Background: an optimization exercise with open tools, aiming at small area and a short achievable clock period. Do not read the settings as production practice. At most, simulation tests tie the RTL to the original design; equivalence was not proved. The series may have gaps, and a smaller design here may also do less where the tests do not look. The RTL of run 12 was laid out without a check of its function. No driver is modelled on the clock port, so clocking that relies on it looks cheaper here than on a real chip.

==> flow/design.v, too long to show whole: its modules and the start of the top module <==
// module rotational_cordic: 3474 lines
module rotational_cordic (
  output logic data_out_rot,
  output logic [15:0] xprime,
  output logic [15:0] yprime,
  input logic [15:0] x,
  input logic [15:0] y,
  input logic [15:0] theta,
  input logic clk, reset, start
);
  // ...
==> flow/flow/run.sh <==
#!/bin/bash
set -euo pipefail
export BUFFER_PORTS_ARGS="-buffer_cell sky130_fd_sc_hd__buf_2"
export SETUP_SLACK_MARGIN=9.4
bash standard.sh finish > standard.log 2>&1
==> flow/standard.sh <==
#!/bin/bash
# synth_recipe.tcl (not shown) runs the flow's synth.tcl, then flattens the netlist and writes it again
# the make line also repeats each setting of config.mk as NAME=value (left out here)
make -C /OpenROAD-flow-scripts/flow DESIGN_CONFIG=/design/flow/config.mk WORK_HOME=/design/flow/orfs CLKGATE_MAP_FILE= SYNTH_SCRIPT=/design/flow/synth_recipe.tcl "${@:-finish}"
==> flow/config.mk <==
export PLATFORM = sky130hd
export DESIGN_NAME = rotational_cordic
export DESIGN_NICKNAME = rotational_cordic
export VERILOG_FILES = /design/flow/design.v
export SDC_FILE = /design/flow/constraint.sdc
export NUM_CORES = 4
export LEC_CHECK = 0
export CAP_MARGIN = 20
export CORE_MARGIN = 2
export CORE_UTILIZATION = 75
export CTS_CLUSTER_DIAMETER = 80
export CTS_CLUSTER_SIZE = 35
export SLEW_MARGIN = 20
==> flow/constraint.sdc <==
create_clock -name core_clock -period 13.0 [get_ports {clk}]
set_input_delay 2.6000 -clock core_clock [delete_from_list [all_inputs] [get_ports {clk}]]
set_output_delay 2.6000 -clock core_clock [all_outputs]
set_load 0.01 [all_outputs]
Run 1, metal 1:
Scale bar: 50 um. Supply wires on this layer in grey. Cells faint in the background.
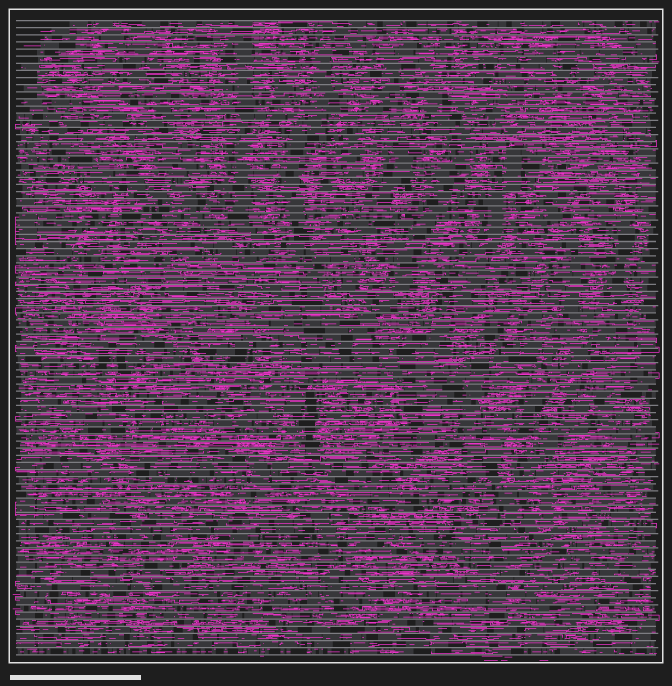
share of all routed wire = 45%
wire length on this layer = 35.6 mm

Run 1, local utilization:
Scale bar: 50 um. 25 x 25 tiles, from dark purple (low) to yellow (high), 0 to 100% covered.
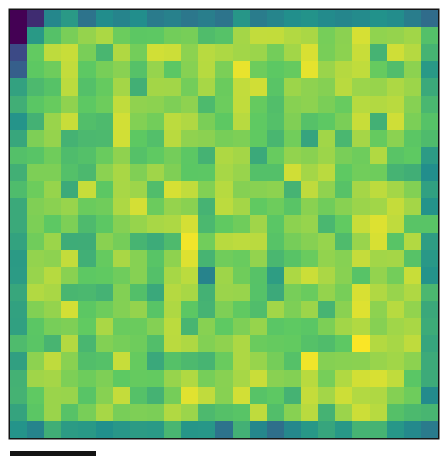
fullest tile = 100%
tiles over 75% full = 62%
nearly empty tiles = 0.30%

Run 1, signal wires on met2:
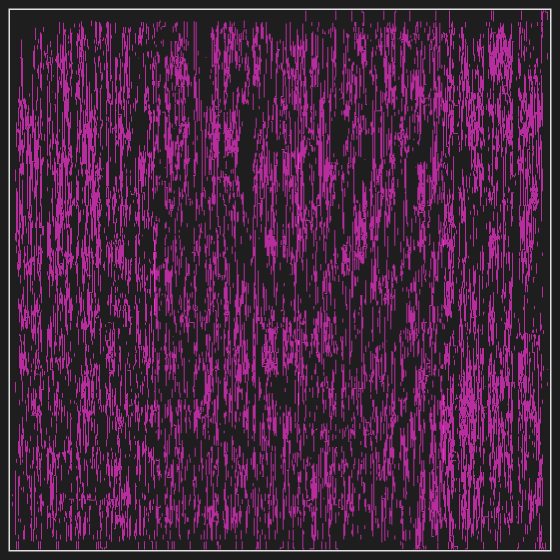
longest straight run = 62.7 um
main direction = vertical

==> run notes, run 1 <==
- Status: timing/DRC/antenna clean
- Die Ht: 249 um
- Hold WC Path Type: register to register
- Final GP Congestion: approximately 0.89
- Routed length per instance: 14.9 um
- H-tree Lvls: 2
- RSZ-0062 raised after global routing: yes
- Die area: about 62000 sq um
- Worst path slowest cell: dfrtp_1
- Critical Path RT: 10.40 ns
- Sequential fraction of the synthesis area: ~37%
- CTS max path bufs: 3
- HPWL Detailed: just over 60000 um
- Place WS: between 9 and 10 ns
- CP delay by family, top: flip-flops
- Most frequent cells in the layout: dfxtp_1 (786), inv_1 (555), ha_1 (509)
- Clock Pin Slew Worst Setup and Hold Paths: roughly 0.11 ns
- Hold path cells: 0
- DRC: 0
- Slew of the pin with the lowest slew margin: approximately 1 ns
- TritonCTS clock tree: yes
- Worst path max stage delay: approximately 0.42 ns
- Worst slew margin: between 30% and 40%
- Vias per cell: roughly 5.4
- Number of core rows: 89
- Tcrit/Tclk final: between 20% and 30%
- Kind of critical path: register to output pin
- GRT Util Overall: between 20% and 30%
- Final setup margin: around 9.2 ns
- Clock Skew: around 0.029 ns
[run 1: per-layer routing]
layer  routed length (um)  share of wire (%)
met5                    0                  0
met4                 1700                2.1
met3                 2160                2.7
met2                39500                 50
met1                35600                 45
[run 1: cell type report]
class | instances | area share [%]
repair buffers | 103 | 1.31
multi-input cells | 2963 | 54.3
well taps | 773 | 2.02
clock buffers | 43 | 2.11
inverters | 556 | 4.36
clock inverters | 21 | 0.710
flip-flops and latches | 835 | 35.2
[run 1: repair_timing]
action	in CTS	in global routing
resized for setup	17	59
pin swaps	0	5
endpoints found under the setup margin	50	95
buffers inserted	4	10
[run 1: worst register-to-register path, delay by kind of cell (launching register included)]
kind	cells	cell delay, ns
AND/OR/NAND/NOR	6	1.53
XOR/XNOR	1	0.12
buffers and inverters	1	0.06
flip-flops	1	0.46
adder cells (fa/ha/maj)	1	0.19
AO/OA/AOI/OAI	2	0.38
multiplexers	2	0.68
[run 1: synth_stat cells, types with 21 or more instances]
cell        n  area share, %
a21o_1     74            1.2
a21oi_1   216            2.4
a31oi_1    30           0.42
clkbuf_1   44           0.37
dfxtp_1   816             36
fa_1      215            9.6
ha_1      511             14
inv_1     556            4.6
mux2i_1    22           0.49
nand2_1   124            1.0
nand2b_1   92            1.3
nand3_1    48           0.53
nand4_1    21           0.29
nor2_1    221            1.8
nor2b_1    54           0.75
nor3_1     83           0.92
o21a_1     81            1.4
o21ai_0    88           0.98
o21ai_1    57           0.63
o21bai_1   33           0.55
xnor2_1   455            8.9
xor2_1    327            6.4
[run 1: kinds of logic after synthesis]
logic type | share of synthesized area [%]
AOI/OAI and AO/OA | 9.57
xor gates and xnor gates | 15.3
adders and majority gates | 23.8
buffers and inverters | 5.13
DFF | 37.4
muxes | 0.673
and+or+nand+nor | 8.17
[run 1: metrics by stage]
stage	std cells	cell area, sq um	util, %
3_3_place_gp	5216	46200	78.1
4_1_cts	5284	47600	80.5
6_report	5294	47900	81.0
2_1_floorplan	4412	45000	-
5_1_grt	5294	47900	81.0
3_5_place_dp	5216	46200	78.1
Run 1, the routed nets:
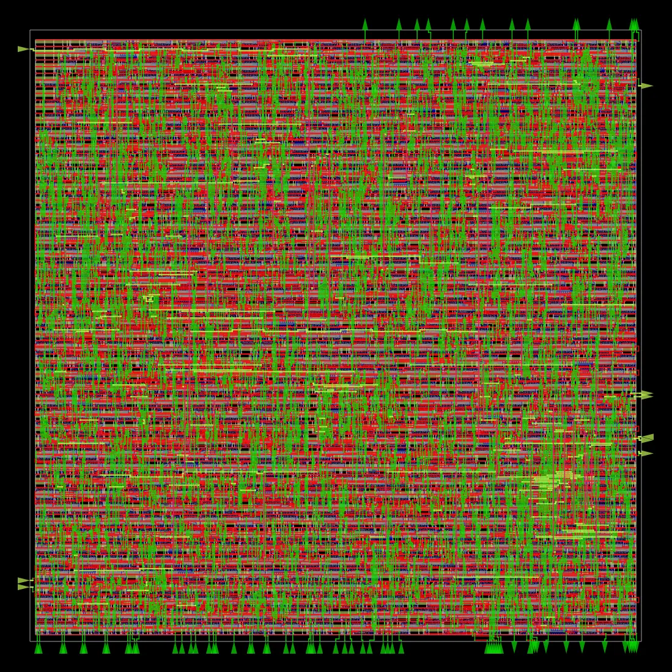

==> run 2: changes to the inputs <==
--- a/flow/config.mk
+++ b/flow/config.mk
@@ -9,5 +9,5 @@
 export CORE_MARGIN = 2
 export CORE_UTILIZATION = 75
-export CTS_CLUSTER_DIAMETER = 80
-export CTS_CLUSTER_SIZE = 35
+export CTS_CLUSTER_DIAMETER = 130
+export CTS_CLUSTER_SIZE = 30
 export SLEW_MARGIN = 20
Run 2, the routed nets:
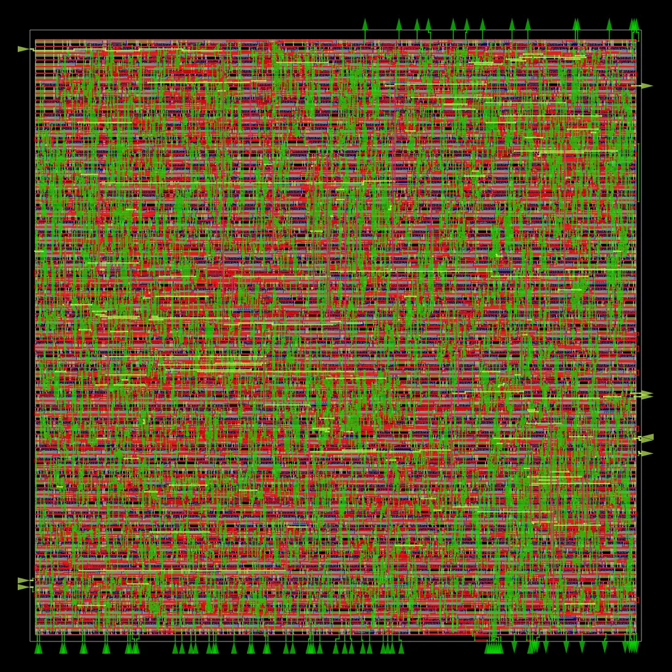
routed length per instance: 14.7 um
wire length on met3: 2010 um
GRT Util Overall: 25.3%

==> run 2 against run 1 <==
Net effect: fmax is 0.41% higher; clock skew shrank 0.011 ns; non-clock buffer count decreased by 1; hold slack better by 0.0015 ns; critical path depth unchanged; sequential share of layout area grew 0.45 points; first-iteration DRC count rose by 0.70%; die area stayed put; synthesized area did not move; via count fell by 0.55%.
==> run notes, run 2 <==
- Post-route ant nets: 0
- Slew of the pin with the lowest slew margin: between 1 and 1.5 ns
- Clock Pin Slew Worst Setup and Hold Paths: approximately 0.11 ns
- CTS max path bufs: 3
- Die Ht: between 200 and 250 um
- Startpoint types: register
- Kind of critical path: register to output pin
- HPWL Detailed: 61700 um
- Top cell type by total area after synthesis: dfxtp_1
- I/O pins: 84
- GRT overflow: 0
- Fin cells: about 5300
- Number of core rows: 89
- Pins Over Slew Limit: 0
- Post-synth top cells: dfxtp_1 (816), inv_1 (556), ha_1 (511)
- Vias per cell: about 5.4
- Dominant cells by area after synthesis: dfxtp_1 (36%), ha_1 (14%), fa_1 (9.6%)
- Clock Skew: about 0.018 ns
- Status: timing/DRC/antenna clean
- H-tree Lvls: 1
- Worst path max stage delay: between 0.3 and 0.4 ns
- RSZ-0062 raised after global routing: yes
- CP delay by family, top: flip-flops
- Most common cell in the netlist: dfxtp_1
- TritonCTS clock tree: yes
- Critical Path RT: around 10 ns
- DRC: 0
- Area after DPL: about 46000 sq um
- First-pass GRT wire length: 133000 um
- Tcrit/Tclk final: between 20% and 30%
- Sequential fraction of the synthesis area: a little under two fifths
- Most frequent cells in the layout: dfxtp_1 (789), inv_1 (555), ha_1 (511)
- Worst slew margin: roughly 29%
- Place WS: 9.01 ns
- Synth top area share: 36.3%
- DP Cell Count: 5216
- Final GP Congestion: 0.893
- Design area: between 40000 and 50000 sq um
- Final setup margin: roughly 9 ns
- Final Util: between 70 and 80%
- Drt first pass iters: 5
- Total negative setup slack: 0 ns
- Worst path slowest cell: dfrtp_1
- Hold path cells: 0
- Die area: slightly above 60000 sq um
- Hold WC Path Type: register to register
- Synth Warn #: 1
Run 2, metal 1:
Scale bar: 50 um. Supply wires on this layer in grey. Cells faint in the background.
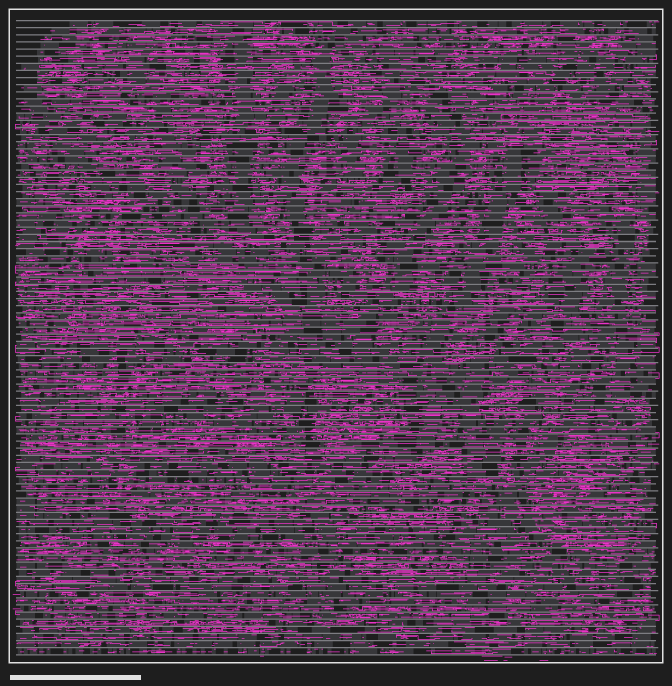
GR Layer Usage met1: 32.6%
final wirelength: 77300 um
via count: 28386

[run 2: layout make-up]
| cell class | count | area (sq um) | share of cell area, % |
|---|---|---|---|
| tap | 773 | 967 | 2.05 |
| clock buffer | 34 | 787 | 1.66 |
| multi-input combinational | 2963 | 26000 | 54.9 |
| timing repair buffer | 102 | 612 | 1.29 |
| inverter | 556 | 2090 | 4.42 |
| sequential | 835 | 16900 | 35.7 |
| clock inverter | 1 | 7.51 | 0.0159 |
[run 2: worst reg2reg max path, stage by stage, from the launching register on]
cell and delay, ns:
dfxtp_2 0.45, xor2_2 0.20, ha_1 0.25, a21o_1 0.16, a21o_1 0.19, inv_1 0.07
ha_1 0.20, nand2b_4 0.07, or4_4 0.43, or4_4 0.44, or3_4 0.37, nor3_4 0.14
nand2b_1 0.09, mux2_4 0.28, xnor2_2 0.12
[run 2: timing repair]
| action | in CTS | in global routing |
|---|---|---|
| buffers inserted | 9 | 4 |
| endpoints found under the setup margin | 49 | 92 |
| pin swaps | 0 | 3 |
| gates resized for setup | 13 | 52 |
[run 2: logic make-up (layout without fill, tap and decap cells)]
| family | Yosys count | after routing | share of synthesized area, % |
|---|---|---|---|
| and+or+nand+nor | 738 | 738 | 8.17 |
| DFF | 835 | 835 | 37.4 |
| adders and majority gates | 726 | 726 | 23.8 |
| buffers and inverters | 614 | 693 | 5.13 |
| muxes | 29 | 29 | 0.673 |
| AOI/OAI and AO/OA | 687 | 687 | 9.57 |
| xor gates and xnor gates | 783 | 783 | 15.3 |
[run 2: routing by layer]
metal  global-route usage (%)  vias up  share of wire (%)
met4                     4.69        0                1.7
met3                     2.29       80                2.6
met5                        0        -                  0
li1                         -    14525                  -
met1                     32.6    13501                 45
met2                     46.7      280                 50
Run 2, signal wires on met2:
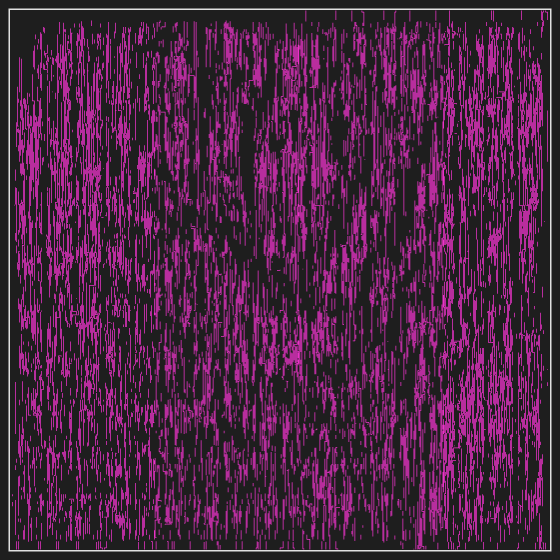

==> run 3: changes to the inputs <==
--- a/flow/config.mk
+++ b/flow/config.mk
@@ -9,5 +9,5 @@
 export CORE_MARGIN = 2
 export CORE_UTILIZATION = 75
-export CTS_CLUSTER_DIAMETER = 130
+export CTS_CLUSTER_DIAMETER = 100
 export CTS_CLUSTER_SIZE = 30
 export SLEW_MARGIN = 20
Run 3, signal wires on met2:
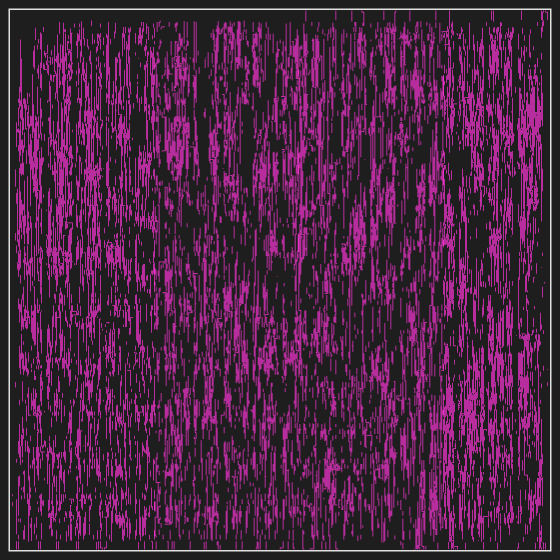
wire length on this layer = 39.3 mm
nets with wire on the layer = 4493
share of all routed wire = 50%
main direction = vertical

Run 3, placed cells, one colour a class:
Scale bar: 50 um. Fill, decap, tap and diode cells in grey.
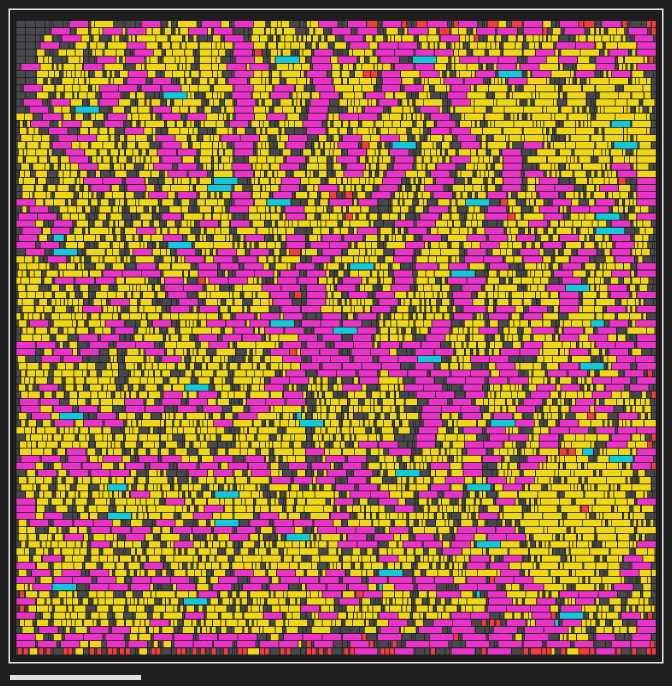
magenta -> sequential cells  # cells 835, share of their area 36%
red -> remaining buffers and delay cells  # cells 102, share of their area 1.3%
cyan -> clock drivers and dummy loads  # cells 47, share of their area 2.3%
yellow -> combinational and other logic  # cells 3519, share of their area 60%

==> run 3 against run 2 <==
Net effect: still clean; final area increased by 0.57%; synthesized cell count unchanged; clock-buffer cell count increased by 7; setup slack improved by 0.040 ns; sequential cell count unchanged; clock skew increased by 0.0077 ns; global-route usage increased by 0.43 points; fmax increased by 1.1%; sequential share of layout area decreased by 0.20 points; largest cell class unchanged.
==> run notes, run 3 <==
- First-pass GRT wire length: 134000 um
- Sequential fraction of the synthesis area: a little under two fifths
- Synth Warn #: 1
- Final Util: 80.4%
- Top cell type by total area after synthesis: dfxtp_1
- Final wirelength: 78600 um
- Vias per cell: ~5.4
- Post-route ant nets: 0
- GRT Util Overall: between 20% and 30%
- Design area: about 48000 sq um
- Final GP Congestion: a little under 0.9
- DRC: 0
- Status: timing/DRC/antenna clean
- Clock Pin Slew Worst Setup and Hold Paths: between 0.1 and 0.15 ns
- Synth top area share: between 30% and 40%
- Number of core rows: 89
- Most frequent cells in the layout: dfxtp_1 (788), inv_1 (555), ha_1 (510)
- Area after DPL: 46200 sq um
- CP delay by family, top: flip-flops
- Worst path max stage delay: 0.37 ns
- Post-synth top cells: dfxtp_1 (816), inv_1 (556), ha_1 (511)
- Worst slew margin: 28.6%
- Worst path slowest cell: dfrtp_1
- HPWL Detailed: 61700 um
- Final setup margin: 9.30 ns
- Fin cells: roughly 5300
- Tcrit/Tclk final: 28.4%
- Via count: roughly 28000
- Most common cell in the netlist: dfxtp_1
- GRT overflow: 0
- I/O pins: 84
- H-tree Lvls: 2
- Slew of the pin with the lowest slew margin: 1.07 ns
- DP Cell Count: between 5000 and 6000
- Hold path cells: 0
- Startpoint types: register
- Place WS: 9.01 ns
- Pins Over Slew Limit: 0
- Total negative setup slack: 0 ns
- Routed length per instance: around 15 um
- TritonCTS clock tree: yes
- Clock Skew: between 0.02 and 0.03 ns
[run 3: cell count changes in the layout (fill, tap and decap cells not counted), sizes merged]
cell	previous run	this run
clkbuf	34	41
inv	555	559
bufinv	0	1
clkinv	0	1
clkinvlp	2	1
[run 3: cell type report]
class                           instances  area, sq um  area share [%]
Multi-Input combinational cell       2963        26000            54.6
Sequential cell                       835        16900            35.5
Inverter                              556         2090            4.40
Tap cell                              773          967            2.03
Clock buffer                           41          951            2.00
Timing Repair Buffer                  102          612            1.29
Clock inverter                          6         97.6           0.205
[run 3: what timing repair did]
| item | in CTS | in global routing |
|---|---|---|
| gates resized for setup | 14 | 53 |
| pin swaps | 0 | 4 |
| setup endpoints to repair | 48 | 94 |
| hold endpoints to repair | 0 | 0 |
| hold buffers | 0 | 0 |
| setup buffers | 4 | 9 |
[run 3: cells by family after synthesis]
kind of cell,after synthesis,share of synthesized area (%)
xor gates and xnor gates,783,15.3
muxes,29,0.673
buffers and inverters,614,5.13
and+or+nand+nor,738,8.17
AOI/OAI and AO/OA,687,9.57
adders and majority gates,726,23.8
DFF,835,37.4
[run 3: per-layer routing]
| metal | global-route usage (%) | part of all wire (%) | up-vias |
|---|---|---|---|
| met5 | 0 | 0 | - |
| met4 | 5.99 | 2.2 | 0 |
| met3 | 2.77 | 2.3 | 114 |
| met2 | 47.0 | 50 | 271 |
| met1 | 32.8 | 46 | 13546 |
| li1 | - | - | 14553 |
Run 3, the routed nets:
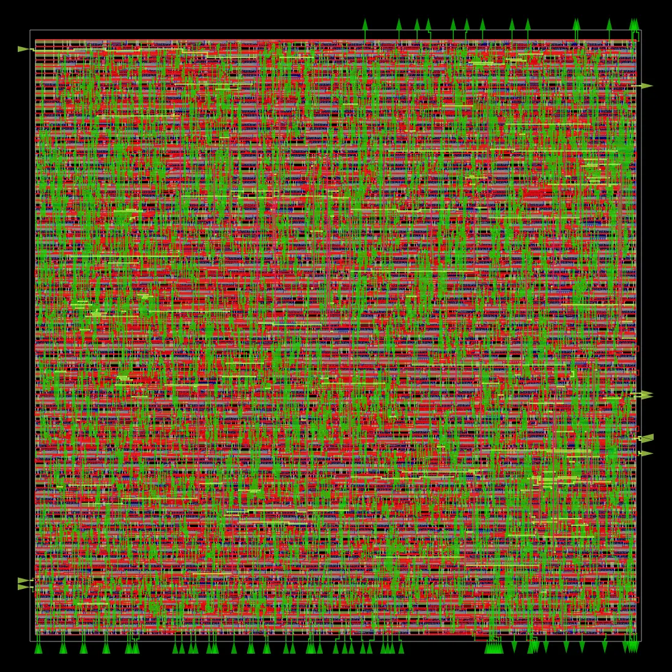

==> run 4: changes to the inputs <==
--- a/flow/config.mk
+++ b/flow/config.mk
@@ -8,5 +8,5 @@
 export CAP_MARGIN = 20
 export CORE_MARGIN = 2
-export CORE_UTILIZATION = 75
+export CORE_UTILIZATION = 80
 export CTS_CLUSTER_DIAMETER = 100
 export CTS_CLUSTER_SIZE = 30
Run 4, the routed nets:
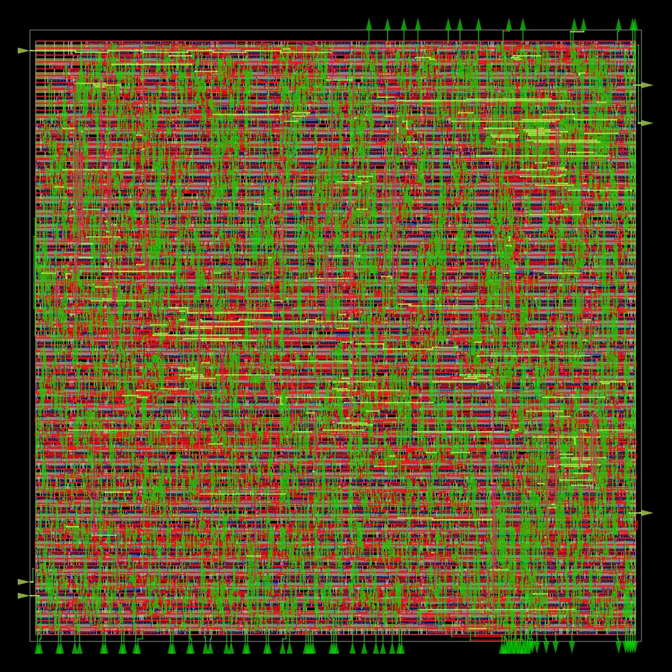
final wirelength: 80900 um
wl on met1: 35000 um
GRT Util Overall: 27.9%
wire length on met3: 2310 um
DR WL met2: 41800 um

Run 4, metal 1:
Scale bar: 50 um. Supply wires on this layer in grey. Cells faint in the background.
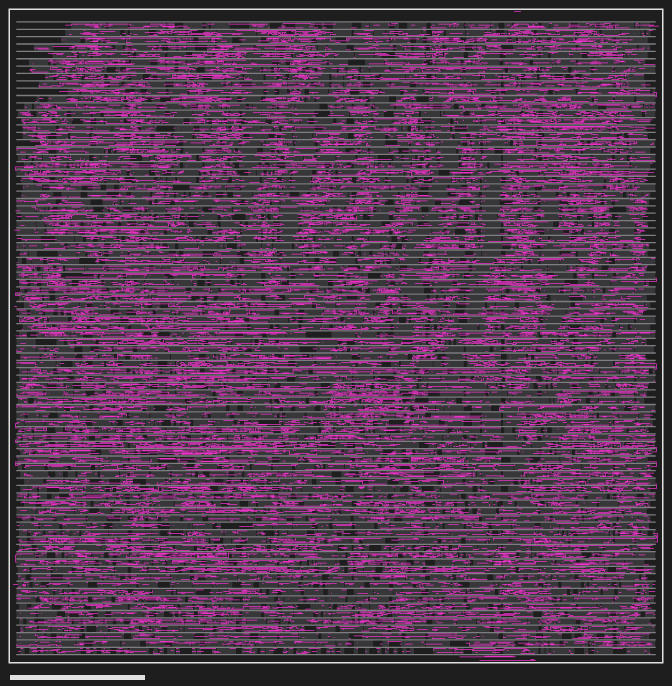
wire length on this layer = 35.0 mm
main direction = horizontal
share of all routed wire = 43%

==> run 4 against run 3 <==
Net effect: sequential cell count stayed put; global-route usage is 2.1 points higher; highest routed layer unchanged; final cell count is 0.63% lower; critical path type unchanged.
==> run notes, run 4 <==
- Worst path slowest cell: dfrtp_1
- Clock Pin Slew Worst Setup and Hold Paths: between 0.1 and 0.15 ns
- Post-synth top cells: dfxtp_1 (816), inv_1 (556), ha_1 (511)
- HPWL Detailed: 63000 um
- Die area: 58100 sq um
- CP delay by family, top: flip-flops
- DRC: 0
- Most frequent cells in the layout: dfxtp_1 (776), inv_1 (553), ha_1 (509)
- Synth Warn #: 1
- Sequential fraction of the synthesis area: a little under two fifths
- H-tree Lvls: 1
- Dominant cells by area after synthesis: dfxtp_1 (36%), ha_1 (14%), fa_1 (9.6%)
- Most common cell in the netlist: dfxtp_1
- Top cell type by total area after synthesis: dfxtp_1
- Worst path max stage delay: 0.38 ns
- Slew of the pin with the lowest slew margin: between 1 and 1.5 ns
- Total negative setup slack: 0 ns
- TritonCTS clock tree: yes
- Vias per cell: 5.51
- Hold WC Path Type: register to register
- GRT overflow: 0
- Die Ht: between 200 and 250 um
- Number of core rows: between 80 and 90
- GRT met3 Usage: under 10%
- Hold path cells: 0
- Startpoint types: register
- RSZ-0062 raised after global routing: yes
- Via count: 28866
- I/O pins: between 80 and 90
- Synth top area share: a little over a third
- GR Layer Usage met1: roughly 34%
- Kind of critical path: register to output pin
- Status: timing/DRC/antenna clean
- First-pass GRT wire length: between 100000 and 150000 um
- Grt met2 use: about half
- Gr busiest metal: met2
[run 4: cell counts after synthesis]
Identical to the previous run, type by type.
[run 4: per-layer routing]
layer  wire (um)  vias to the layer above
met5           0                        -
met4        1840                        0
met3        2310                      126
met2       41800                      402
met1       35000                    13804
li1            -                    14534
[run 4: cell families after synthesis]
family / count (synthesis) / synth area share [%]
flip-flops: 835 / 37.4
XOR/XNOR: 783 / 15.3
AND/OR/NAND/NOR: 738 / 8.17
adder cells (fa/ha/maj): 726 / 23.8
AO/OA/AOI/OAI: 687 / 9.57
buffers and inverters: 614 / 5.13
multiplexers: 29 / 0.673
[run 4: what timing repair did]
item / 4_1_cts / 5_1_grt
resized for setup: 13 / 91
hold buffers: 0 / 0
buffers inserted: 4 / 13
endpoints found under the setup margin: 52 / 96
gates cloned: 0 / 0
pin swaps: 0 / 8
[run 4: worst register-to-register path, cell delays in order, from the launching register on]
cell and delay [ns]:
dfxtp_4 0.40, xor2_2 0.19, ha_1 0.28, a21o_1 0.16, a21o_1 0.19, inv_1 0.07
ha_2 0.19, nand2b_4 0.06, or4_4 0.44, or4_4 0.45, or3_4 0.37, nor3_4 0.14
nand2b_1 0.10, mux2_4 0.29, xnor2_2 0.12
[run 4: cell type report]
cell class	instances	area (sq um)
fill	3097	7890
multi-input combinational	2963	26000
tap	748	936
inverter	556	2090
sequential	835	16900
timing repair buffer	104	659
clock buffer	35	801
clock inverter	2	13.8
[run 4: per-stage QoR]
step | cells | util (%) | worst slack [ns] | hold WS [ns] | cell area (sq um)
after CTS | 5230 | 85.0 | 9.21 | 0.320 | 47000
final | 5243 | 85.7 | 9.25 | 0.331 | 47400
after detailed placement | 5189 | 83.4 | 9.02 | 0.312 | 46100
after global routing | 5243 | 85.7 | 9.20 | 0.324 | 47400
after floorplan | 4412 | - | 9.45 | 0.310 | 45000
after global placement | 5189 | 83.4 | 9.11 | 0.310 | 46100
Run 4, local utilization:
Scale bar: 50 um. 24 x 24 tiles, from dark purple (low) to yellow (high), 0 to 100% covered.
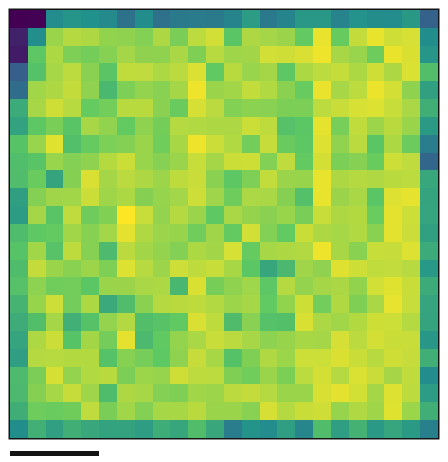

==> run 5: changes to the inputs <==
--- a/flow/config.mk
+++ b/flow/config.mk
@@ -6,8 +6,8 @@
 export NUM_CORES = 4
 export LEC_CHECK = 0
-export CAP_MARGIN = 20
+export CAP_MARGIN = 0
 export CORE_MARGIN = 2
-export CORE_UTILIZATION = 80
+export CORE_UTILIZATION = 75
 export CTS_CLUSTER_DIAMETER = 100
 export CTS_CLUSTER_SIZE = 30
-export SLEW_MARGIN = 20
+export SLEW_MARGIN = 0
Run 5, local utilization:
Scale bar: 50 um. 25 x 25 tiles, from dark purple (low) to yellow (high), 0 to 100% covered.
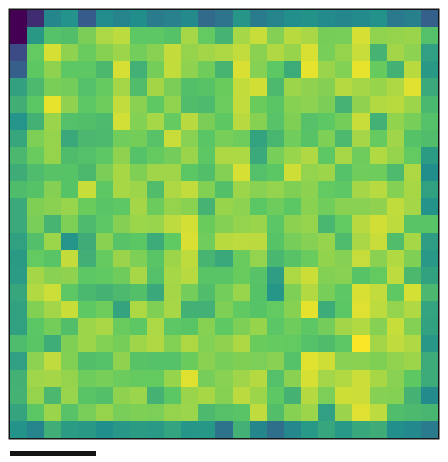
Core Box Area: 59100 sq um
Final Util: 80.4%
Initial Util: 76.0%

==> run 5 against run 4 <==
Net effect: still clean; non-clock buffer count fell by 2; first-iteration DRC count fell by 2.5%; via count fell by 1.3%.
==> run notes, run 5 <==
- Pins Over Slew Limit: 0
- Dominant cells by area after synthesis: dfxtp_1 (36%), ha_1 (14%), fa_1 (9.6%)
- Number of core rows: 89
- TritonCTS clock tree: yes
- Sequential fraction of the synthesis area: between 30% and 40%
- Hold WS: roughly 0.33 ns
- Area after DPL: between 40000 and 50000 sq um
- Status: timing/DRC/antenna clean
- H-tree Lvls: 2
- Startpoint types: register
- Slew of the pin with the lowest slew margin: about 1.1 ns
- Post-synth top cells: dfxtp_1 (816), inv_1 (556), ha_1 (511)
- DRC: 0
- Hold WC Path Type: register to register
- CTS max path bufs: 3
- Critical Path RT: roughly 10 ns
- Synth Warn #: 1
- Drt first pass iters: 5
- Tcrit/Tclk final: 28.4%
- Via count: ~28000
- GRT overflow: 0
- Post-CTS Hold Buffers: 0
- GRT Util Overall: approximately 26%
- Top cell type by total area after synthesis: dfxtp_1
- Kind of critical path: register to output pin
- RSZ-0062 raised after global routing: yes
- Final setup margin: between 9 and 10 ns
- Clock Pin Slew Worst Setup and Hold Paths: around 0.11 ns
- Worst path slowest cell: dfrtp_1
- Fill count: 3852
- Post-route ant nets: 0
- Final GP Congestion: between 0.8 and 0.9
- Clock Skew: about 0.025 ns
Run 5, metal 1:
Scale bar: 50 um. Supply wires on this layer in grey. Cells faint in the background.
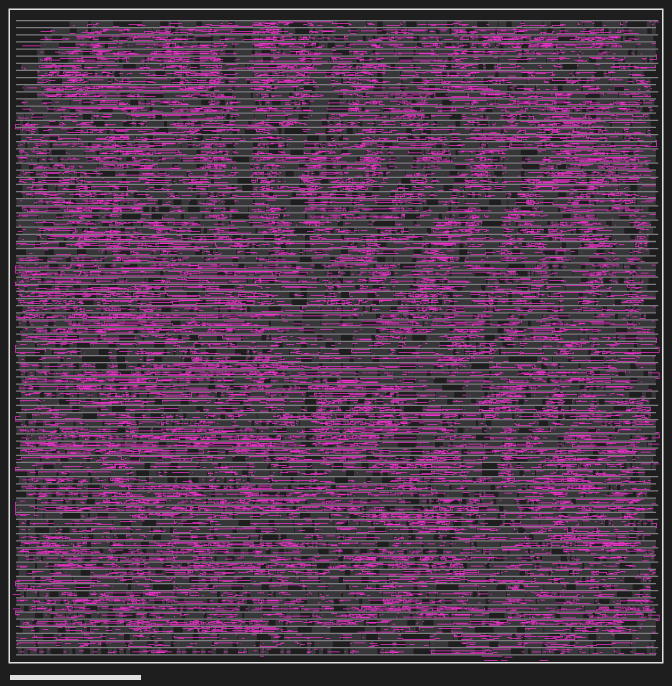
nets with wire on the layer = 5057
share of all routed wire = 46%

run 5: cell counts after synthesis:
Identical to the previous run, type by type.
run 5: cells by family (layout without fill, tap and decap cells):
group,Yosys count,in the layout,share of synthesized area (%)
flip-flops,835,835,37.4
XOR/XNOR,783,783,15.3
AND/OR/NAND/NOR,738,738,8.17
adder cells (fa/ha/maj),726,726,23.8
AO/OA/AOI/OAI,687,687,9.57
buffers and inverters,614,705,5.13
multiplexers,29,29,0.673
run 5: cell type report:
class                   instances  area, sq um  area share [%]
multi-input cells            2963        26000            54.6
flip-flops and latches        835        16900            35.5
inverters                     556         2090            4.40
well taps                     773          967            2.03
clock buffers                  41          951            2.00
repair buffers                102          612            1.29
clock inverters                 6         97.6           0.205
run 5: timing repair:
action / 4_1_cts / 5_1_grt
gates resized for setup: 14 / 53
setup endpoints to repair: 48 / 94
setup buffers: 4 / 9
pin swaps: 0 / 4
run 5: metal layers:
metal	global-route usage, %	wire, um	vias up
met1	32.8	35800	13546
li1	-	-	14553
met4	5.99	1690	0
met5	0	0	-
met2	47.0	39300	271
met3	2.77	1810	114
==> run 6: changes to the inputs <==
--- a/flow/config.mk
+++ b/flow/config.mk
@@ -6,8 +6,8 @@
 export NUM_CORES = 4
 export LEC_CHECK = 0
-export CAP_MARGIN = 0
+export CAP_MARGIN = 20
 export CORE_MARGIN = 2
 export CORE_UTILIZATION = 75
-export CTS_CLUSTER_DIAMETER = 100
-export CTS_CLUSTER_SIZE = 30
-export SLEW_MARGIN = 0
+export CTS_CLUSTER_DIAMETER = 90
+export CTS_CLUSTER_SIZE = 32
+export SLEW_MARGIN = 20
Run 6, local utilization:
Scale bar: 50 um. 25 x 25 tiles, from dark purple (low) to yellow (high), 0 to 100% covered.
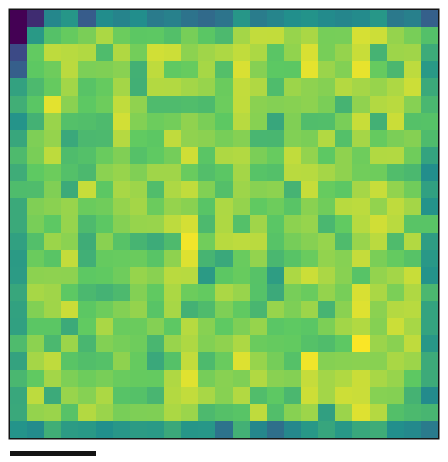
Final Util: 80.7%

Run 6, signal wires on met2:
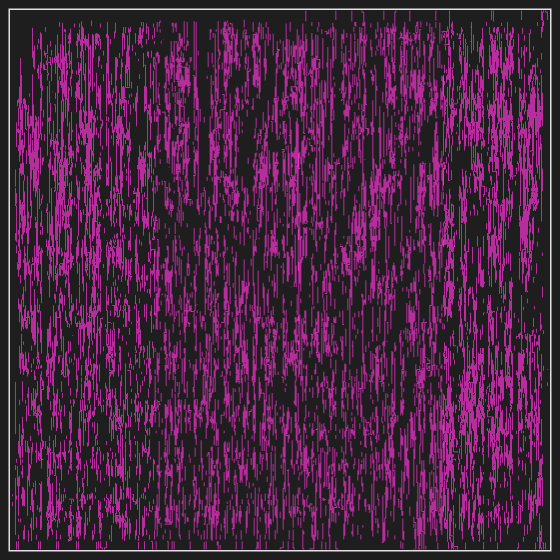
grt met2 use: 47.3%
final wirelength: 78700 um
via count: 28515

==> run 6 against run 5 <==
Net effect: die area did not move; setup slack improved by 0.0041 ns; final area rose by 0.38%; clock skew fell by 0.0016 ns; global-route usage rose by 0.080 points; largest cell class unchanged.
==> run notes, run 6 <==
- Sequential fraction of the synthesis area: between 30 and 40%
- I/O pins: 84
- CTS max path bufs: 3
- Startpoint types: register
- Number of core rows: 89
- Simple-Gate Fraction of Synth Area: roughly 8%
- Post-synth top cells: dfxtp_1 (816), inv_1 (556), ha_1 (511)
- Worst path max stage delay: 0.37 ns
- DRC: 0
- Pins Over Slew Limit: 0
- Die Ht: between 200 and 250 um
- Reg area: ~17000 sq um
- Design area: roughly 48000 sq um
- Top cell type by total area after synthesis: dfxtp_1
- Mux share of post-synthesis cell area: less than 1%
- Clock Pin Slew Worst Setup and Hold Paths: between 0.1 and 0.15 ns
- Compound-Gate Fraction of Synth Area: under 10%
- Hold WS: 0.336 ns
- Vias per cell: between 5 and 6
- Post-CTS Hold Buffers: 0
- Synth top area share: between 30% and 40%
- GRT overflow: 0
- Worst path slowest cell: dfrtp_1
- RSZ-0062 raised after global routing: yes
- Status: timing/DRC/antenna clean
- Dominant cells by area after synthesis: dfxtp_1 (36%), ha_1 (14%), fa_1 (9.6%)
- Final GP Congestion: 0.893
- Footprint of the multi-input gates: around 26000 sq um
- Critical Path RT: 10.40 ns
- Largest family of logic cells by synthesized area: adder cells
- TritonCTS clock tree: yes
- GRT Util Overall: 25.8%
- Routed length per instance: 14.9 um
- Most common cell in the netlist: dfxtp_1
- Post-route ant nets: 0
- Hold WC Path Type: register to register
run 6: cell families after synthesis:
logic type      count (synthesis)
buf+inv                       614
mux                            29
simple gates                  738
flops                         835
fa+ha+maj                     726
xor+xnor                      783
compound gates                687
run 6: what timing repair did:
item | CTS | global route
pin swaps | 0 | 3
gates resized for setup | 13 | 60
setup endpoints to repair | 49 | 98
buffers inserted | 3 | 8
run 6: cell type report:
type | instances | share of cell area, %
sequential | 835 | 35.3
tap | 773 | 2.03
clock buffer | 43 | 2.05
timing repair buffer | 100 | 1.25
clock inverter | 20 | 0.529
inverter | 556 | 4.38
multi-input combinational | 2963 | 54.4
run 6: metal layers:
| metal | global-route usage (%) | up-vias | wire [um] |
|---|---|---|---|
| li1 | - | 14557 | - |
| met1 | 33.0 | 13585 | 35800 |
| met2 | 47.3 | 279 | 39500 |
| met3 | 2.61 | 94 | 1890 |
| met4 | 5.90 | 0 | 1530 |
| met5 | 0 | - | 0 |
run 6: metrics by stage:
stage                     util, %  setup slack, ns  cells
after floorplan                 -             9.45   4412
after global placement       78.1             9.10   5216
after detailed placement     78.1             9.01   5216
after CTS                    80.3             9.26   5282
after global routing         80.7             9.20   5290
final                        80.7             9.31   5290
Run 6, the routed nets:
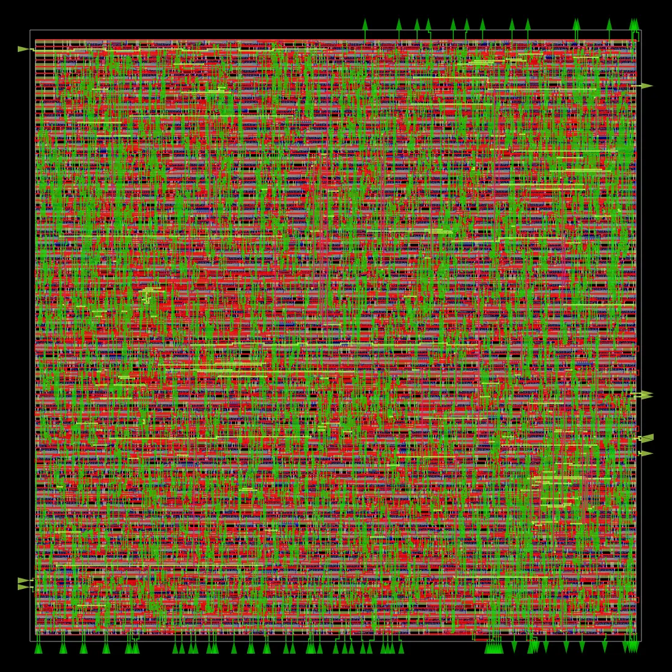

==> run 7: changes to the inputs <==
--- a/flow/config.mk
+++ b/flow/config.mk
@@ -9,5 +9,5 @@
 export CORE_MARGIN = 2
 export CORE_UTILIZATION = 75
-export CTS_CLUSTER_DIAMETER = 90
-export CTS_CLUSTER_SIZE = 32
+export CTS_CLUSTER_DIAMETER = 120
+export CTS_CLUSTER_SIZE = 28
 export SLEW_MARGIN = 20
Run 7, the routed nets:
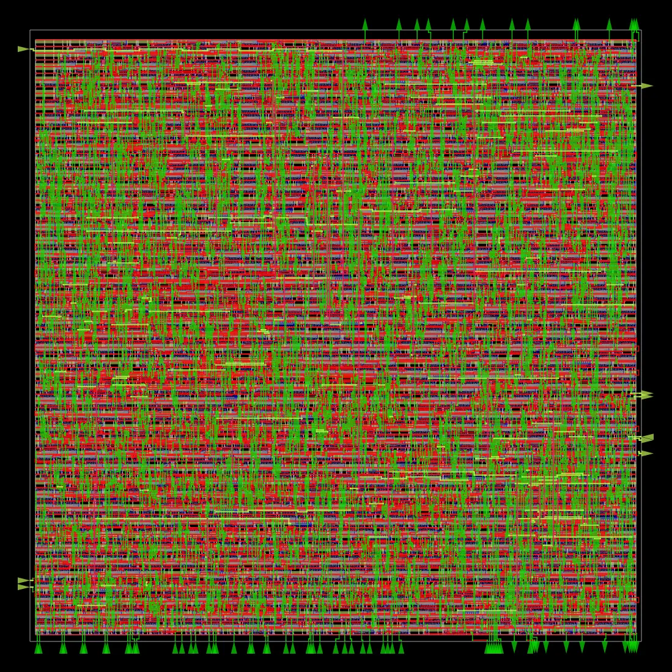
wire length on met3: 2030 um
via count: 28394
DR WL met2: 38900 um
wl on met1: 35500 um
GRT Util Overall: 25.6%

Run 7, placed cells, one colour a class:
Scale bar: 50 um. Fill, decap, tap and diode cells in grey.
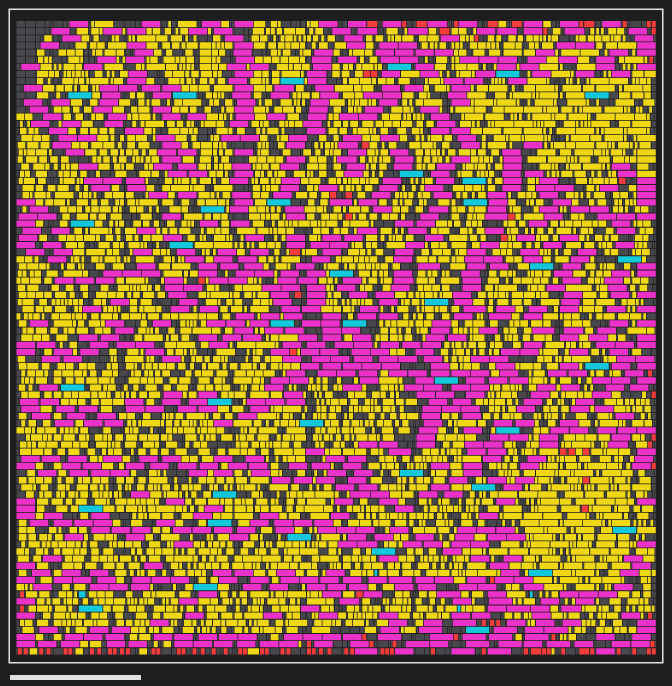
cyan -> clock drivers and dummy loads  # cells 41, share of their area 2.0%
magenta -> sequential cells  # cells 835, share of their area 36%
yellow -> combinational and other logic  # cells 3519, share of their area 60%
red -> remaining buffers and delay cells  # cells 102, share of their area 1.3%

==> run 7 against run 6 <==
Net effect: final cell count is 0.38% lower; fmax hardly changed; via count is 0.42% lower; synthesized area stayed put; largest cell class unchanged; utilization is 0.47 points lower; wire length is 1.2% lower; synthesized cell count stayed put; sequential share of layout area is 0.19 points higher.
==> run notes, run 7 <==
- Status: timing/DRC/antenna clean
- Die Ht: 249 um
- Clock Pin Slew Worst Setup and Hold Paths: 0.10 ns
- Routed length per instance: about 15 um
- Hold path cells: 0
- Final wirelength: 77800 um
- Core Box Area: a little under 60000 sq um
- Hold WC Path Type: register to register
- GRT overflow: 0
- Final GP Congestion: just under 0.9
- Sequential fraction of the synthesis area: between 30% and 40%
- Synth top area share: 36.3%
- HPWL Detailed: between 60000 and 70000 um
- Synth Warn #: 1
- RSZ-0062 raised after global routing: yes
- Clock Skew: roughly 0.019 ns
- Number of core rows: 89
- Startpoint types: register
- Initial Util: between 70% and 80%
- Worst path slowest cell: dfrtp_1
- Fill count: 3884
- Kind of critical path: register to output pin
- Critical Path RT: around 10 ns
- I/O pins: 84
- Final setup margin: between 9 and 10 ns
- Hold WS: between 0.3 and 0.4 ns
- CTS max path bufs: 3
-- run 7: final cells by class --
class                      instances  area, sq um  share of cell area [%]
multi-input combinational       2963        26000                    54.7
clock buffer                      40          937                    1.97
clock inverter                     1         7.51                  0.0158
inverter                         556         2090                    4.40
timing repair buffer             102          612                    1.29
tap                              773          967                    2.04
sequential                       835        16900                    35.5
-- run 7: timing repair --
| item | CTS | global route |
|---|---|---|
| gates cloned | 0 | 0 |
| setup buffers | 5 | 8 |
| endpoints found under the setup margin | 49 | 87 |
| gates resized for setup | 15 | 55 |
| hold buffers | 0 | 0 |
| pin swaps | 0 | 3 |
-- run 7: cell families after synthesis --
kind of cell / Yosys count / share of synthesized area (%)
AOI/OAI and AO/OA: 687 / 9.57
adders and majority gates: 726 / 23.8
xor gates and xnor gates: 783 / 15.3
and+or+nand+nor: 738 / 8.17
DFF: 835 / 37.4
buffers and inverters: 614 / 5.13
muxes: 29 / 0.673
-- run 7: routing by layer --
metal	up-vias	global-route usage (%)	wire (um)
li1	14533	-	-
met1	13493	32.8	35500
met2	278	46.7	38900
met3	90	2.92	2030
met4	0	5.37	1350
met5	-	0	0
-- run 7: per-stage QoR --
step,util [%],cells
global route,80.3,5270
detailed placement,78.1,5216
global placement,78.1,5216
floorplan,-,4412
CTS,79.8,5262
finish,80.3,5270
Run 7, metal 1:
Scale bar: 50 um. Supply wires on this layer in grey. Cells faint in the background.
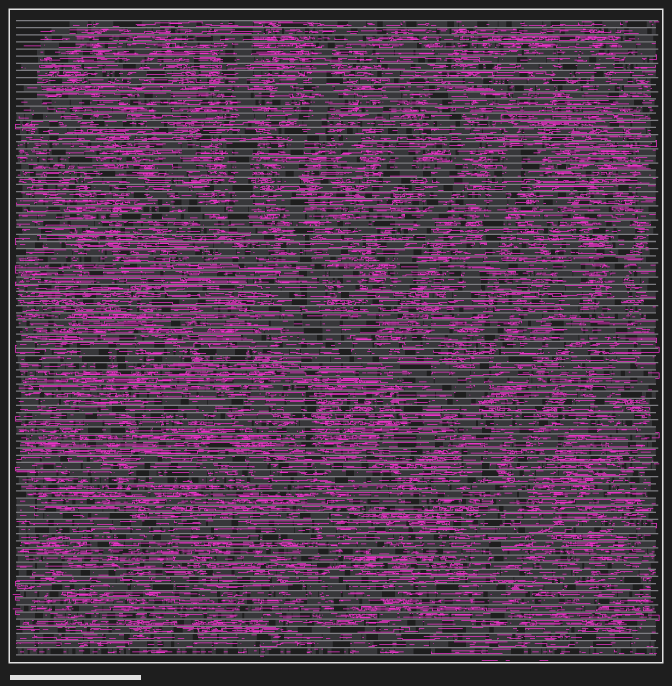

==> run 8: changes to the inputs <==
==> flow/flow/run.sh (replaced) <==
#!/bin/bash
set -euo pipefail
export BUFFER_PORTS_ARGS="-buffer_cell sky130_fd_sc_hd__buf_2"
bash standard.sh finish > standard.log 2>&1
Run 8, metal 1:
Scale bar: 50 um. Supply wires on this layer in grey. Cells faint in the background.
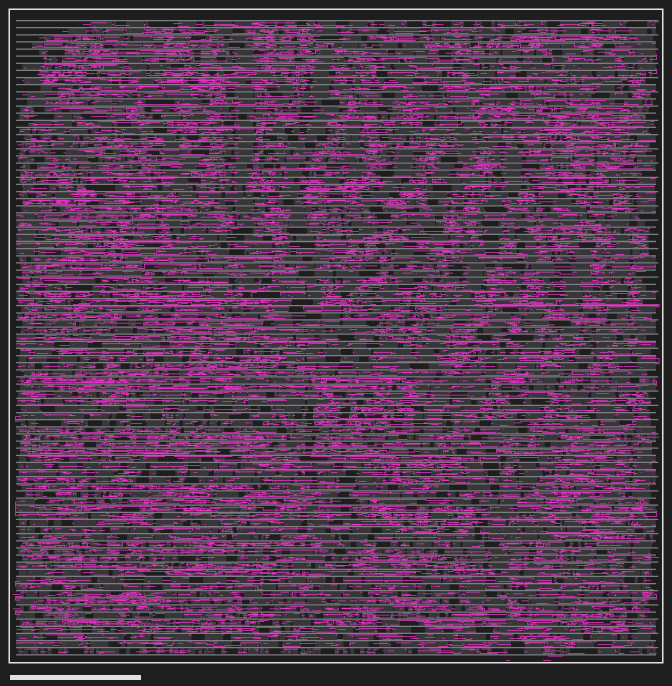
via count: 28228
GR Layer Usage met1: 32.7%

==> run 8 against run 7 <==
Net effect: still clean on timing, DRC and antenna; setup slack got worse by 0.26 ns; non-clock buffer count decreased by 13; fmax is 6.6% lower; final area decreased by 0.73%; sequential cell count unchanged; synthesized area did not move; final cell count shrank 0.25%; clock-buffer cell count unchanged; utilization shrank 0.59 points; hold slack better by 0.0075 ns.
==> run notes, run 8 <==
- Status: timing/DRC/antenna clean
- DRC: 0
- Most frequent cells in the layout: dfxtp_1 (811), inv_1 (556), ha_1 (511)
- Clock Skew: approximately 0.016 ns
- First-pass GRT wire length: around 130000 um
- Die Ht: roughly 250 um
- TritonCTS clock tree: yes
- Place WS: 9.07 ns
- GRT Util Overall: about 26%
- Startpoint types: register
- Number of core rows: between 80 and 90
- Slew of the pin with the lowest slew margin: approximately 1.1 ns
- Top cell type by total area after synthesis: dfxtp_1
- Most common cell in the netlist: dfxtp_1
- Post-route ant nets: 0
- Final GP Congestion: around 0.9
- Dominant cells by area after synthesis: dfxtp_1 (36%), ha_1 (14%), fa_1 (9.6%)
- Reg area: around 17000 sq um
- RSZ-0062 raised after global routing: no
- Synth Warn #: 1
- Critical Path RT: 13.48 ns
- H-tree Lvls: 2
- Final setup margin: between 9 and 10 ns
- Sequential fraction of the synthesis area: 37.4%
- Post-cts resize count: 0
Run 8, placed cells, one colour a class:
Scale bar: 50 um. Fill, decap, tap and diode cells in grey.
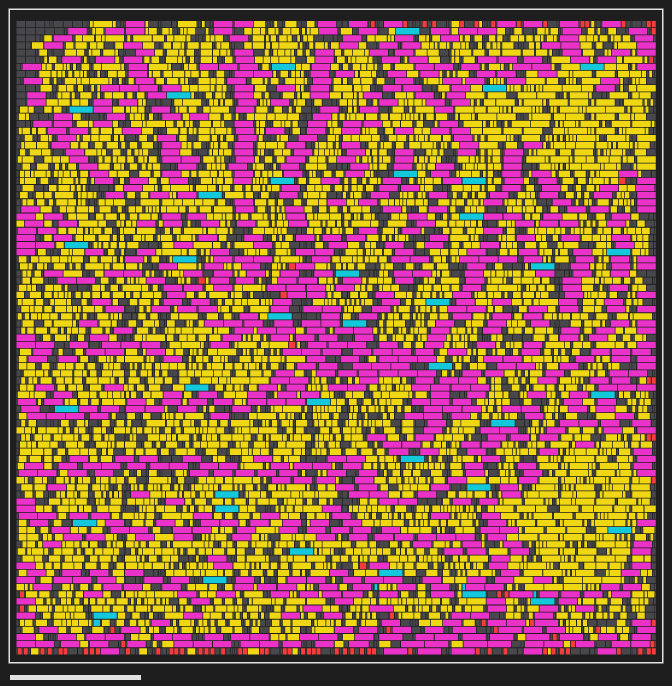
yellow -> combinational and other logic  # cells 3519, share of their area 61%
magenta -> sequential cells  # cells 835, share of their area 36%
cyan -> clock drivers and dummy loads  # cells 41, share of their area 2.0%
red -> remaining buffers and delay cells  # cells 89, share of their area 1.0%

-- run 8: cell count changes in the layout (fill, tap and decap cells not counted), moves of 3 or more --
cell and change:
dfxtp_2 -16, a21oi_2 -5, dfxtp_4 -8, a21oi_1 +5, buf_2 +8, buf_4 -12, nor3_2 -5, dfxtp_1 +24
buf_6 -9, nor4_1 +3, xor2_1 +3, nor3_1 +6
-- run 8: cells by family after synthesis --
family          Yosys count  synth area share, %
xor+xnor                783                 15.3
simple gates            738                 8.17
fa+ha+maj               726                 23.8
compound gates          687                 9.57
flops                   835                 37.4
mux                      29                0.673
buf+inv                 614                 5.13
-- run 8: per-stage QoR --
| stage | area (sq um) | hold WS, ns | util (%) |
|---|---|---|---|
| 2_1_floorplan | 45000 | 0.310 | - |
| 6_report | 47100 | 0.331 | 79.7 |
| 4_1_cts | 47100 | 0.330 | 79.7 |
| 3_5_place_dp | 46200 | 0.312 | 78.1 |
| 5_1_grt | 47100 | 0.332 | 79.7 |
| 3_3_place_gp | 46200 | 0.310 | 78.1 |
-- run 8: cell type report --
cell class                 count  share of cell area [%]
multi-input combinational   2963                    54.8
sequential                   835                    35.7
inverter                     556                    4.43
tap                          773                    2.05
clock buffer                  40                    1.99
timing repair buffer          89                   0.977
clock inverter                 1                  0.0159
-- run 8: worst register-to-register path, cell delays in order (launching register included) --
cell and delay (ns):
dfxtp_1 0.80, xnor2_1 0.19, ha_1 0.30, a21o_1 0.15, a21oi_1 0.22, o21bai_1 0.10, a21o_1 0.20, a31o_2 0.26
inv_1 0.06, ha_1 0.14, or3b_1 0.37, or3_1 0.36, nor3_1 0.22, nand2b_1 0.13, nor3_1 0.14, a21oi_1 0.07
xnor2_1 0.12
-- run 8: metal layers --
metal | up-vias | global-route usage, % | share of wire [%]
met2 | 255 | 46.5 | 50
met1 | 13343 | 32.7 | 45
li1 | 14533 | - | -
met4 | 0 | 5.85 | 2.1
met3 | 97 | 3.00 | 2.7
met5 | - | 0 | 0
Run 8, the routed nets:
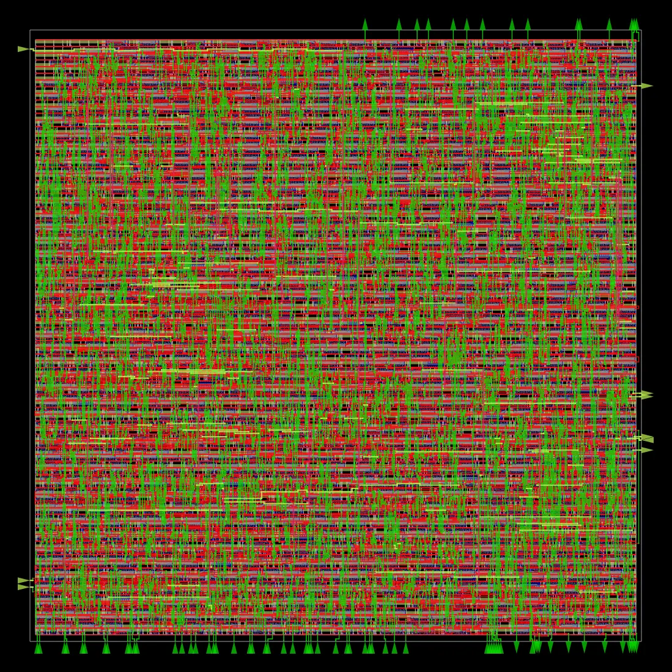

==> run 9: changes to the inputs <==
==> flow/flow/run.sh (replaced) <==
#!/bin/bash
set -euo pipefail
export BUFFER_PORTS_ARGS="-buffer_cell sky130_fd_sc_hd__buf_2"
export SETUP_SLACK_MARGIN=9.3
export POST_CTS_TCL="$PWD/flow/recover.tcl"
bash standard.sh finish > standard.log 2>&1
==> flow/flow/recover.tcl (new file) <==
# Downsize cells that have timing slack beyond the setup margin (area/power recovery).
log_cmd estimate_parasitics -placement
log_cmd repair_timing -recover_power 100 -setup_margin $::env(SETUP_SLACK_MARGIN)
set result [catch { detailed_placement } msg]
if { $result != 0 } { error "Detailed placement failed after power recovery: $msg" }
check_placement -verbose
--- a/flow/config.mk
+++ b/flow/config.mk
@@ -9,5 +9,5 @@
 export CORE_MARGIN = 2
 export CORE_UTILIZATION = 75
-export CTS_CLUSTER_DIAMETER = 120
-export CTS_CLUSTER_SIZE = 28
+export CTS_CLUSTER_DIAMETER = 100
+export CTS_CLUSTER_SIZE = 30
 export SLEW_MARGIN = 20
Run 9, the routed nets:
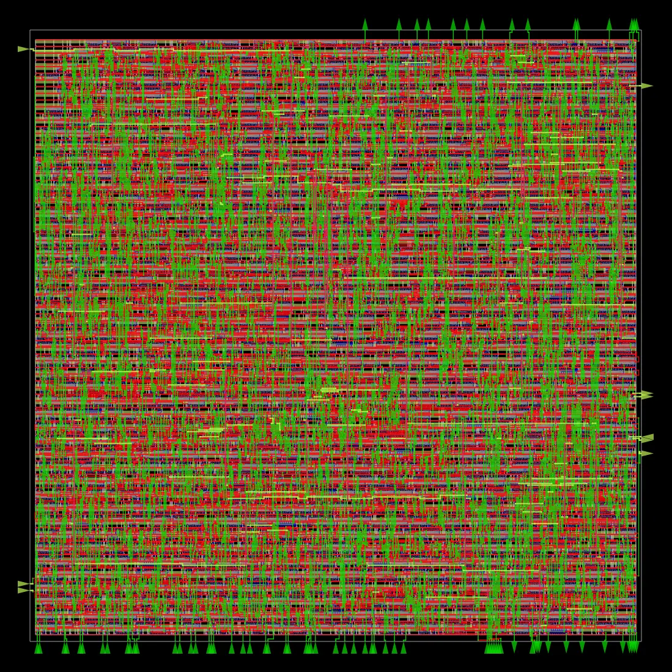
highest metal used: met4
DR WL met2: 39100 um
GRT Util Overall: 25.7%
wire length on met3: 1760 um

Run 9, placed cells, one colour a class:
Scale bar: 50 um. Fill, decap, tap and diode cells in grey.
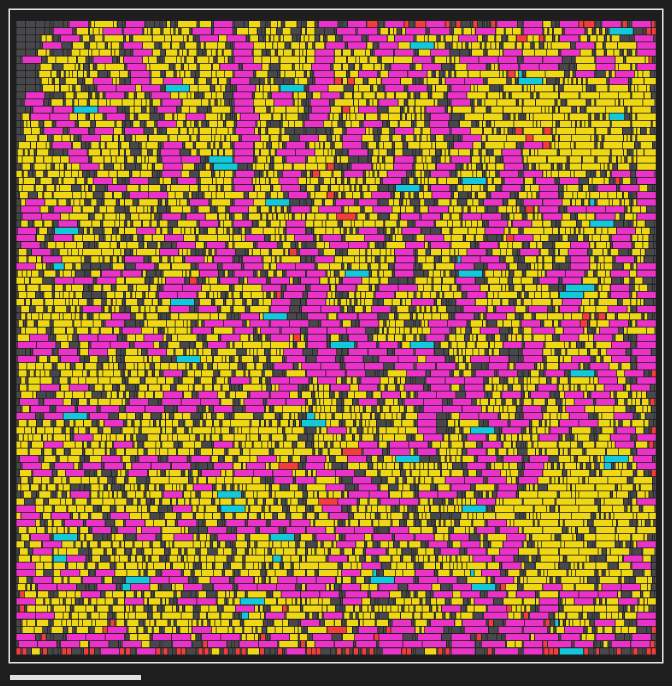
Final Util: 80.5%
number of core rows: 89
design area: 47600 sq um

==> run 9 against run 8 <==
Net effect: first-iteration DRC count decreased by 8.4%; highest routed layer unchanged; global-route usage increased by 0.10 points; wire length increased by 1.9%; via count increased by 0.81%; synthesized area unchanged; sequential cell count unchanged.
==> run notes, run 9 <==
- Top cell type by total area after synthesis: dfxtp_1
- TritonCTS clock tree: yes
- Die Ht: 249 um
- I/O pins: 84
- First-pass GRT wire length: 134000 um
- Hold WS: 0.330 ns
- Status: timing/DRC/antenna clean
- Total negative setup slack: 0 ns
- HPWL Detailed: roughly 60000 um
- Worst path slowest cell: dfrtp_1
- Most common cell in the netlist: dfxtp_1
- Final setup margin: roughly 9.3 ns
- CP delay by family, top: flip-flops
- GRT overflow: 0
- Slew of the pin with the lowest slew margin: 0.801 ns
- Largest family of logic cells by synthesized area: adder cells
- Die area: between 60000 and 70000 sq um
- Startpoint types: register
- Pins Over Slew Limit: 0
- Post-synth top cells: dfxtp_1 (816), inv_1 (556), ha_1 (511)
- RSZ-0062 raised after global routing: yes
- Critical Path RT: around 10 ns
- Hold WC Path Type: register to register
- Place WS: between 8 and 9 ns
## run 9: cell count changes in the layout (fill, tap and decap cells not counted), sizes merged
| cell | previous run | this run |
|---|---|---|
| buf | 89 | 79 |
| bufinv | 0 | 1 |
| clkbuf | 40 | 73 |
| clkinv | 0 | 3 |
| clkinvlp | 1 | 3 |
| inv | 556 | 558 |
## run 9: cell families (layout without fill, tap and decap cells)
group | count (synthesis) | count (layout)
DFF | 835 | 835
xor gates and xnor gates | 783 | 783
and+or+nand+nor | 738 | 738
adders and majority gates | 726 | 726
AOI/OAI and AO/OA | 687 | 687
buffers and inverters | 614 | 717
muxes | 29 | 29
## run 9: per-layer routing
layer | global-route usage, % | vias up | share of wire [%]
met5 | 0 | - | 0
li1 | - | 14551 | -
met1 | 32.6 | 13572 | 46
met3 | 2.77 | 96 | 2.2
met4 | 5.92 | 0 | 2.2
met2 | 47.1 | 238 | 50
## run 9: area by class of cell
type	instances	area, sq um
clock inverter	9	104
timing repair buffer	109	689
sequential	835	16900
inverter	556	2090
tap	773	967
clock buffer	43	958
multi-input combinational	2963	25900
fill	3828	11500
Run 9, local utilization:
Scale bar: 50 um. 25 x 25 tiles, from dark purple (low) to yellow (high), 0 to 100% covered.
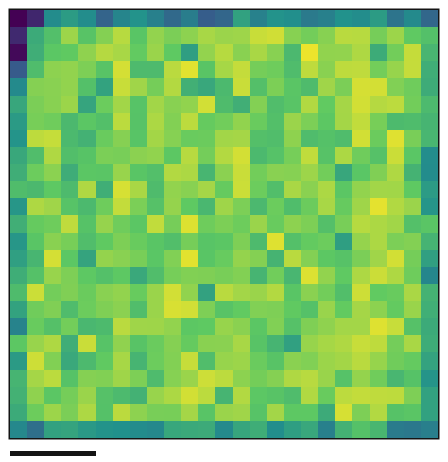

==> run 10: changes to the inputs <==
--- a/flow/design.v
+++ b/flow/design.v
@@ -2172,252 +2172,34 @@
 assign ax8 = hx8 ^ {17{~s8}};
 assign ay8 = hy8 ^ {17{s8}};
-logic [16:0] ex8_p, ex8_g, ex8;
-logic [17:0] ex8_c;
-assign ex8_p = x8 ^ ax8;
-assign ex8_g = x8 & ax8;
-assign ex8_c[0] = ~s8;
-logic ex8_g0;
-assign ex8_g0 = ex8_g[0] | (ex8_p[0] & ~s8);
-logic ex8_bg1, ex8_bp1;
-assign ex8_bg1 = ex8_g[1] | (ex8_p[1] & ex8_g0);
-assign ex8_bp1 = ex8_p[1] & ex8_p[0];
-logic ex8_bg2, ex8_bp2;
-assign ex8_bg2 = ex8_g[3] | (ex8_p[3] & ex8_g[2]);
-assign ex8_bp2 = ex8_p[3] & ex8_p[2];
-logic ex8_bg3, ex8_bp3;
-assign ex8_bg3 = ex8_g[5] | (ex8_p[5] & ex8_g[4]);
-assign ex8_bp3 = ex8_p[5] & ex8_p[4];
-logic ex8_bg4, ex8_bp4;
-assign ex8_bg4 = ex8_g[7] | (ex8_p[7] & ex8_g[6]);
-assign ex8_bp4 = ex8_p[7] & ex8_p[6];
-logic ex8_bg5, ex8_bp5;
-assign ex8_bg5 = ex8_g[9] | (ex8_p[9] & ex8_g[8]);
-assign ex8_bp5 = ex8_p[9] & ex8_p[8];
-logic ex8_bg6, ex8_bp6;
-assign ex8_bg6 = ex8_g[11] | (ex8_p[11] & ex8_g[10]);
-assign ex8_bp6 = ex8_p[11] & ex8_p[10];
-logic ex8_bg7, ex8_bp7;
-assign ex8_bg7 = ex8_g[13] | (ex8_p[13] & ex8_g[12]);
-assign ex8_bp7 = ex8_p[13] & ex8_p[12];
-logic ex8_bg8, ex8_bp8;
-assign ex8_bg8 = ex8_g[15] | (ex8_p[15] & ex8_g[14]);
-assign ex8_bp8 = ex8_p[15] & ex8_p[14];
-logic ex8_bg9, ex8_bp9;
-assign ex8_bg9 = ex8_g[2] | (ex8_p[2] & ex8_bg1);
-assign ex8_bp9 = ex8_p[2] & ex8_bp1;
-logic ex8_bg10, ex8_bp10;
-assign ex8_bg10 = ex8_bg2 | (ex8_bp2 & ex8_bg1);
-assign ex8_bp10 = ex8_bp2 & ex8_bp1;
-logic ex8_bg11, ex8_bp11;
-assign ex8_bg11 = ex8_g[6] | (ex8_p[6] & ex8_bg3);
-assign ex8_bp11 = ex8_p[6] & ex8_bp3;
-logic ex8_bg12, ex8_bp12;
-assign ex8_bg12 = ex8_bg4 | (ex8_bp4 & ex8_bg3);
-assign ex8_bp12 = ex8_bp4 & ex8_bp3;
-logic ex8_bg13, ex8_bp13;
-assign ex8_bg13 = ex8_g[10] | (ex8_p[10] & ex8_bg5);
-assign ex8_bp13 = ex8_p[10] & ex8_bp5;
-logic ex8_bg14, ex8_bp14;
-assign ex8_bg14 = ex8_bg6 | (ex8_bp6 & ex8_bg5);
-assign ex8_bp14 = ex8_bp6 & ex8_bp5;
-logic ex8_bg15, ex8_bp15;
-assign ex8_bg15 = ex8_g[14] | (ex8_p[14] & ex8_bg7);
-assign ex8_bp15 = ex8_p[14] & ex8_bp7;
-logic ex8_bg16, ex8_bp16;
-assign ex8_bg16 = ex8_bg8 | (ex8_bp8 & ex8_bg7);
-assign ex8_bp16 = ex8_bp8 & ex8_bp7;
-logic ex8_bg17, ex8_bp17;
-assign ex8_bg17 = ex8_g[4] | (ex8_p[4] & ex8_bg10);
-assign ex8_bp17 = ex8_p[4] & ex8_bp10;
-logic ex8_bg18, ex8_bp18;
-assign ex8_bg18 = ex8_bg3 | (ex8_bp3 & ex8_bg10);
-assign ex8_bp18 = ex8_bp3 & ex8_bp10;
-logic ex8_bg19, ex8_bp19;
-assign ex8_bg19 = ex8_bg11 | (ex8_bp11 & ex8_bg10);
-assign ex8_bp19 = ex8_bp11 & ex8_bp10;
-logic ex8_bg20, ex8_bp20;
-assign ex8_bg20 = ex8_bg12 | (ex8_bp12 & ex8_bg10);
-assign ex8_bp20 = ex8_bp12 & ex8_bp10;
-logic ex8_bg21, ex8_bp21;
-assign ex8_bg21 = ex8_g[12] | (ex8_p[12] & ex8_bg14);
-assign ex8_bp21 = ex8_p[12] & ex8_bp14;
-logic ex8_bg22, ex8_bp22;
-assign ex8_bg22 = ex8_bg7 | (ex8_bp7 & ex8_bg14);
-assign ex8_bp22 = ex8_bp7 & ex8_bp14;
-logic ex8_bg23, ex8_bp23;
-assign ex8_bg23 = ex8_bg15 | (ex8_bp15 & ex8_bg14);
-assign ex8_bp23 = ex8_bp15 & ex8_bp14;
-logic ex8_bg24, ex8_bp24;
-assign ex8_bg24 = ex8_bg16 | (ex8_bp16 & ex8_bg14);
-assign ex8_bp24 = ex8_bp16 & ex8_bp14;
-logic ex8_bg25, ex8_bp25;
-assign ex8_bg25 = ex8_g[8] | (ex8_p[8] & ex8_bg20);
-assign ex8_bp25 = ex8_p[8] & ex8_bp20;
-logic ex8_bg26, ex8_bp26;
-assign ex8_bg26 = ex8_bg5 | (ex8_bp5 & ex8_bg20);
-assign ex8_bp26 = ex8_bp5 & ex8_bp20;
-logic ex8_bg27, ex8_bp27;
-assign ex8_bg27 = ex8_bg13 | (ex8_bp13 & ex8_bg20);
-assign ex8_bp27 = ex8_bp13 & ex8_bp20;
-logic ex8_bg28, ex8_bp28;
-assign ex8_bg28 = ex8_bg14 | (ex8_bp14 & ex8_bg20);
-assign ex8_bp28 = ex8_bp14 & ex8_bp20;
-logic ex8_bg29, ex8_bp29;
-assign ex8_bg29 = ex8_bg21 | (ex8_bp21 & ex8_bg20);
-assign ex8_bp29 = ex8_bp21 & ex8_bp20;
-logic ex8_bg30, ex8_bp30;
-assign ex8_bg30 = ex8_bg22 | (ex8_bp22 & ex8_bg20);
-assign ex8_bp30 = ex8_bp22 & ex8_bp20;
-logic ex8_bg31, ex8_bp31;
-assign ex8_bg31 = ex8_bg23 | (ex8_bp23 & ex8_bg20);
-assign ex8_bp31 = ex8_bp23 & ex8_bp20;
-logic ex8_bg32, ex8_bp32;
-assign ex8_bg32 = ex8_bg24 | (ex8_bp24 & ex8_bg20);
-assign ex8_bp32 = ex8_bp24 & ex8_bp20;
-logic ex8_bg33, ex8_bp33;
-assign ex8_bg33 = ex8_g[16] | (ex8_p[16] & ex8_bg32);
-assign ex8_bp33 = ex8_p[16] & ex8_bp32;
-assign ex8_c[1] = ex8_g0;
-assign ex8_c[2] = ex8_bg1;
-assign ex8_c[3] = ex8_bg9;
-assign ex8_c[4] = ex8_bg10;
-assign ex8_c[5] = ex8_bg17;
-assign ex8_c[6] = ex8_bg18;
-assign ex8_c[7] = ex8_bg19;
-assign ex8_c[8] = ex8_bg20;
-assign ex8_c[9] = ex8_bg25;
-assign ex8_c[10] = ex8_bg26;
-assign ex8_c[11] = ex8_bg27;
-assign ex8_c[12] = ex8_bg28;
-assign ex8_c[13] = ex8_bg29;
-assign ex8_c[14] = ex8_bg30;
-assign ex8_c[15] = ex8_bg31;
-assign ex8_c[16] = ex8_bg32;
-assign ex8_c[17] = ex8_bg33;
-assign ex8 = ex8_p ^ ex8_c[16:0];
-logic [16:0] ey8_p, ey8_g, ey8;
-logic [17:0] ey8_c;
-assign ey8_p = y8 ^ ay8;
-assign ey8_g = y8 & ay8;
-assign ey8_c[0] = s8;
-logic ey8_g0;
-assign ey8_g0 = ey8_g[0] | (ey8_p[0] & s8);
-logic ey8_bg1, ey8_bp1;
-assign ey8_bg1 = ey8_g[1] | (ey8_p[1] & ey8_g0);
-assign ey8_bp1 = ey8_p[1] & ey8_p[0];
-logic ey8_bg2, ey8_bp2;
-assign ey8_bg2 = ey8_g[3] | (ey8_p[3] & ey8_g[2]);
-assign ey8_bp2 = ey8_p[3] & ey8_p[2];
-logic ey8_bg3, ey8_bp3;
-assign ey8_bg3 = ey8_g[5] | (ey8_p[5] & ey8_g[4]);
-assign ey8_bp3 = ey8_p[5] & ey8_p[4];
-logic ey8_bg4, ey8_bp4;
-assign ey8_bg4 = ey8_g[7] | (ey8_p[7] & ey8_g[6]);
-assign ey8_bp4 = ey8_p[7] & ey8_p[6];
-logic ey8_bg5, ey8_bp5;
-assign ey8_bg5 = ey8_g[9] | (ey8_p[9] & ey8_g[8]);
-assign ey8_bp5 = ey8_p[9] & ey8_p[8];
-logic ey8_bg6, ey8_bp6;
-assign ey8_bg6 = ey8_g[11] | (ey8_p[11] & ey8_g[10]);
-assign ey8_bp6 = ey8_p[11] & ey8_p[10];
-logic ey8_bg7, ey8_bp7;
-assign ey8_bg7 = ey8_g[13] | (ey8_p[13] & ey8_g[12]);
-assign ey8_bp7 = ey8_p[13] & ey8_p[12];
-logic ey8_bg8, ey8_bp8;
-assign ey8_bg8 = ey8_g[15] | (ey8_p[15] & ey8_g[14]);
-assign ey8_bp8 = ey8_p[15] & ey8_p[14];
-logic ey8_bg9, ey8_bp9;
-assign ey8_bg9 = ey8_g[2] | (ey8_p[2] & ey8_bg1);
-assign ey8_bp9 = ey8_p[2] & ey8_bp1;
-logic ey8_bg10, ey8_bp10;
-assign ey8_bg10 = ey8_bg2 | (ey8_bp2 & ey8_bg1);
-assign ey8_bp10 = ey8_bp2 & ey8_bp1;
-logic ey8_bg11, ey8_bp11;
-assign ey8_bg11 = ey8_g[6] | (ey8_p[6] & ey8_bg3);
-assign ey8_bp11 = ey8_p[6] & ey8_bp3;
-logic ey8_bg12, ey8_bp12;
-assign ey8_bg12 = ey8_bg4 | (ey8_bp4 & ey8_bg3);
-assign ey8_bp12 = ey8_bp4 & ey8_bp3;
-logic ey8_bg13, ey8_bp13;
-assign ey8_bg13 = ey8_g[10] | (ey8_p[10] & ey8_bg5);
-assign ey8_bp13 = ey8_p[10] & ey8_bp5;
-logic ey8_bg14, ey8_bp14;
-assign ey8_bg14 = ey8_bg6 | (ey8_bp6 & ey8_bg5);
-assign ey8_bp14 = ey8_bp6 & ey8_bp5;
-logic ey8_bg15, ey8_bp15;
-assign ey8_bg15 = ey8_g[14] | (ey8_p[14] & ey8_bg7);
-assign ey8_bp15 = ey8_p[14] & ey8_bp7;
-logic ey8_bg16, ey8_bp16;
-assign ey8_bg16 = ey8_bg8 | (ey8_bp8 & ey8_bg7);
-assign ey8_bp16 = ey8_bp8 & ey8_bp7;
-logic ey8_bg17, ey8_bp17;
-assign ey8_bg17 = ey8_g[4] | (ey8_p[4] & ey8_bg10);
-assign ey8_bp17 = ey8_p[4] & ey8_bp10;
-logic ey8_bg18, ey8_bp18;
-assign ey8_bg18 = ey8_bg3 | (ey8_bp3 & ey8_bg10);
-assign ey8_bp18 = ey8_bp3 & ey8_bp10;
-logic ey8_bg19, ey8_bp19;
-assign ey8_bg19 = ey8_bg11 | (ey8_bp11 & ey8_bg10);
-assign ey8_bp19 = ey8_bp11 & ey8_bp10;
-logic ey8_bg20, ey8_bp20;
-assign ey8_bg20 = ey8_bg12 | (ey8_bp12 & ey8_bg10);
-assign ey8_bp20 = ey8_bp12 & ey8_bp10;
-logic ey8_bg21, ey8_bp21;
-assign ey8_bg21 = ey8_g[12] | (ey8_p[12] & ey8_bg14);
-assign ey8_bp21 = ey8_p[12] & ey8_bp14;
-logic ey8_bg22, ey8_bp22;
-assign ey8_bg22 = ey8_bg7 | (ey8_bp7 & ey8_bg14);
-assign ey8_bp22 = ey8_bp7 & ey8_bp14;
-logic ey8_bg23, ey8_bp23;
-assign ey8_bg23 = ey8_bg15 | (ey8_bp15 & ey8_bg14);
-assign ey8_bp23 = ey8_bp15 & ey8_bp14;
-logic ey8_bg24, ey8_bp24;
-assign ey8_bg24 = ey8_bg16 | (ey8_bp16 & ey8_bg14);
-assign ey8_bp24 = ey8_bp16 & ey8_bp14;
-logic ey8_bg25, ey8_bp25;
-assign ey8_bg25 = ey8_g[8] | (ey8_p[8] & ey8_bg20);
-assign ey8_bp25 = ey8_p[8] & ey8_bp20;
-logic ey8_bg26, ey8_bp26;
-assign ey8_bg26 = ey8_bg5 | (ey8_bp5 & ey8_bg20);
-assign ey8_bp26 = ey8_bp5 & ey8_bp20;
-logic ey8_bg27, ey8_bp27;
-assign ey8_bg27 = ey8_bg13 | (ey8_bp13 & ey8_bg20);
-assign ey8_bp27 = ey8_bp13 & ey8_bp20;
-logic ey8_bg28, ey8_bp28;
-assign ey8_bg28 = ey8_bg14 | (ey8_bp14 & ey8_bg20);
-assign ey8_bp28 = ey8_bp14 & ey8_bp20;
-logic ey8_bg29, ey8_bp29;
-assign ey8_bg29 = ey8_bg21 | (ey8_bp21 & ey8_bg20);
-assign ey8_bp29 = ey8_bp21 & ey8_bp20;
-logic ey8_bg30, ey8_bp30;
-assign ey8_bg30 = ey8_bg22 | (ey8_bp22 & ey8_bg20);
-assign ey8_bp30 = ey8_bp22 & ey8_bp20;
-logic ey8_bg31, ey8_bp31;
-assign ey8_bg31 = ey8_bg23 | (ey8_bp23 & ey8_bg20);
-assign ey8_bp31 = ey8_bp23 & ey8_bp20;
-logic ey8_bg32, ey8_bp32;
-assign ey8_bg32 = ey8_bg24 | (ey8_bp24 & ey8_bg20);
-assign ey8_bp32 = ey8_bp24 & ey8_bp20;
-logic ey8_bg33, ey8_bp33;
-assign ey8_bg33 = ey8_g[16] | (ey8_p[16] & ey8_bg32);
-assign ey8_bp33 = ey8_p[16] & ey8_bp32;
-assign ey8_c[1] = ey8_g0;
-assign ey8_c[2] = ey8_bg1;
-assign ey8_c[3] = ey8_bg9;
-assign ey8_c[4] = ey8_bg10;
-assign ey8_c[5] = ey8_bg17;
-assign ey8_c[6] = ey8_bg18;
-assign ey8_c[7] = ey8_bg19;
-assign ey8_c[8] = ey8_bg20;
-assign ey8_c[9] = ey8_bg25;
-assign ey8_c[10] = ey8_bg26;
-assign ey8_c[11] = ey8_bg27;
-assign ey8_c[12] = ey8_bg28;
-assign ey8_c[13] = ey8_bg29;
-assign ey8_c[14] = ey8_bg30;
-assign ey8_c[15] = ey8_bg31;
-assign ey8_c[16] = ey8_bg32;
-assign ey8_c[17] = ey8_bg33;
-assign ey8 = ey8_p ^ ey8_c[16:0];
+logic [16:0] ex8;
+logic [9:0] ex8_lo;
+assign ex8_lo = {1'b0, x8[8:0]} + {1'b0, ax8[8:0]} + {9'd0, ~s8};
+logic ex8_inc, ex8_dec;
+assign ex8_inc = ex8_lo[9] & ~ax8[16];
+assign ex8_dec = ~ex8_lo[9] & ax8[16];
+assign ex8[8:0] = ex8_lo[8:0];
+assign ex8[9] = x8[9] ^ (ex8_inc | ex8_dec);
+assign ex8[10] = x8[10] ^ ((ex8_inc & (&x8[9:9])) | (ex8_dec & ~(|x8[9:9])));
+assign ex8[11] = x8[11] ^ ((ex8_inc & (&x8[10:9])) | (ex8_dec & ~(|x8[10:9])));
+assign ex8[12] = x8[12] ^ ((ex8_inc & (&x8[11:9])) | (ex8_dec & ~(|x8[11:9])));
+assign ex8[13] = x8[13] ^ ((ex8_inc & (&x8[12:9])) | (ex8_dec & ~(|x8[12:9])));
+assign ex8[14] = x8[14] ^ ((ex8_inc & (&x8[13:9])) | (ex8_dec & ~(|x8[13:9])));
+assign ex8[15] = x8[15] ^ ((ex8_inc & (&x8[14:9])) | (ex8_dec & ~(|x8[14:9])));
+assign ex8[16] = x8[16] ^ ((ex8_inc & (&x8[15:9])) | (ex8_dec & ~(|x8[15:9])));
+logic [16:0] ey8;
+logic [9:0] ey8_lo;
+assign ey8_lo = {1'b0, y8[8:0]} + {1'b0, ay8[8:0]} + {9'd0, s8};
+logic ey8_inc, ey8_dec;
+assign ey8_inc = ey8_lo[9] & ~ay8[16];
+assign ey8_dec = ~ey8_lo[9] & ay8[16];
+assign ey8[8:0] = ey8_lo[8:0];
+assign ey8[9] = y8[9] ^ (ey8_inc | ey8_dec);
+assign ey8[10] = y8[10] ^ ((ey8_inc & (&y8[9:9])) | (ey8_dec & ~(|y8[9:9])));
+assign ey8[11] = y8[11] ^ ((ey8_inc & (&y8[10:9])) | (ey8_dec & ~(|y8[10:9])));
+assign ey8[12] = y8[12] ^ ((ey8_inc & (&y8[11:9])) | (ey8_dec & ~(|y8[11:9])));
+assign ey8[13] = y8[13] ^ ((ey8_inc & (&y8[12:9])) | (ey8_dec & ~(|y8[12:9])));
+assign ey8[14] = y8[14] ^ ((ey8_inc & (&y8[13:9])) | (ey8_dec & ~(|y8[13:9])));
+assign ey8[15] = y8[15] ^ ((ey8_inc & (&y8[14:9])) | (ey8_dec & ~(|y8[14:9])));
+assign ey8[16] = y8[16] ^ ((ey8_inc & (&y8[15:9])) | (ey8_dec & ~(|y8[15:9])));
 assign n9_x = ex8; assign n9_y = ey8;
 assign n9_t = t8[6:0];
==> flow/flow/run.sh (replaced) <==
#!/bin/bash
set -euo pipefail
export BUFFER_PORTS_ARGS="-buffer_cell sky130_fd_sc_hd__buf_2"
export SETUP_SLACK_MARGIN=9.4
bash standard.sh finish > standard.log 2>&1
removed: flow/flow/recover.tcl
Run 10, local utilization:
Scale bar: 100 um. 25 x 25 tiles, from dark purple (low) to yellow (high), 0 to 100% covered.
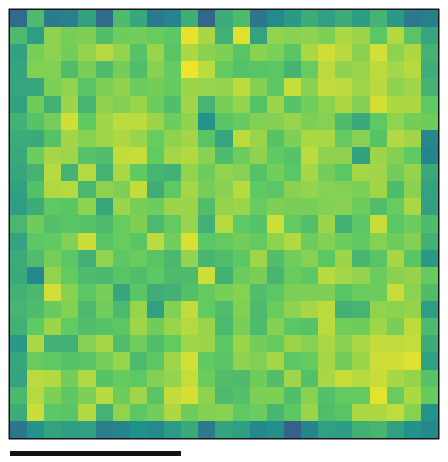
fullest tile = 98%
tiles over 75% full = 60%
mean over tiles = 75%

Run 10, placed cells, one colour a class:
Scale bar: 100 um. Fill, decap, tap and diode cells in grey.
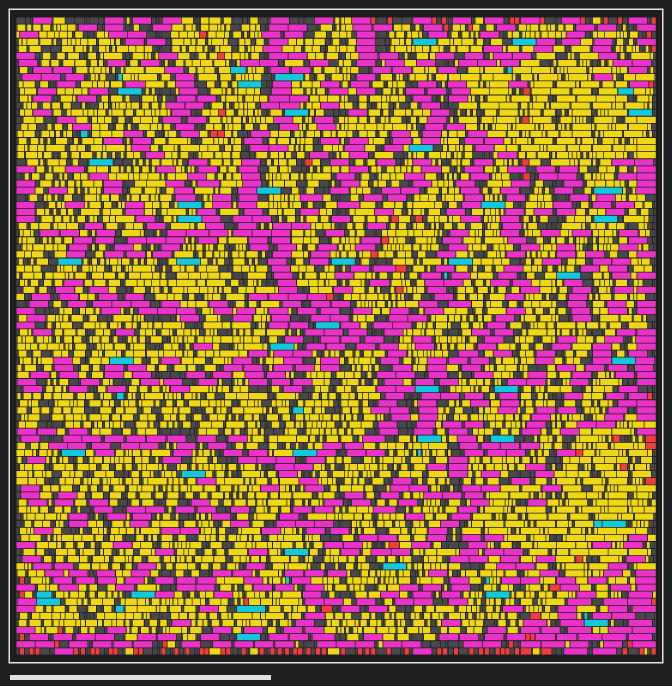
red -> remaining buffers and delay cells  # cells 106, share of their area 1.4%
magenta -> sequential cells  # cells 835, share of their area 36%
yellow -> combinational and other logic  # cells 3631, share of their area 60%
cyan -> clock drivers and dummy loads  # cells 55, share of their area 2.4%

==> run 10 against run 9 <==
Net effect: still clean; clock skew increased by 0.012 ns; setup slack improved by 0.011 ns; fmax increased by 0.30%; sequential cell count unchanged; sequential share of layout area decreased by 0.39 points; largest cell class unchanged.
==> run notes, run 10 <==
- Most common cell in the netlist: dfxtp_1
- Footprint of the multi-input gates: between 20000 and 30000 sq um
- Worst path max stage delay: 0.37 ns
- CP delay by family, top: flip-flops
- Hold WC Path Type: register to register
- Status: timing/DRC/antenna clean
- Core Box Area: between 60000 and 70000 sq um
- Fill count: a little under 4000
- Routed length per instance: about 15 um
- Hold path cells: 0
- TritonCTS clock tree: yes
- CTS max path bufs: 3
- GRT overflow: 0
- Place WS: between 9 and 10 ns
- Top cell type by total area after synthesis: dfxtp_1
- Initial Util: about three quarters
- Clock Pin Slew Worst Setup and Hold Paths: roughly 0.10 ns
- Post-CTS Hold Buffers: 0
- Startpoint types: register
- Reg area: between 15000 and 20000 sq um
- Final wirelength: between 80000 and 90000 um
- Pins Over Slew Limit: 0
- Die area: approximately 63000 sq um
- DRC: 0
- Tcrit/Tclk final: around 28%
- Final setup margin: around 9.3 ns
- Synth top area share: between 30% and 40%
- Kind of critical path: register to output pin
- Post-route ant nets: 0
- Post-synth top cells: dfxtp_1 (816), inv_1 (584), ha_1 (503)
- Worst slew margin: 44.4%
- Worst path slowest cell: dfrtp_1
- Clock Skew: roughly 0.029 ns
## run 10: changes by cell type after synthesis, moves of 19 or more
cell / previous run / this run
inv_1: 556 / 584
nand2_1: 124 / 155
a21o_1: 74 / 55
nand2b_1: 92 / 61
nor3_1: 83 / 106
o21ai_1: 57 / 0
o21ai_0: 88 / 141
a21boi_0: 5 / 26
## run 10: area by class of cell
| class | count | share of cell area [%] |
|---|---|---|
| Inverter | 584 | 4.56 |
| Tap cell | 782 | 2.03 |
| Clock inverter | 13 | 0.400 |
| Timing Repair Buffer | 106 | 1.33 |
| Multi-Input combinational cell | 3047 | 54.7 |
| Sequential cell | 835 | 35.0 |
| Clock buffer | 42 | 1.96 |
## run 10: metal layers
layer | share of wire [%] | wire, um | vias up | track usage [%]
met5 | 0 | 0 | - | 0
met3 | 3.2 | 2620 | 133 | 2.68
met1 | 45 | 37100 | 14060 | 34.4
li1 | - | - | 15097 | -
met4 | 2.3 | 1910 | 0 | 6.95
met2 | 49 | 40100 | 417 | 47.4
## run 10: cell families (layout without fill, tap and decap cells)
family	count (synthesis)	count (layout)	share of synthesized area, %
compound gates	719	719	10.2
fa+ha+maj	712	712	23.0
flops	835	835	37.0
mux	35	35	0.784
simple gates	819	819	9.03
xor+xnor	762	762	14.7
buf+inv	645	745	5.33
## run 10: timing repair
action | 4_1_cts | 5_1_grt
setup buffers | 0 | 20
cloned | 0 | 0
endpoints found under the setup margin | 61 | 108
pin swaps | 0 | 6
gates resized for setup | 20 | 62
## run 10: per-stage QoR
stage                     std cells  cell area [sq um]  hold WS [ns]  utilization [%]
after CTS                      5389              47800         0.333             79.6
after detailed placement       5334              46700         0.312             77.6
after global routing           5409              48200         0.336             80.1
after global placement         5334              46700         0.309             77.6
final                          5409              48200         0.330             80.1
after floorplan                4527              45500         0.310                -
Run 10, metal 1:
Scale bar: 100 um. Supply wires on this layer in grey. Cells faint in the background.
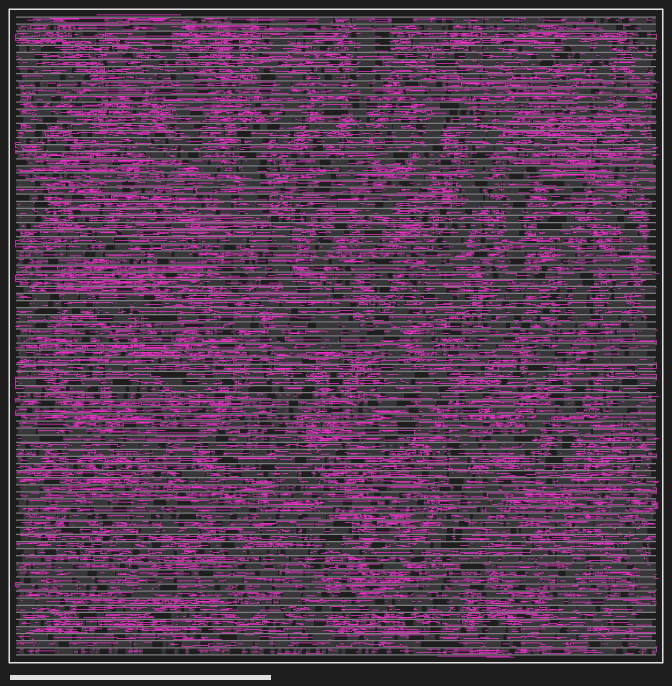

==> run 11: changes to the inputs <==
--- a/flow/config.mk
+++ b/flow/config.mk
@@ -8,6 +8,6 @@
 export CAP_MARGIN = 20
 export CORE_MARGIN = 2
-export CORE_UTILIZATION = 75
-export CTS_CLUSTER_DIAMETER = 100
-export CTS_CLUSTER_SIZE = 30
+export CORE_UTILIZATION = 65
+export CTS_CLUSTER_DIAMETER = 60
+export CTS_CLUSTER_SIZE = 25
 export SLEW_MARGIN = 20
Run 11, metal 1:
Scale bar: 100 um. Supply wires on this layer in grey. Cells faint in the background.
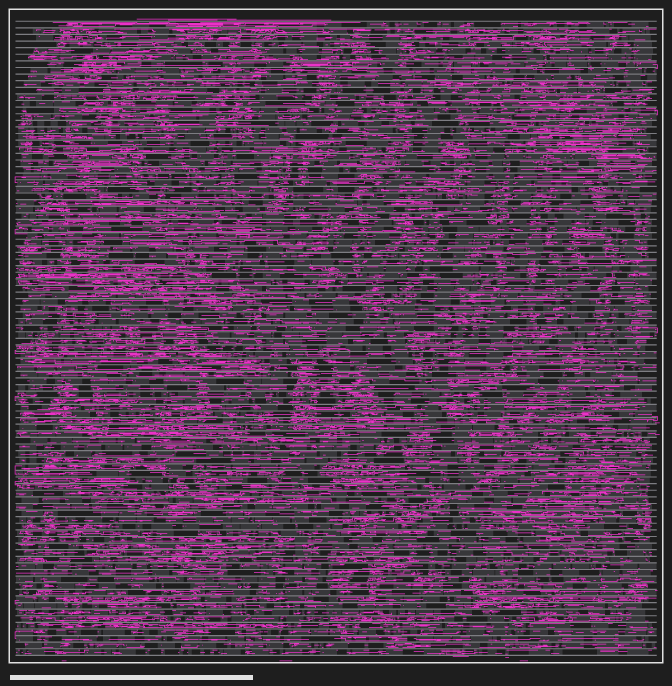
longest straight run = 65.8 um
share of all routed wire = 47%
nets with wire on the layer = 5191
wire length on this layer = 38.5 mm

Run 11, local utilization:
Scale bar: 100 um. 27 x 27 tiles, from dark purple (low) to yellow (high), 0 to 100% covered.
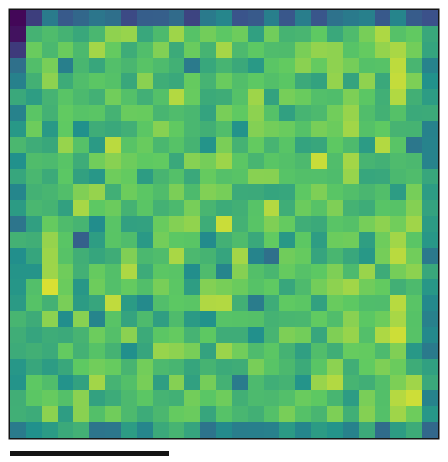
tiles over 75% full = 30%
nearly empty tiles = 0.10%
fullest tile = 94%
mean over tiles = 67%

==> run 11 against run 10 <==
Net effect: sequential cell count did not move; clock-buffer cell count grew 25; largest cell class unchanged; critical path depth stayed put; die area up 15%; highest routed layer unchanged.
==> run notes, run 11 <==
- Dominant cells by area after synthesis: dfxtp_1 (36%), ha_1 (14%), fa_1 (9.2%)
- Clock Skew: about 0.024 ns
- Area after DPL: between 40000 and 50000 sq um
- Startpoint types: register
- GRT Util Overall: 23.0%
- Pins Over Slew Limit: 0
- Kind of critical path: register to output pin
- CP delay by family, top: flip-flops
- Die Ht: approximately 270 um
- Final wirelength: a little over 80000 um
- Hold path cells: 0
- Sequential fraction of the synthesis area: ~37%
- Number of core rows: between 90 and 100
- Initial Util: 65.9%
- Vias per cell: between 5 and 6
- Routed length per instance: around 14 um
- Worst path slowest cell: dfrtp_1
- Clock Pin Slew Worst Setup and Hold Paths: around 0.09 ns
- Wl on met1: between 30000 and 40000 um
- Status: timing/DRC/antenna clean
- Post-CTS Hold Buffers: 0
- Place WS: 9.28 ns
- I/O pins: 84
- Post-synth top cells: dfxtp_1 (816), inv_1 (584), ha_1 (503)
- Worst path max stage delay: between 0.3 and 0.4 ns
- Wire length on met3: 2290 um
- Synth top area share: between 30% and 40%
- DR WL met2: approximately 39000 um
- Slew of the pin with the lowest slew margin: ~0.73 ns
- Highest metal used: met4
- First-pass GRT wire length: around 140000 um
run 11: final cells by class:
class	instances	area, sq um
timing repair buffer	102	629
clock buffer	67	1580
sequential	835	16900
tap	931	1160
clock inverter	42	539
fill	5412	19600
multi-input combinational	3047	26300
inverter	584	2200
run 11: logic make-up (layout without fill, tap and decap cells):
kind of cell,count (synthesis),after routing,synth area share [%]
XOR/XNOR,762,762,14.7
flip-flops,835,835,37.0
multiplexers,35,35,0.784
adder cells (fa/ha/maj),712,712,23.0
buffers and inverters,645,795,5.33
AO/OA/AOI/OAI,719,719,10.2
AND/OR/NAND/NOR,819,819,9.03
run 11: per-layer routing:
layer / up-vias / GRT usage [%]
met3: 121 / 2.58
li1: 15152 / -
met2: 300 / 40.0
met1: 13726 / 30.8
met5: - / 0
met4: 0 / 5.33
run 11: stage by stage:
stage | util [%] | hold WS [ns]
global placement | 68.0 | 0.310
global route | 71.5 | 0.316
finish | 71.5 | 0.315
floorplan | - | 0.310
detailed placement | 68.0 | 0.312
CTS | 71.1 | 0.324
run 11: repair_timing:
| item | 4_1_cts | 5_1_grt |
|---|---|---|
| setup endpoints to repair | 47 | 99 |
| buffers inserted | 2 | 9 |
| gates resized for setup | 10 | 58 |
Run 11, the routed nets:
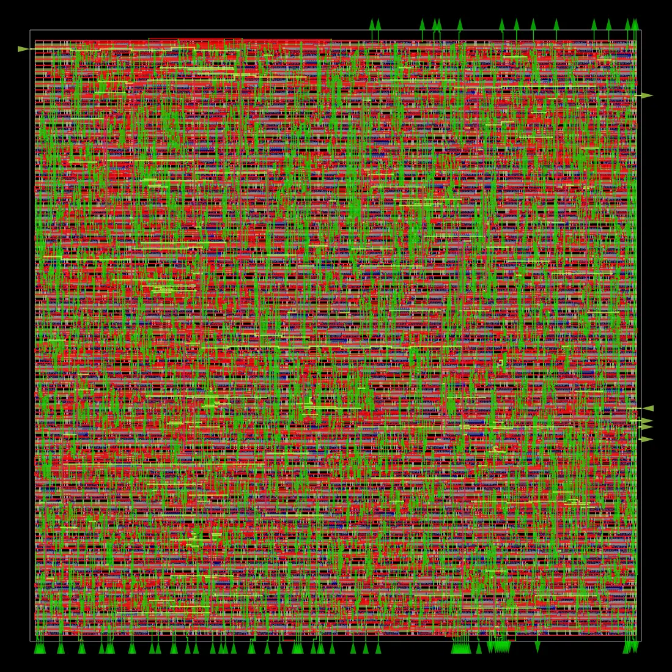

==> run 12: too many edits to list; what changed since run 11 <==
flow/design.v: 3256 -> 3690 lines; modules unchanged: 0
  rotational_cordic: edited, 3256 -> 3690 lines
--- a/flow/config.mk
+++ b/flow/config.mk
@@ -8,6 +8,6 @@
 export CAP_MARGIN = 20
 export CORE_MARGIN = 2
-export CORE_UTILIZATION = 65
-export CTS_CLUSTER_DIAMETER = 60
-export CTS_CLUSTER_SIZE = 25
+export CORE_UTILIZATION = 75
+export CTS_CLUSTER_DIAMETER = 100
+export CTS_CLUSTER_SIZE = 30
 export SLEW_MARGIN = 20
Run 12, the routed nets:
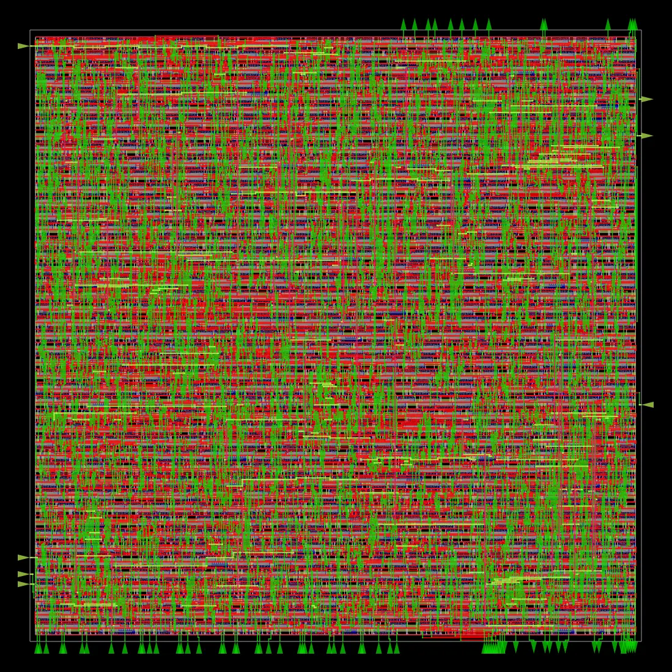
final wirelength: 79500 um
wire length on met3: 2090 um
DR WL met2: 39700 um

Run 12, placed cells, one colour a class:
Scale bar: 100 um. Fill, decap, tap and diode cells in grey.
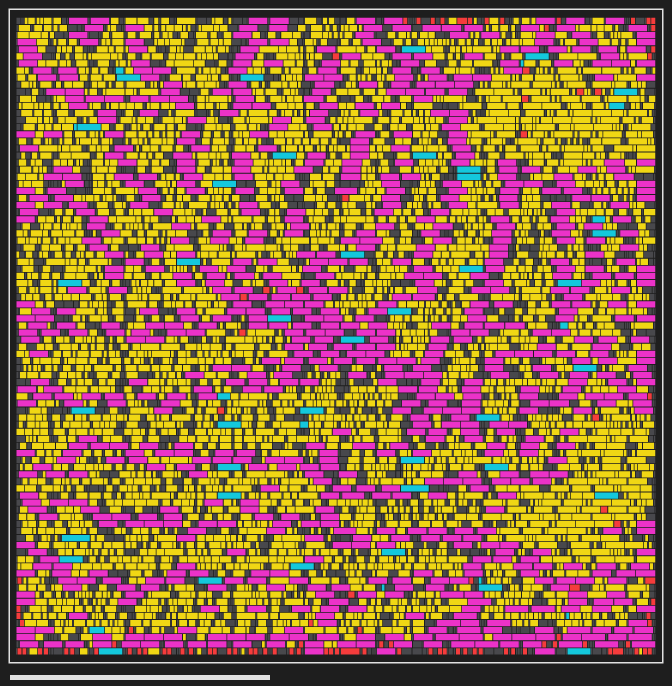
cyan -> clock drivers and dummy loads  # cells 51, share of their area 2.3%
magenta -> sequential cells  # cells 835, share of their area 36%
yellow -> combinational and other logic  # cells 3571, share of their area 61%
red -> remaining buffers and delay cells  # cells 100, share of their area 1.2%

==> run 12 against run 11 <==
Net effect: still clean; synthesized area up 0.13%; sequential share of layout area up 0.84 points; synthesized cell count down 1.4%; critical path type unchanged; largest cell class unchanged.
==> run notes, run 12 <==
- Simple-Gate Fraction of Synth Area: ~7.5%
- Kind of critical path: register to output pin
- RSZ-0062 raised after global routing: yes
- Routed length per instance: 14.9 um
- Status: timing/DRC/antenna clean
- Sequential fraction of the synthesis area: ~37%
- Footprint of the multi-input gates: about 26000 sq um
- Critical Path RT: 10.40 ns
- First-pass GRT wire length: 135000 um
- Clock Pin Slew Worst Setup and Hold Paths: around 0.11 ns
- Number of core rows: 90
- Worst path slowest cell: dfrtp_1
- HPWL Detailed: 63000 um
- Reg area: between 15000 and 20000 sq um
- Slew of the pin with the lowest slew margin: about 1.0 ns
- Area after DPL: roughly 47000 sq um
- Worst path max stage delay: about 0.37 ns
- Top cell type by total area after synthesis: dfxtp_1
- Hold path cells: 0
- Worst slew margin: a little under a third
- H-tree Lvls: 2
- Clock Skew: about 0.032 ns
- Final GP Congestion: between 0.8 and 0.9
- Initial Util: 75.7%
- CP delay by family, top: flip-flops
- Fill count: a little under 4000
- Hold WC Path Type: register to register
- Adder-cell share of the synthesized area: 24.0%
- Tcrit/Tclk final: 28.4%
- XOR/XNOR Fraction of Synth Area: between 10% and 20%
- DP Cell Count: between 5000 and 6000
- CTS max path bufs: 3
- GRT Util Overall: between 20% and 30%
- Vias per cell: 5.42
- GRT overflow: 0
- Post-synth top cells: dfxtp_1 (816), inv_1 (590), ha_1 (521)
- Pins Over Slew Limit: 0
- Most frequent cells in the layout: dfxtp_1 (790), inv_1 (588), ha_1 (521)
-- run 12: final cells by class --
cell class	instances	area share [%]
multi-input cells	2981	54.8
flip-flops and latches	835	35.0
well taps	782	2.03
clock buffers	44	2.02
repair buffers	100	1.21
inverters	590	4.62
clock inverters	7	0.247
-- run 12: per-stage QoR --
step | hold WS, ns | setup WS, ns | utilization (%)
after floorplan | 0.310 | 9.41 | -
after global placement | 0.310 | 9.08 | 77.8
after detailed placement | 0.312 | 8.99 | 77.8
after CTS | 0.325 | 9.26 | 79.7
after global routing | 0.336 | 9.26 | 80.0
final | 0.325 | 9.31 | 80.0
-- run 12: per-layer routing --
layer | track usage, % | routed length [um] | vias up
met5 | 0 | 0 | -
met4 | 6.54 | 1810 | 0
met3 | 2.73 | 2090 | 107
met2 | 46.9 | 39700 | 293
met1 | 33.0 | 35900 | 13686
li1 | - | - | 14837
-- run 12: cell families after synthesis --
kind of cell    count (synthesis)
mux                            27
fa+ha+maj                     742
flops                         835
compound gates                747
buf+inv                       646
simple gates                  667
xor+xnor                      798
-- run 12: timing repair --
item,CTS,global route
resized for setup,15,42
setup endpoints to repair,59,89
setup buffers,3,8

-- static timing again, ports no longer ideal --
The flow's constraints put no driver on any port. The routed layouts listed below were extracted and timed again, unchanged, in two steps. Step 1 assumes that a clkbuf_16 drives the clock port and a buf_2 every other input. Step 2 adds t to the input delays and takes it off the output delays; t is the mean of the earliest and latest rising clock arrival at the registers after step 1. Input paths then give back, and output paths get back, about the clock's delay inside the block. Slacks: ideal ports / drivers / drivers and shift; pairs: ideal ports / drivers.
| run | t (ns) | setup WS [ns] | worst register clock-pin slew, ns |
|---|---|---|---|
| run 1 | 0.659 | 9.247 / 9.184 / 9.456 | 0.12 / 0.12 |
| run 2 | 0.691 | 9.262 / 9.200 / 9.451 | 0.12 / 0.12 |
| run 3 | 0.649 | 9.303 / 9.242 / 9.440 | 0.12 / 0.12 |
| run 4 | 0.700 | 9.249 / 9.185 / 9.449 | 0.11 / 0.11 |
| run 5 | 0.649 | 9.303 / 9.242 / 9.440 | 0.12 / 0.12 |
| run 6 | 0.643 | 9.307 / 9.245 / 9.439 | 0.12 / 0.12 |
| run 7 | 0.647 | 9.310 / 9.244 / 9.444 | 0.11 / 0.11 |
| run 8 | 0.649 | 9.047 / 9.047 / 9.047 | 0.11 / 0.11 |
| run 9 | 0.657 | 9.302 / 9.240 / 9.366 | 0.11 / 0.11 |
| run 10 | 0.647 | 9.313 / 9.248 / 9.547 | 0.11 / 0.11 |
| run 11 | 0.699 | 9.262 / 9.195 / 9.578 | 0.09 / 0.09 |
| run 12 | 0.652 | 9.306 / 9.241 / 9.598 | 0.11 / 0.11 |
After both steps setup and hold are still met in every run listed.
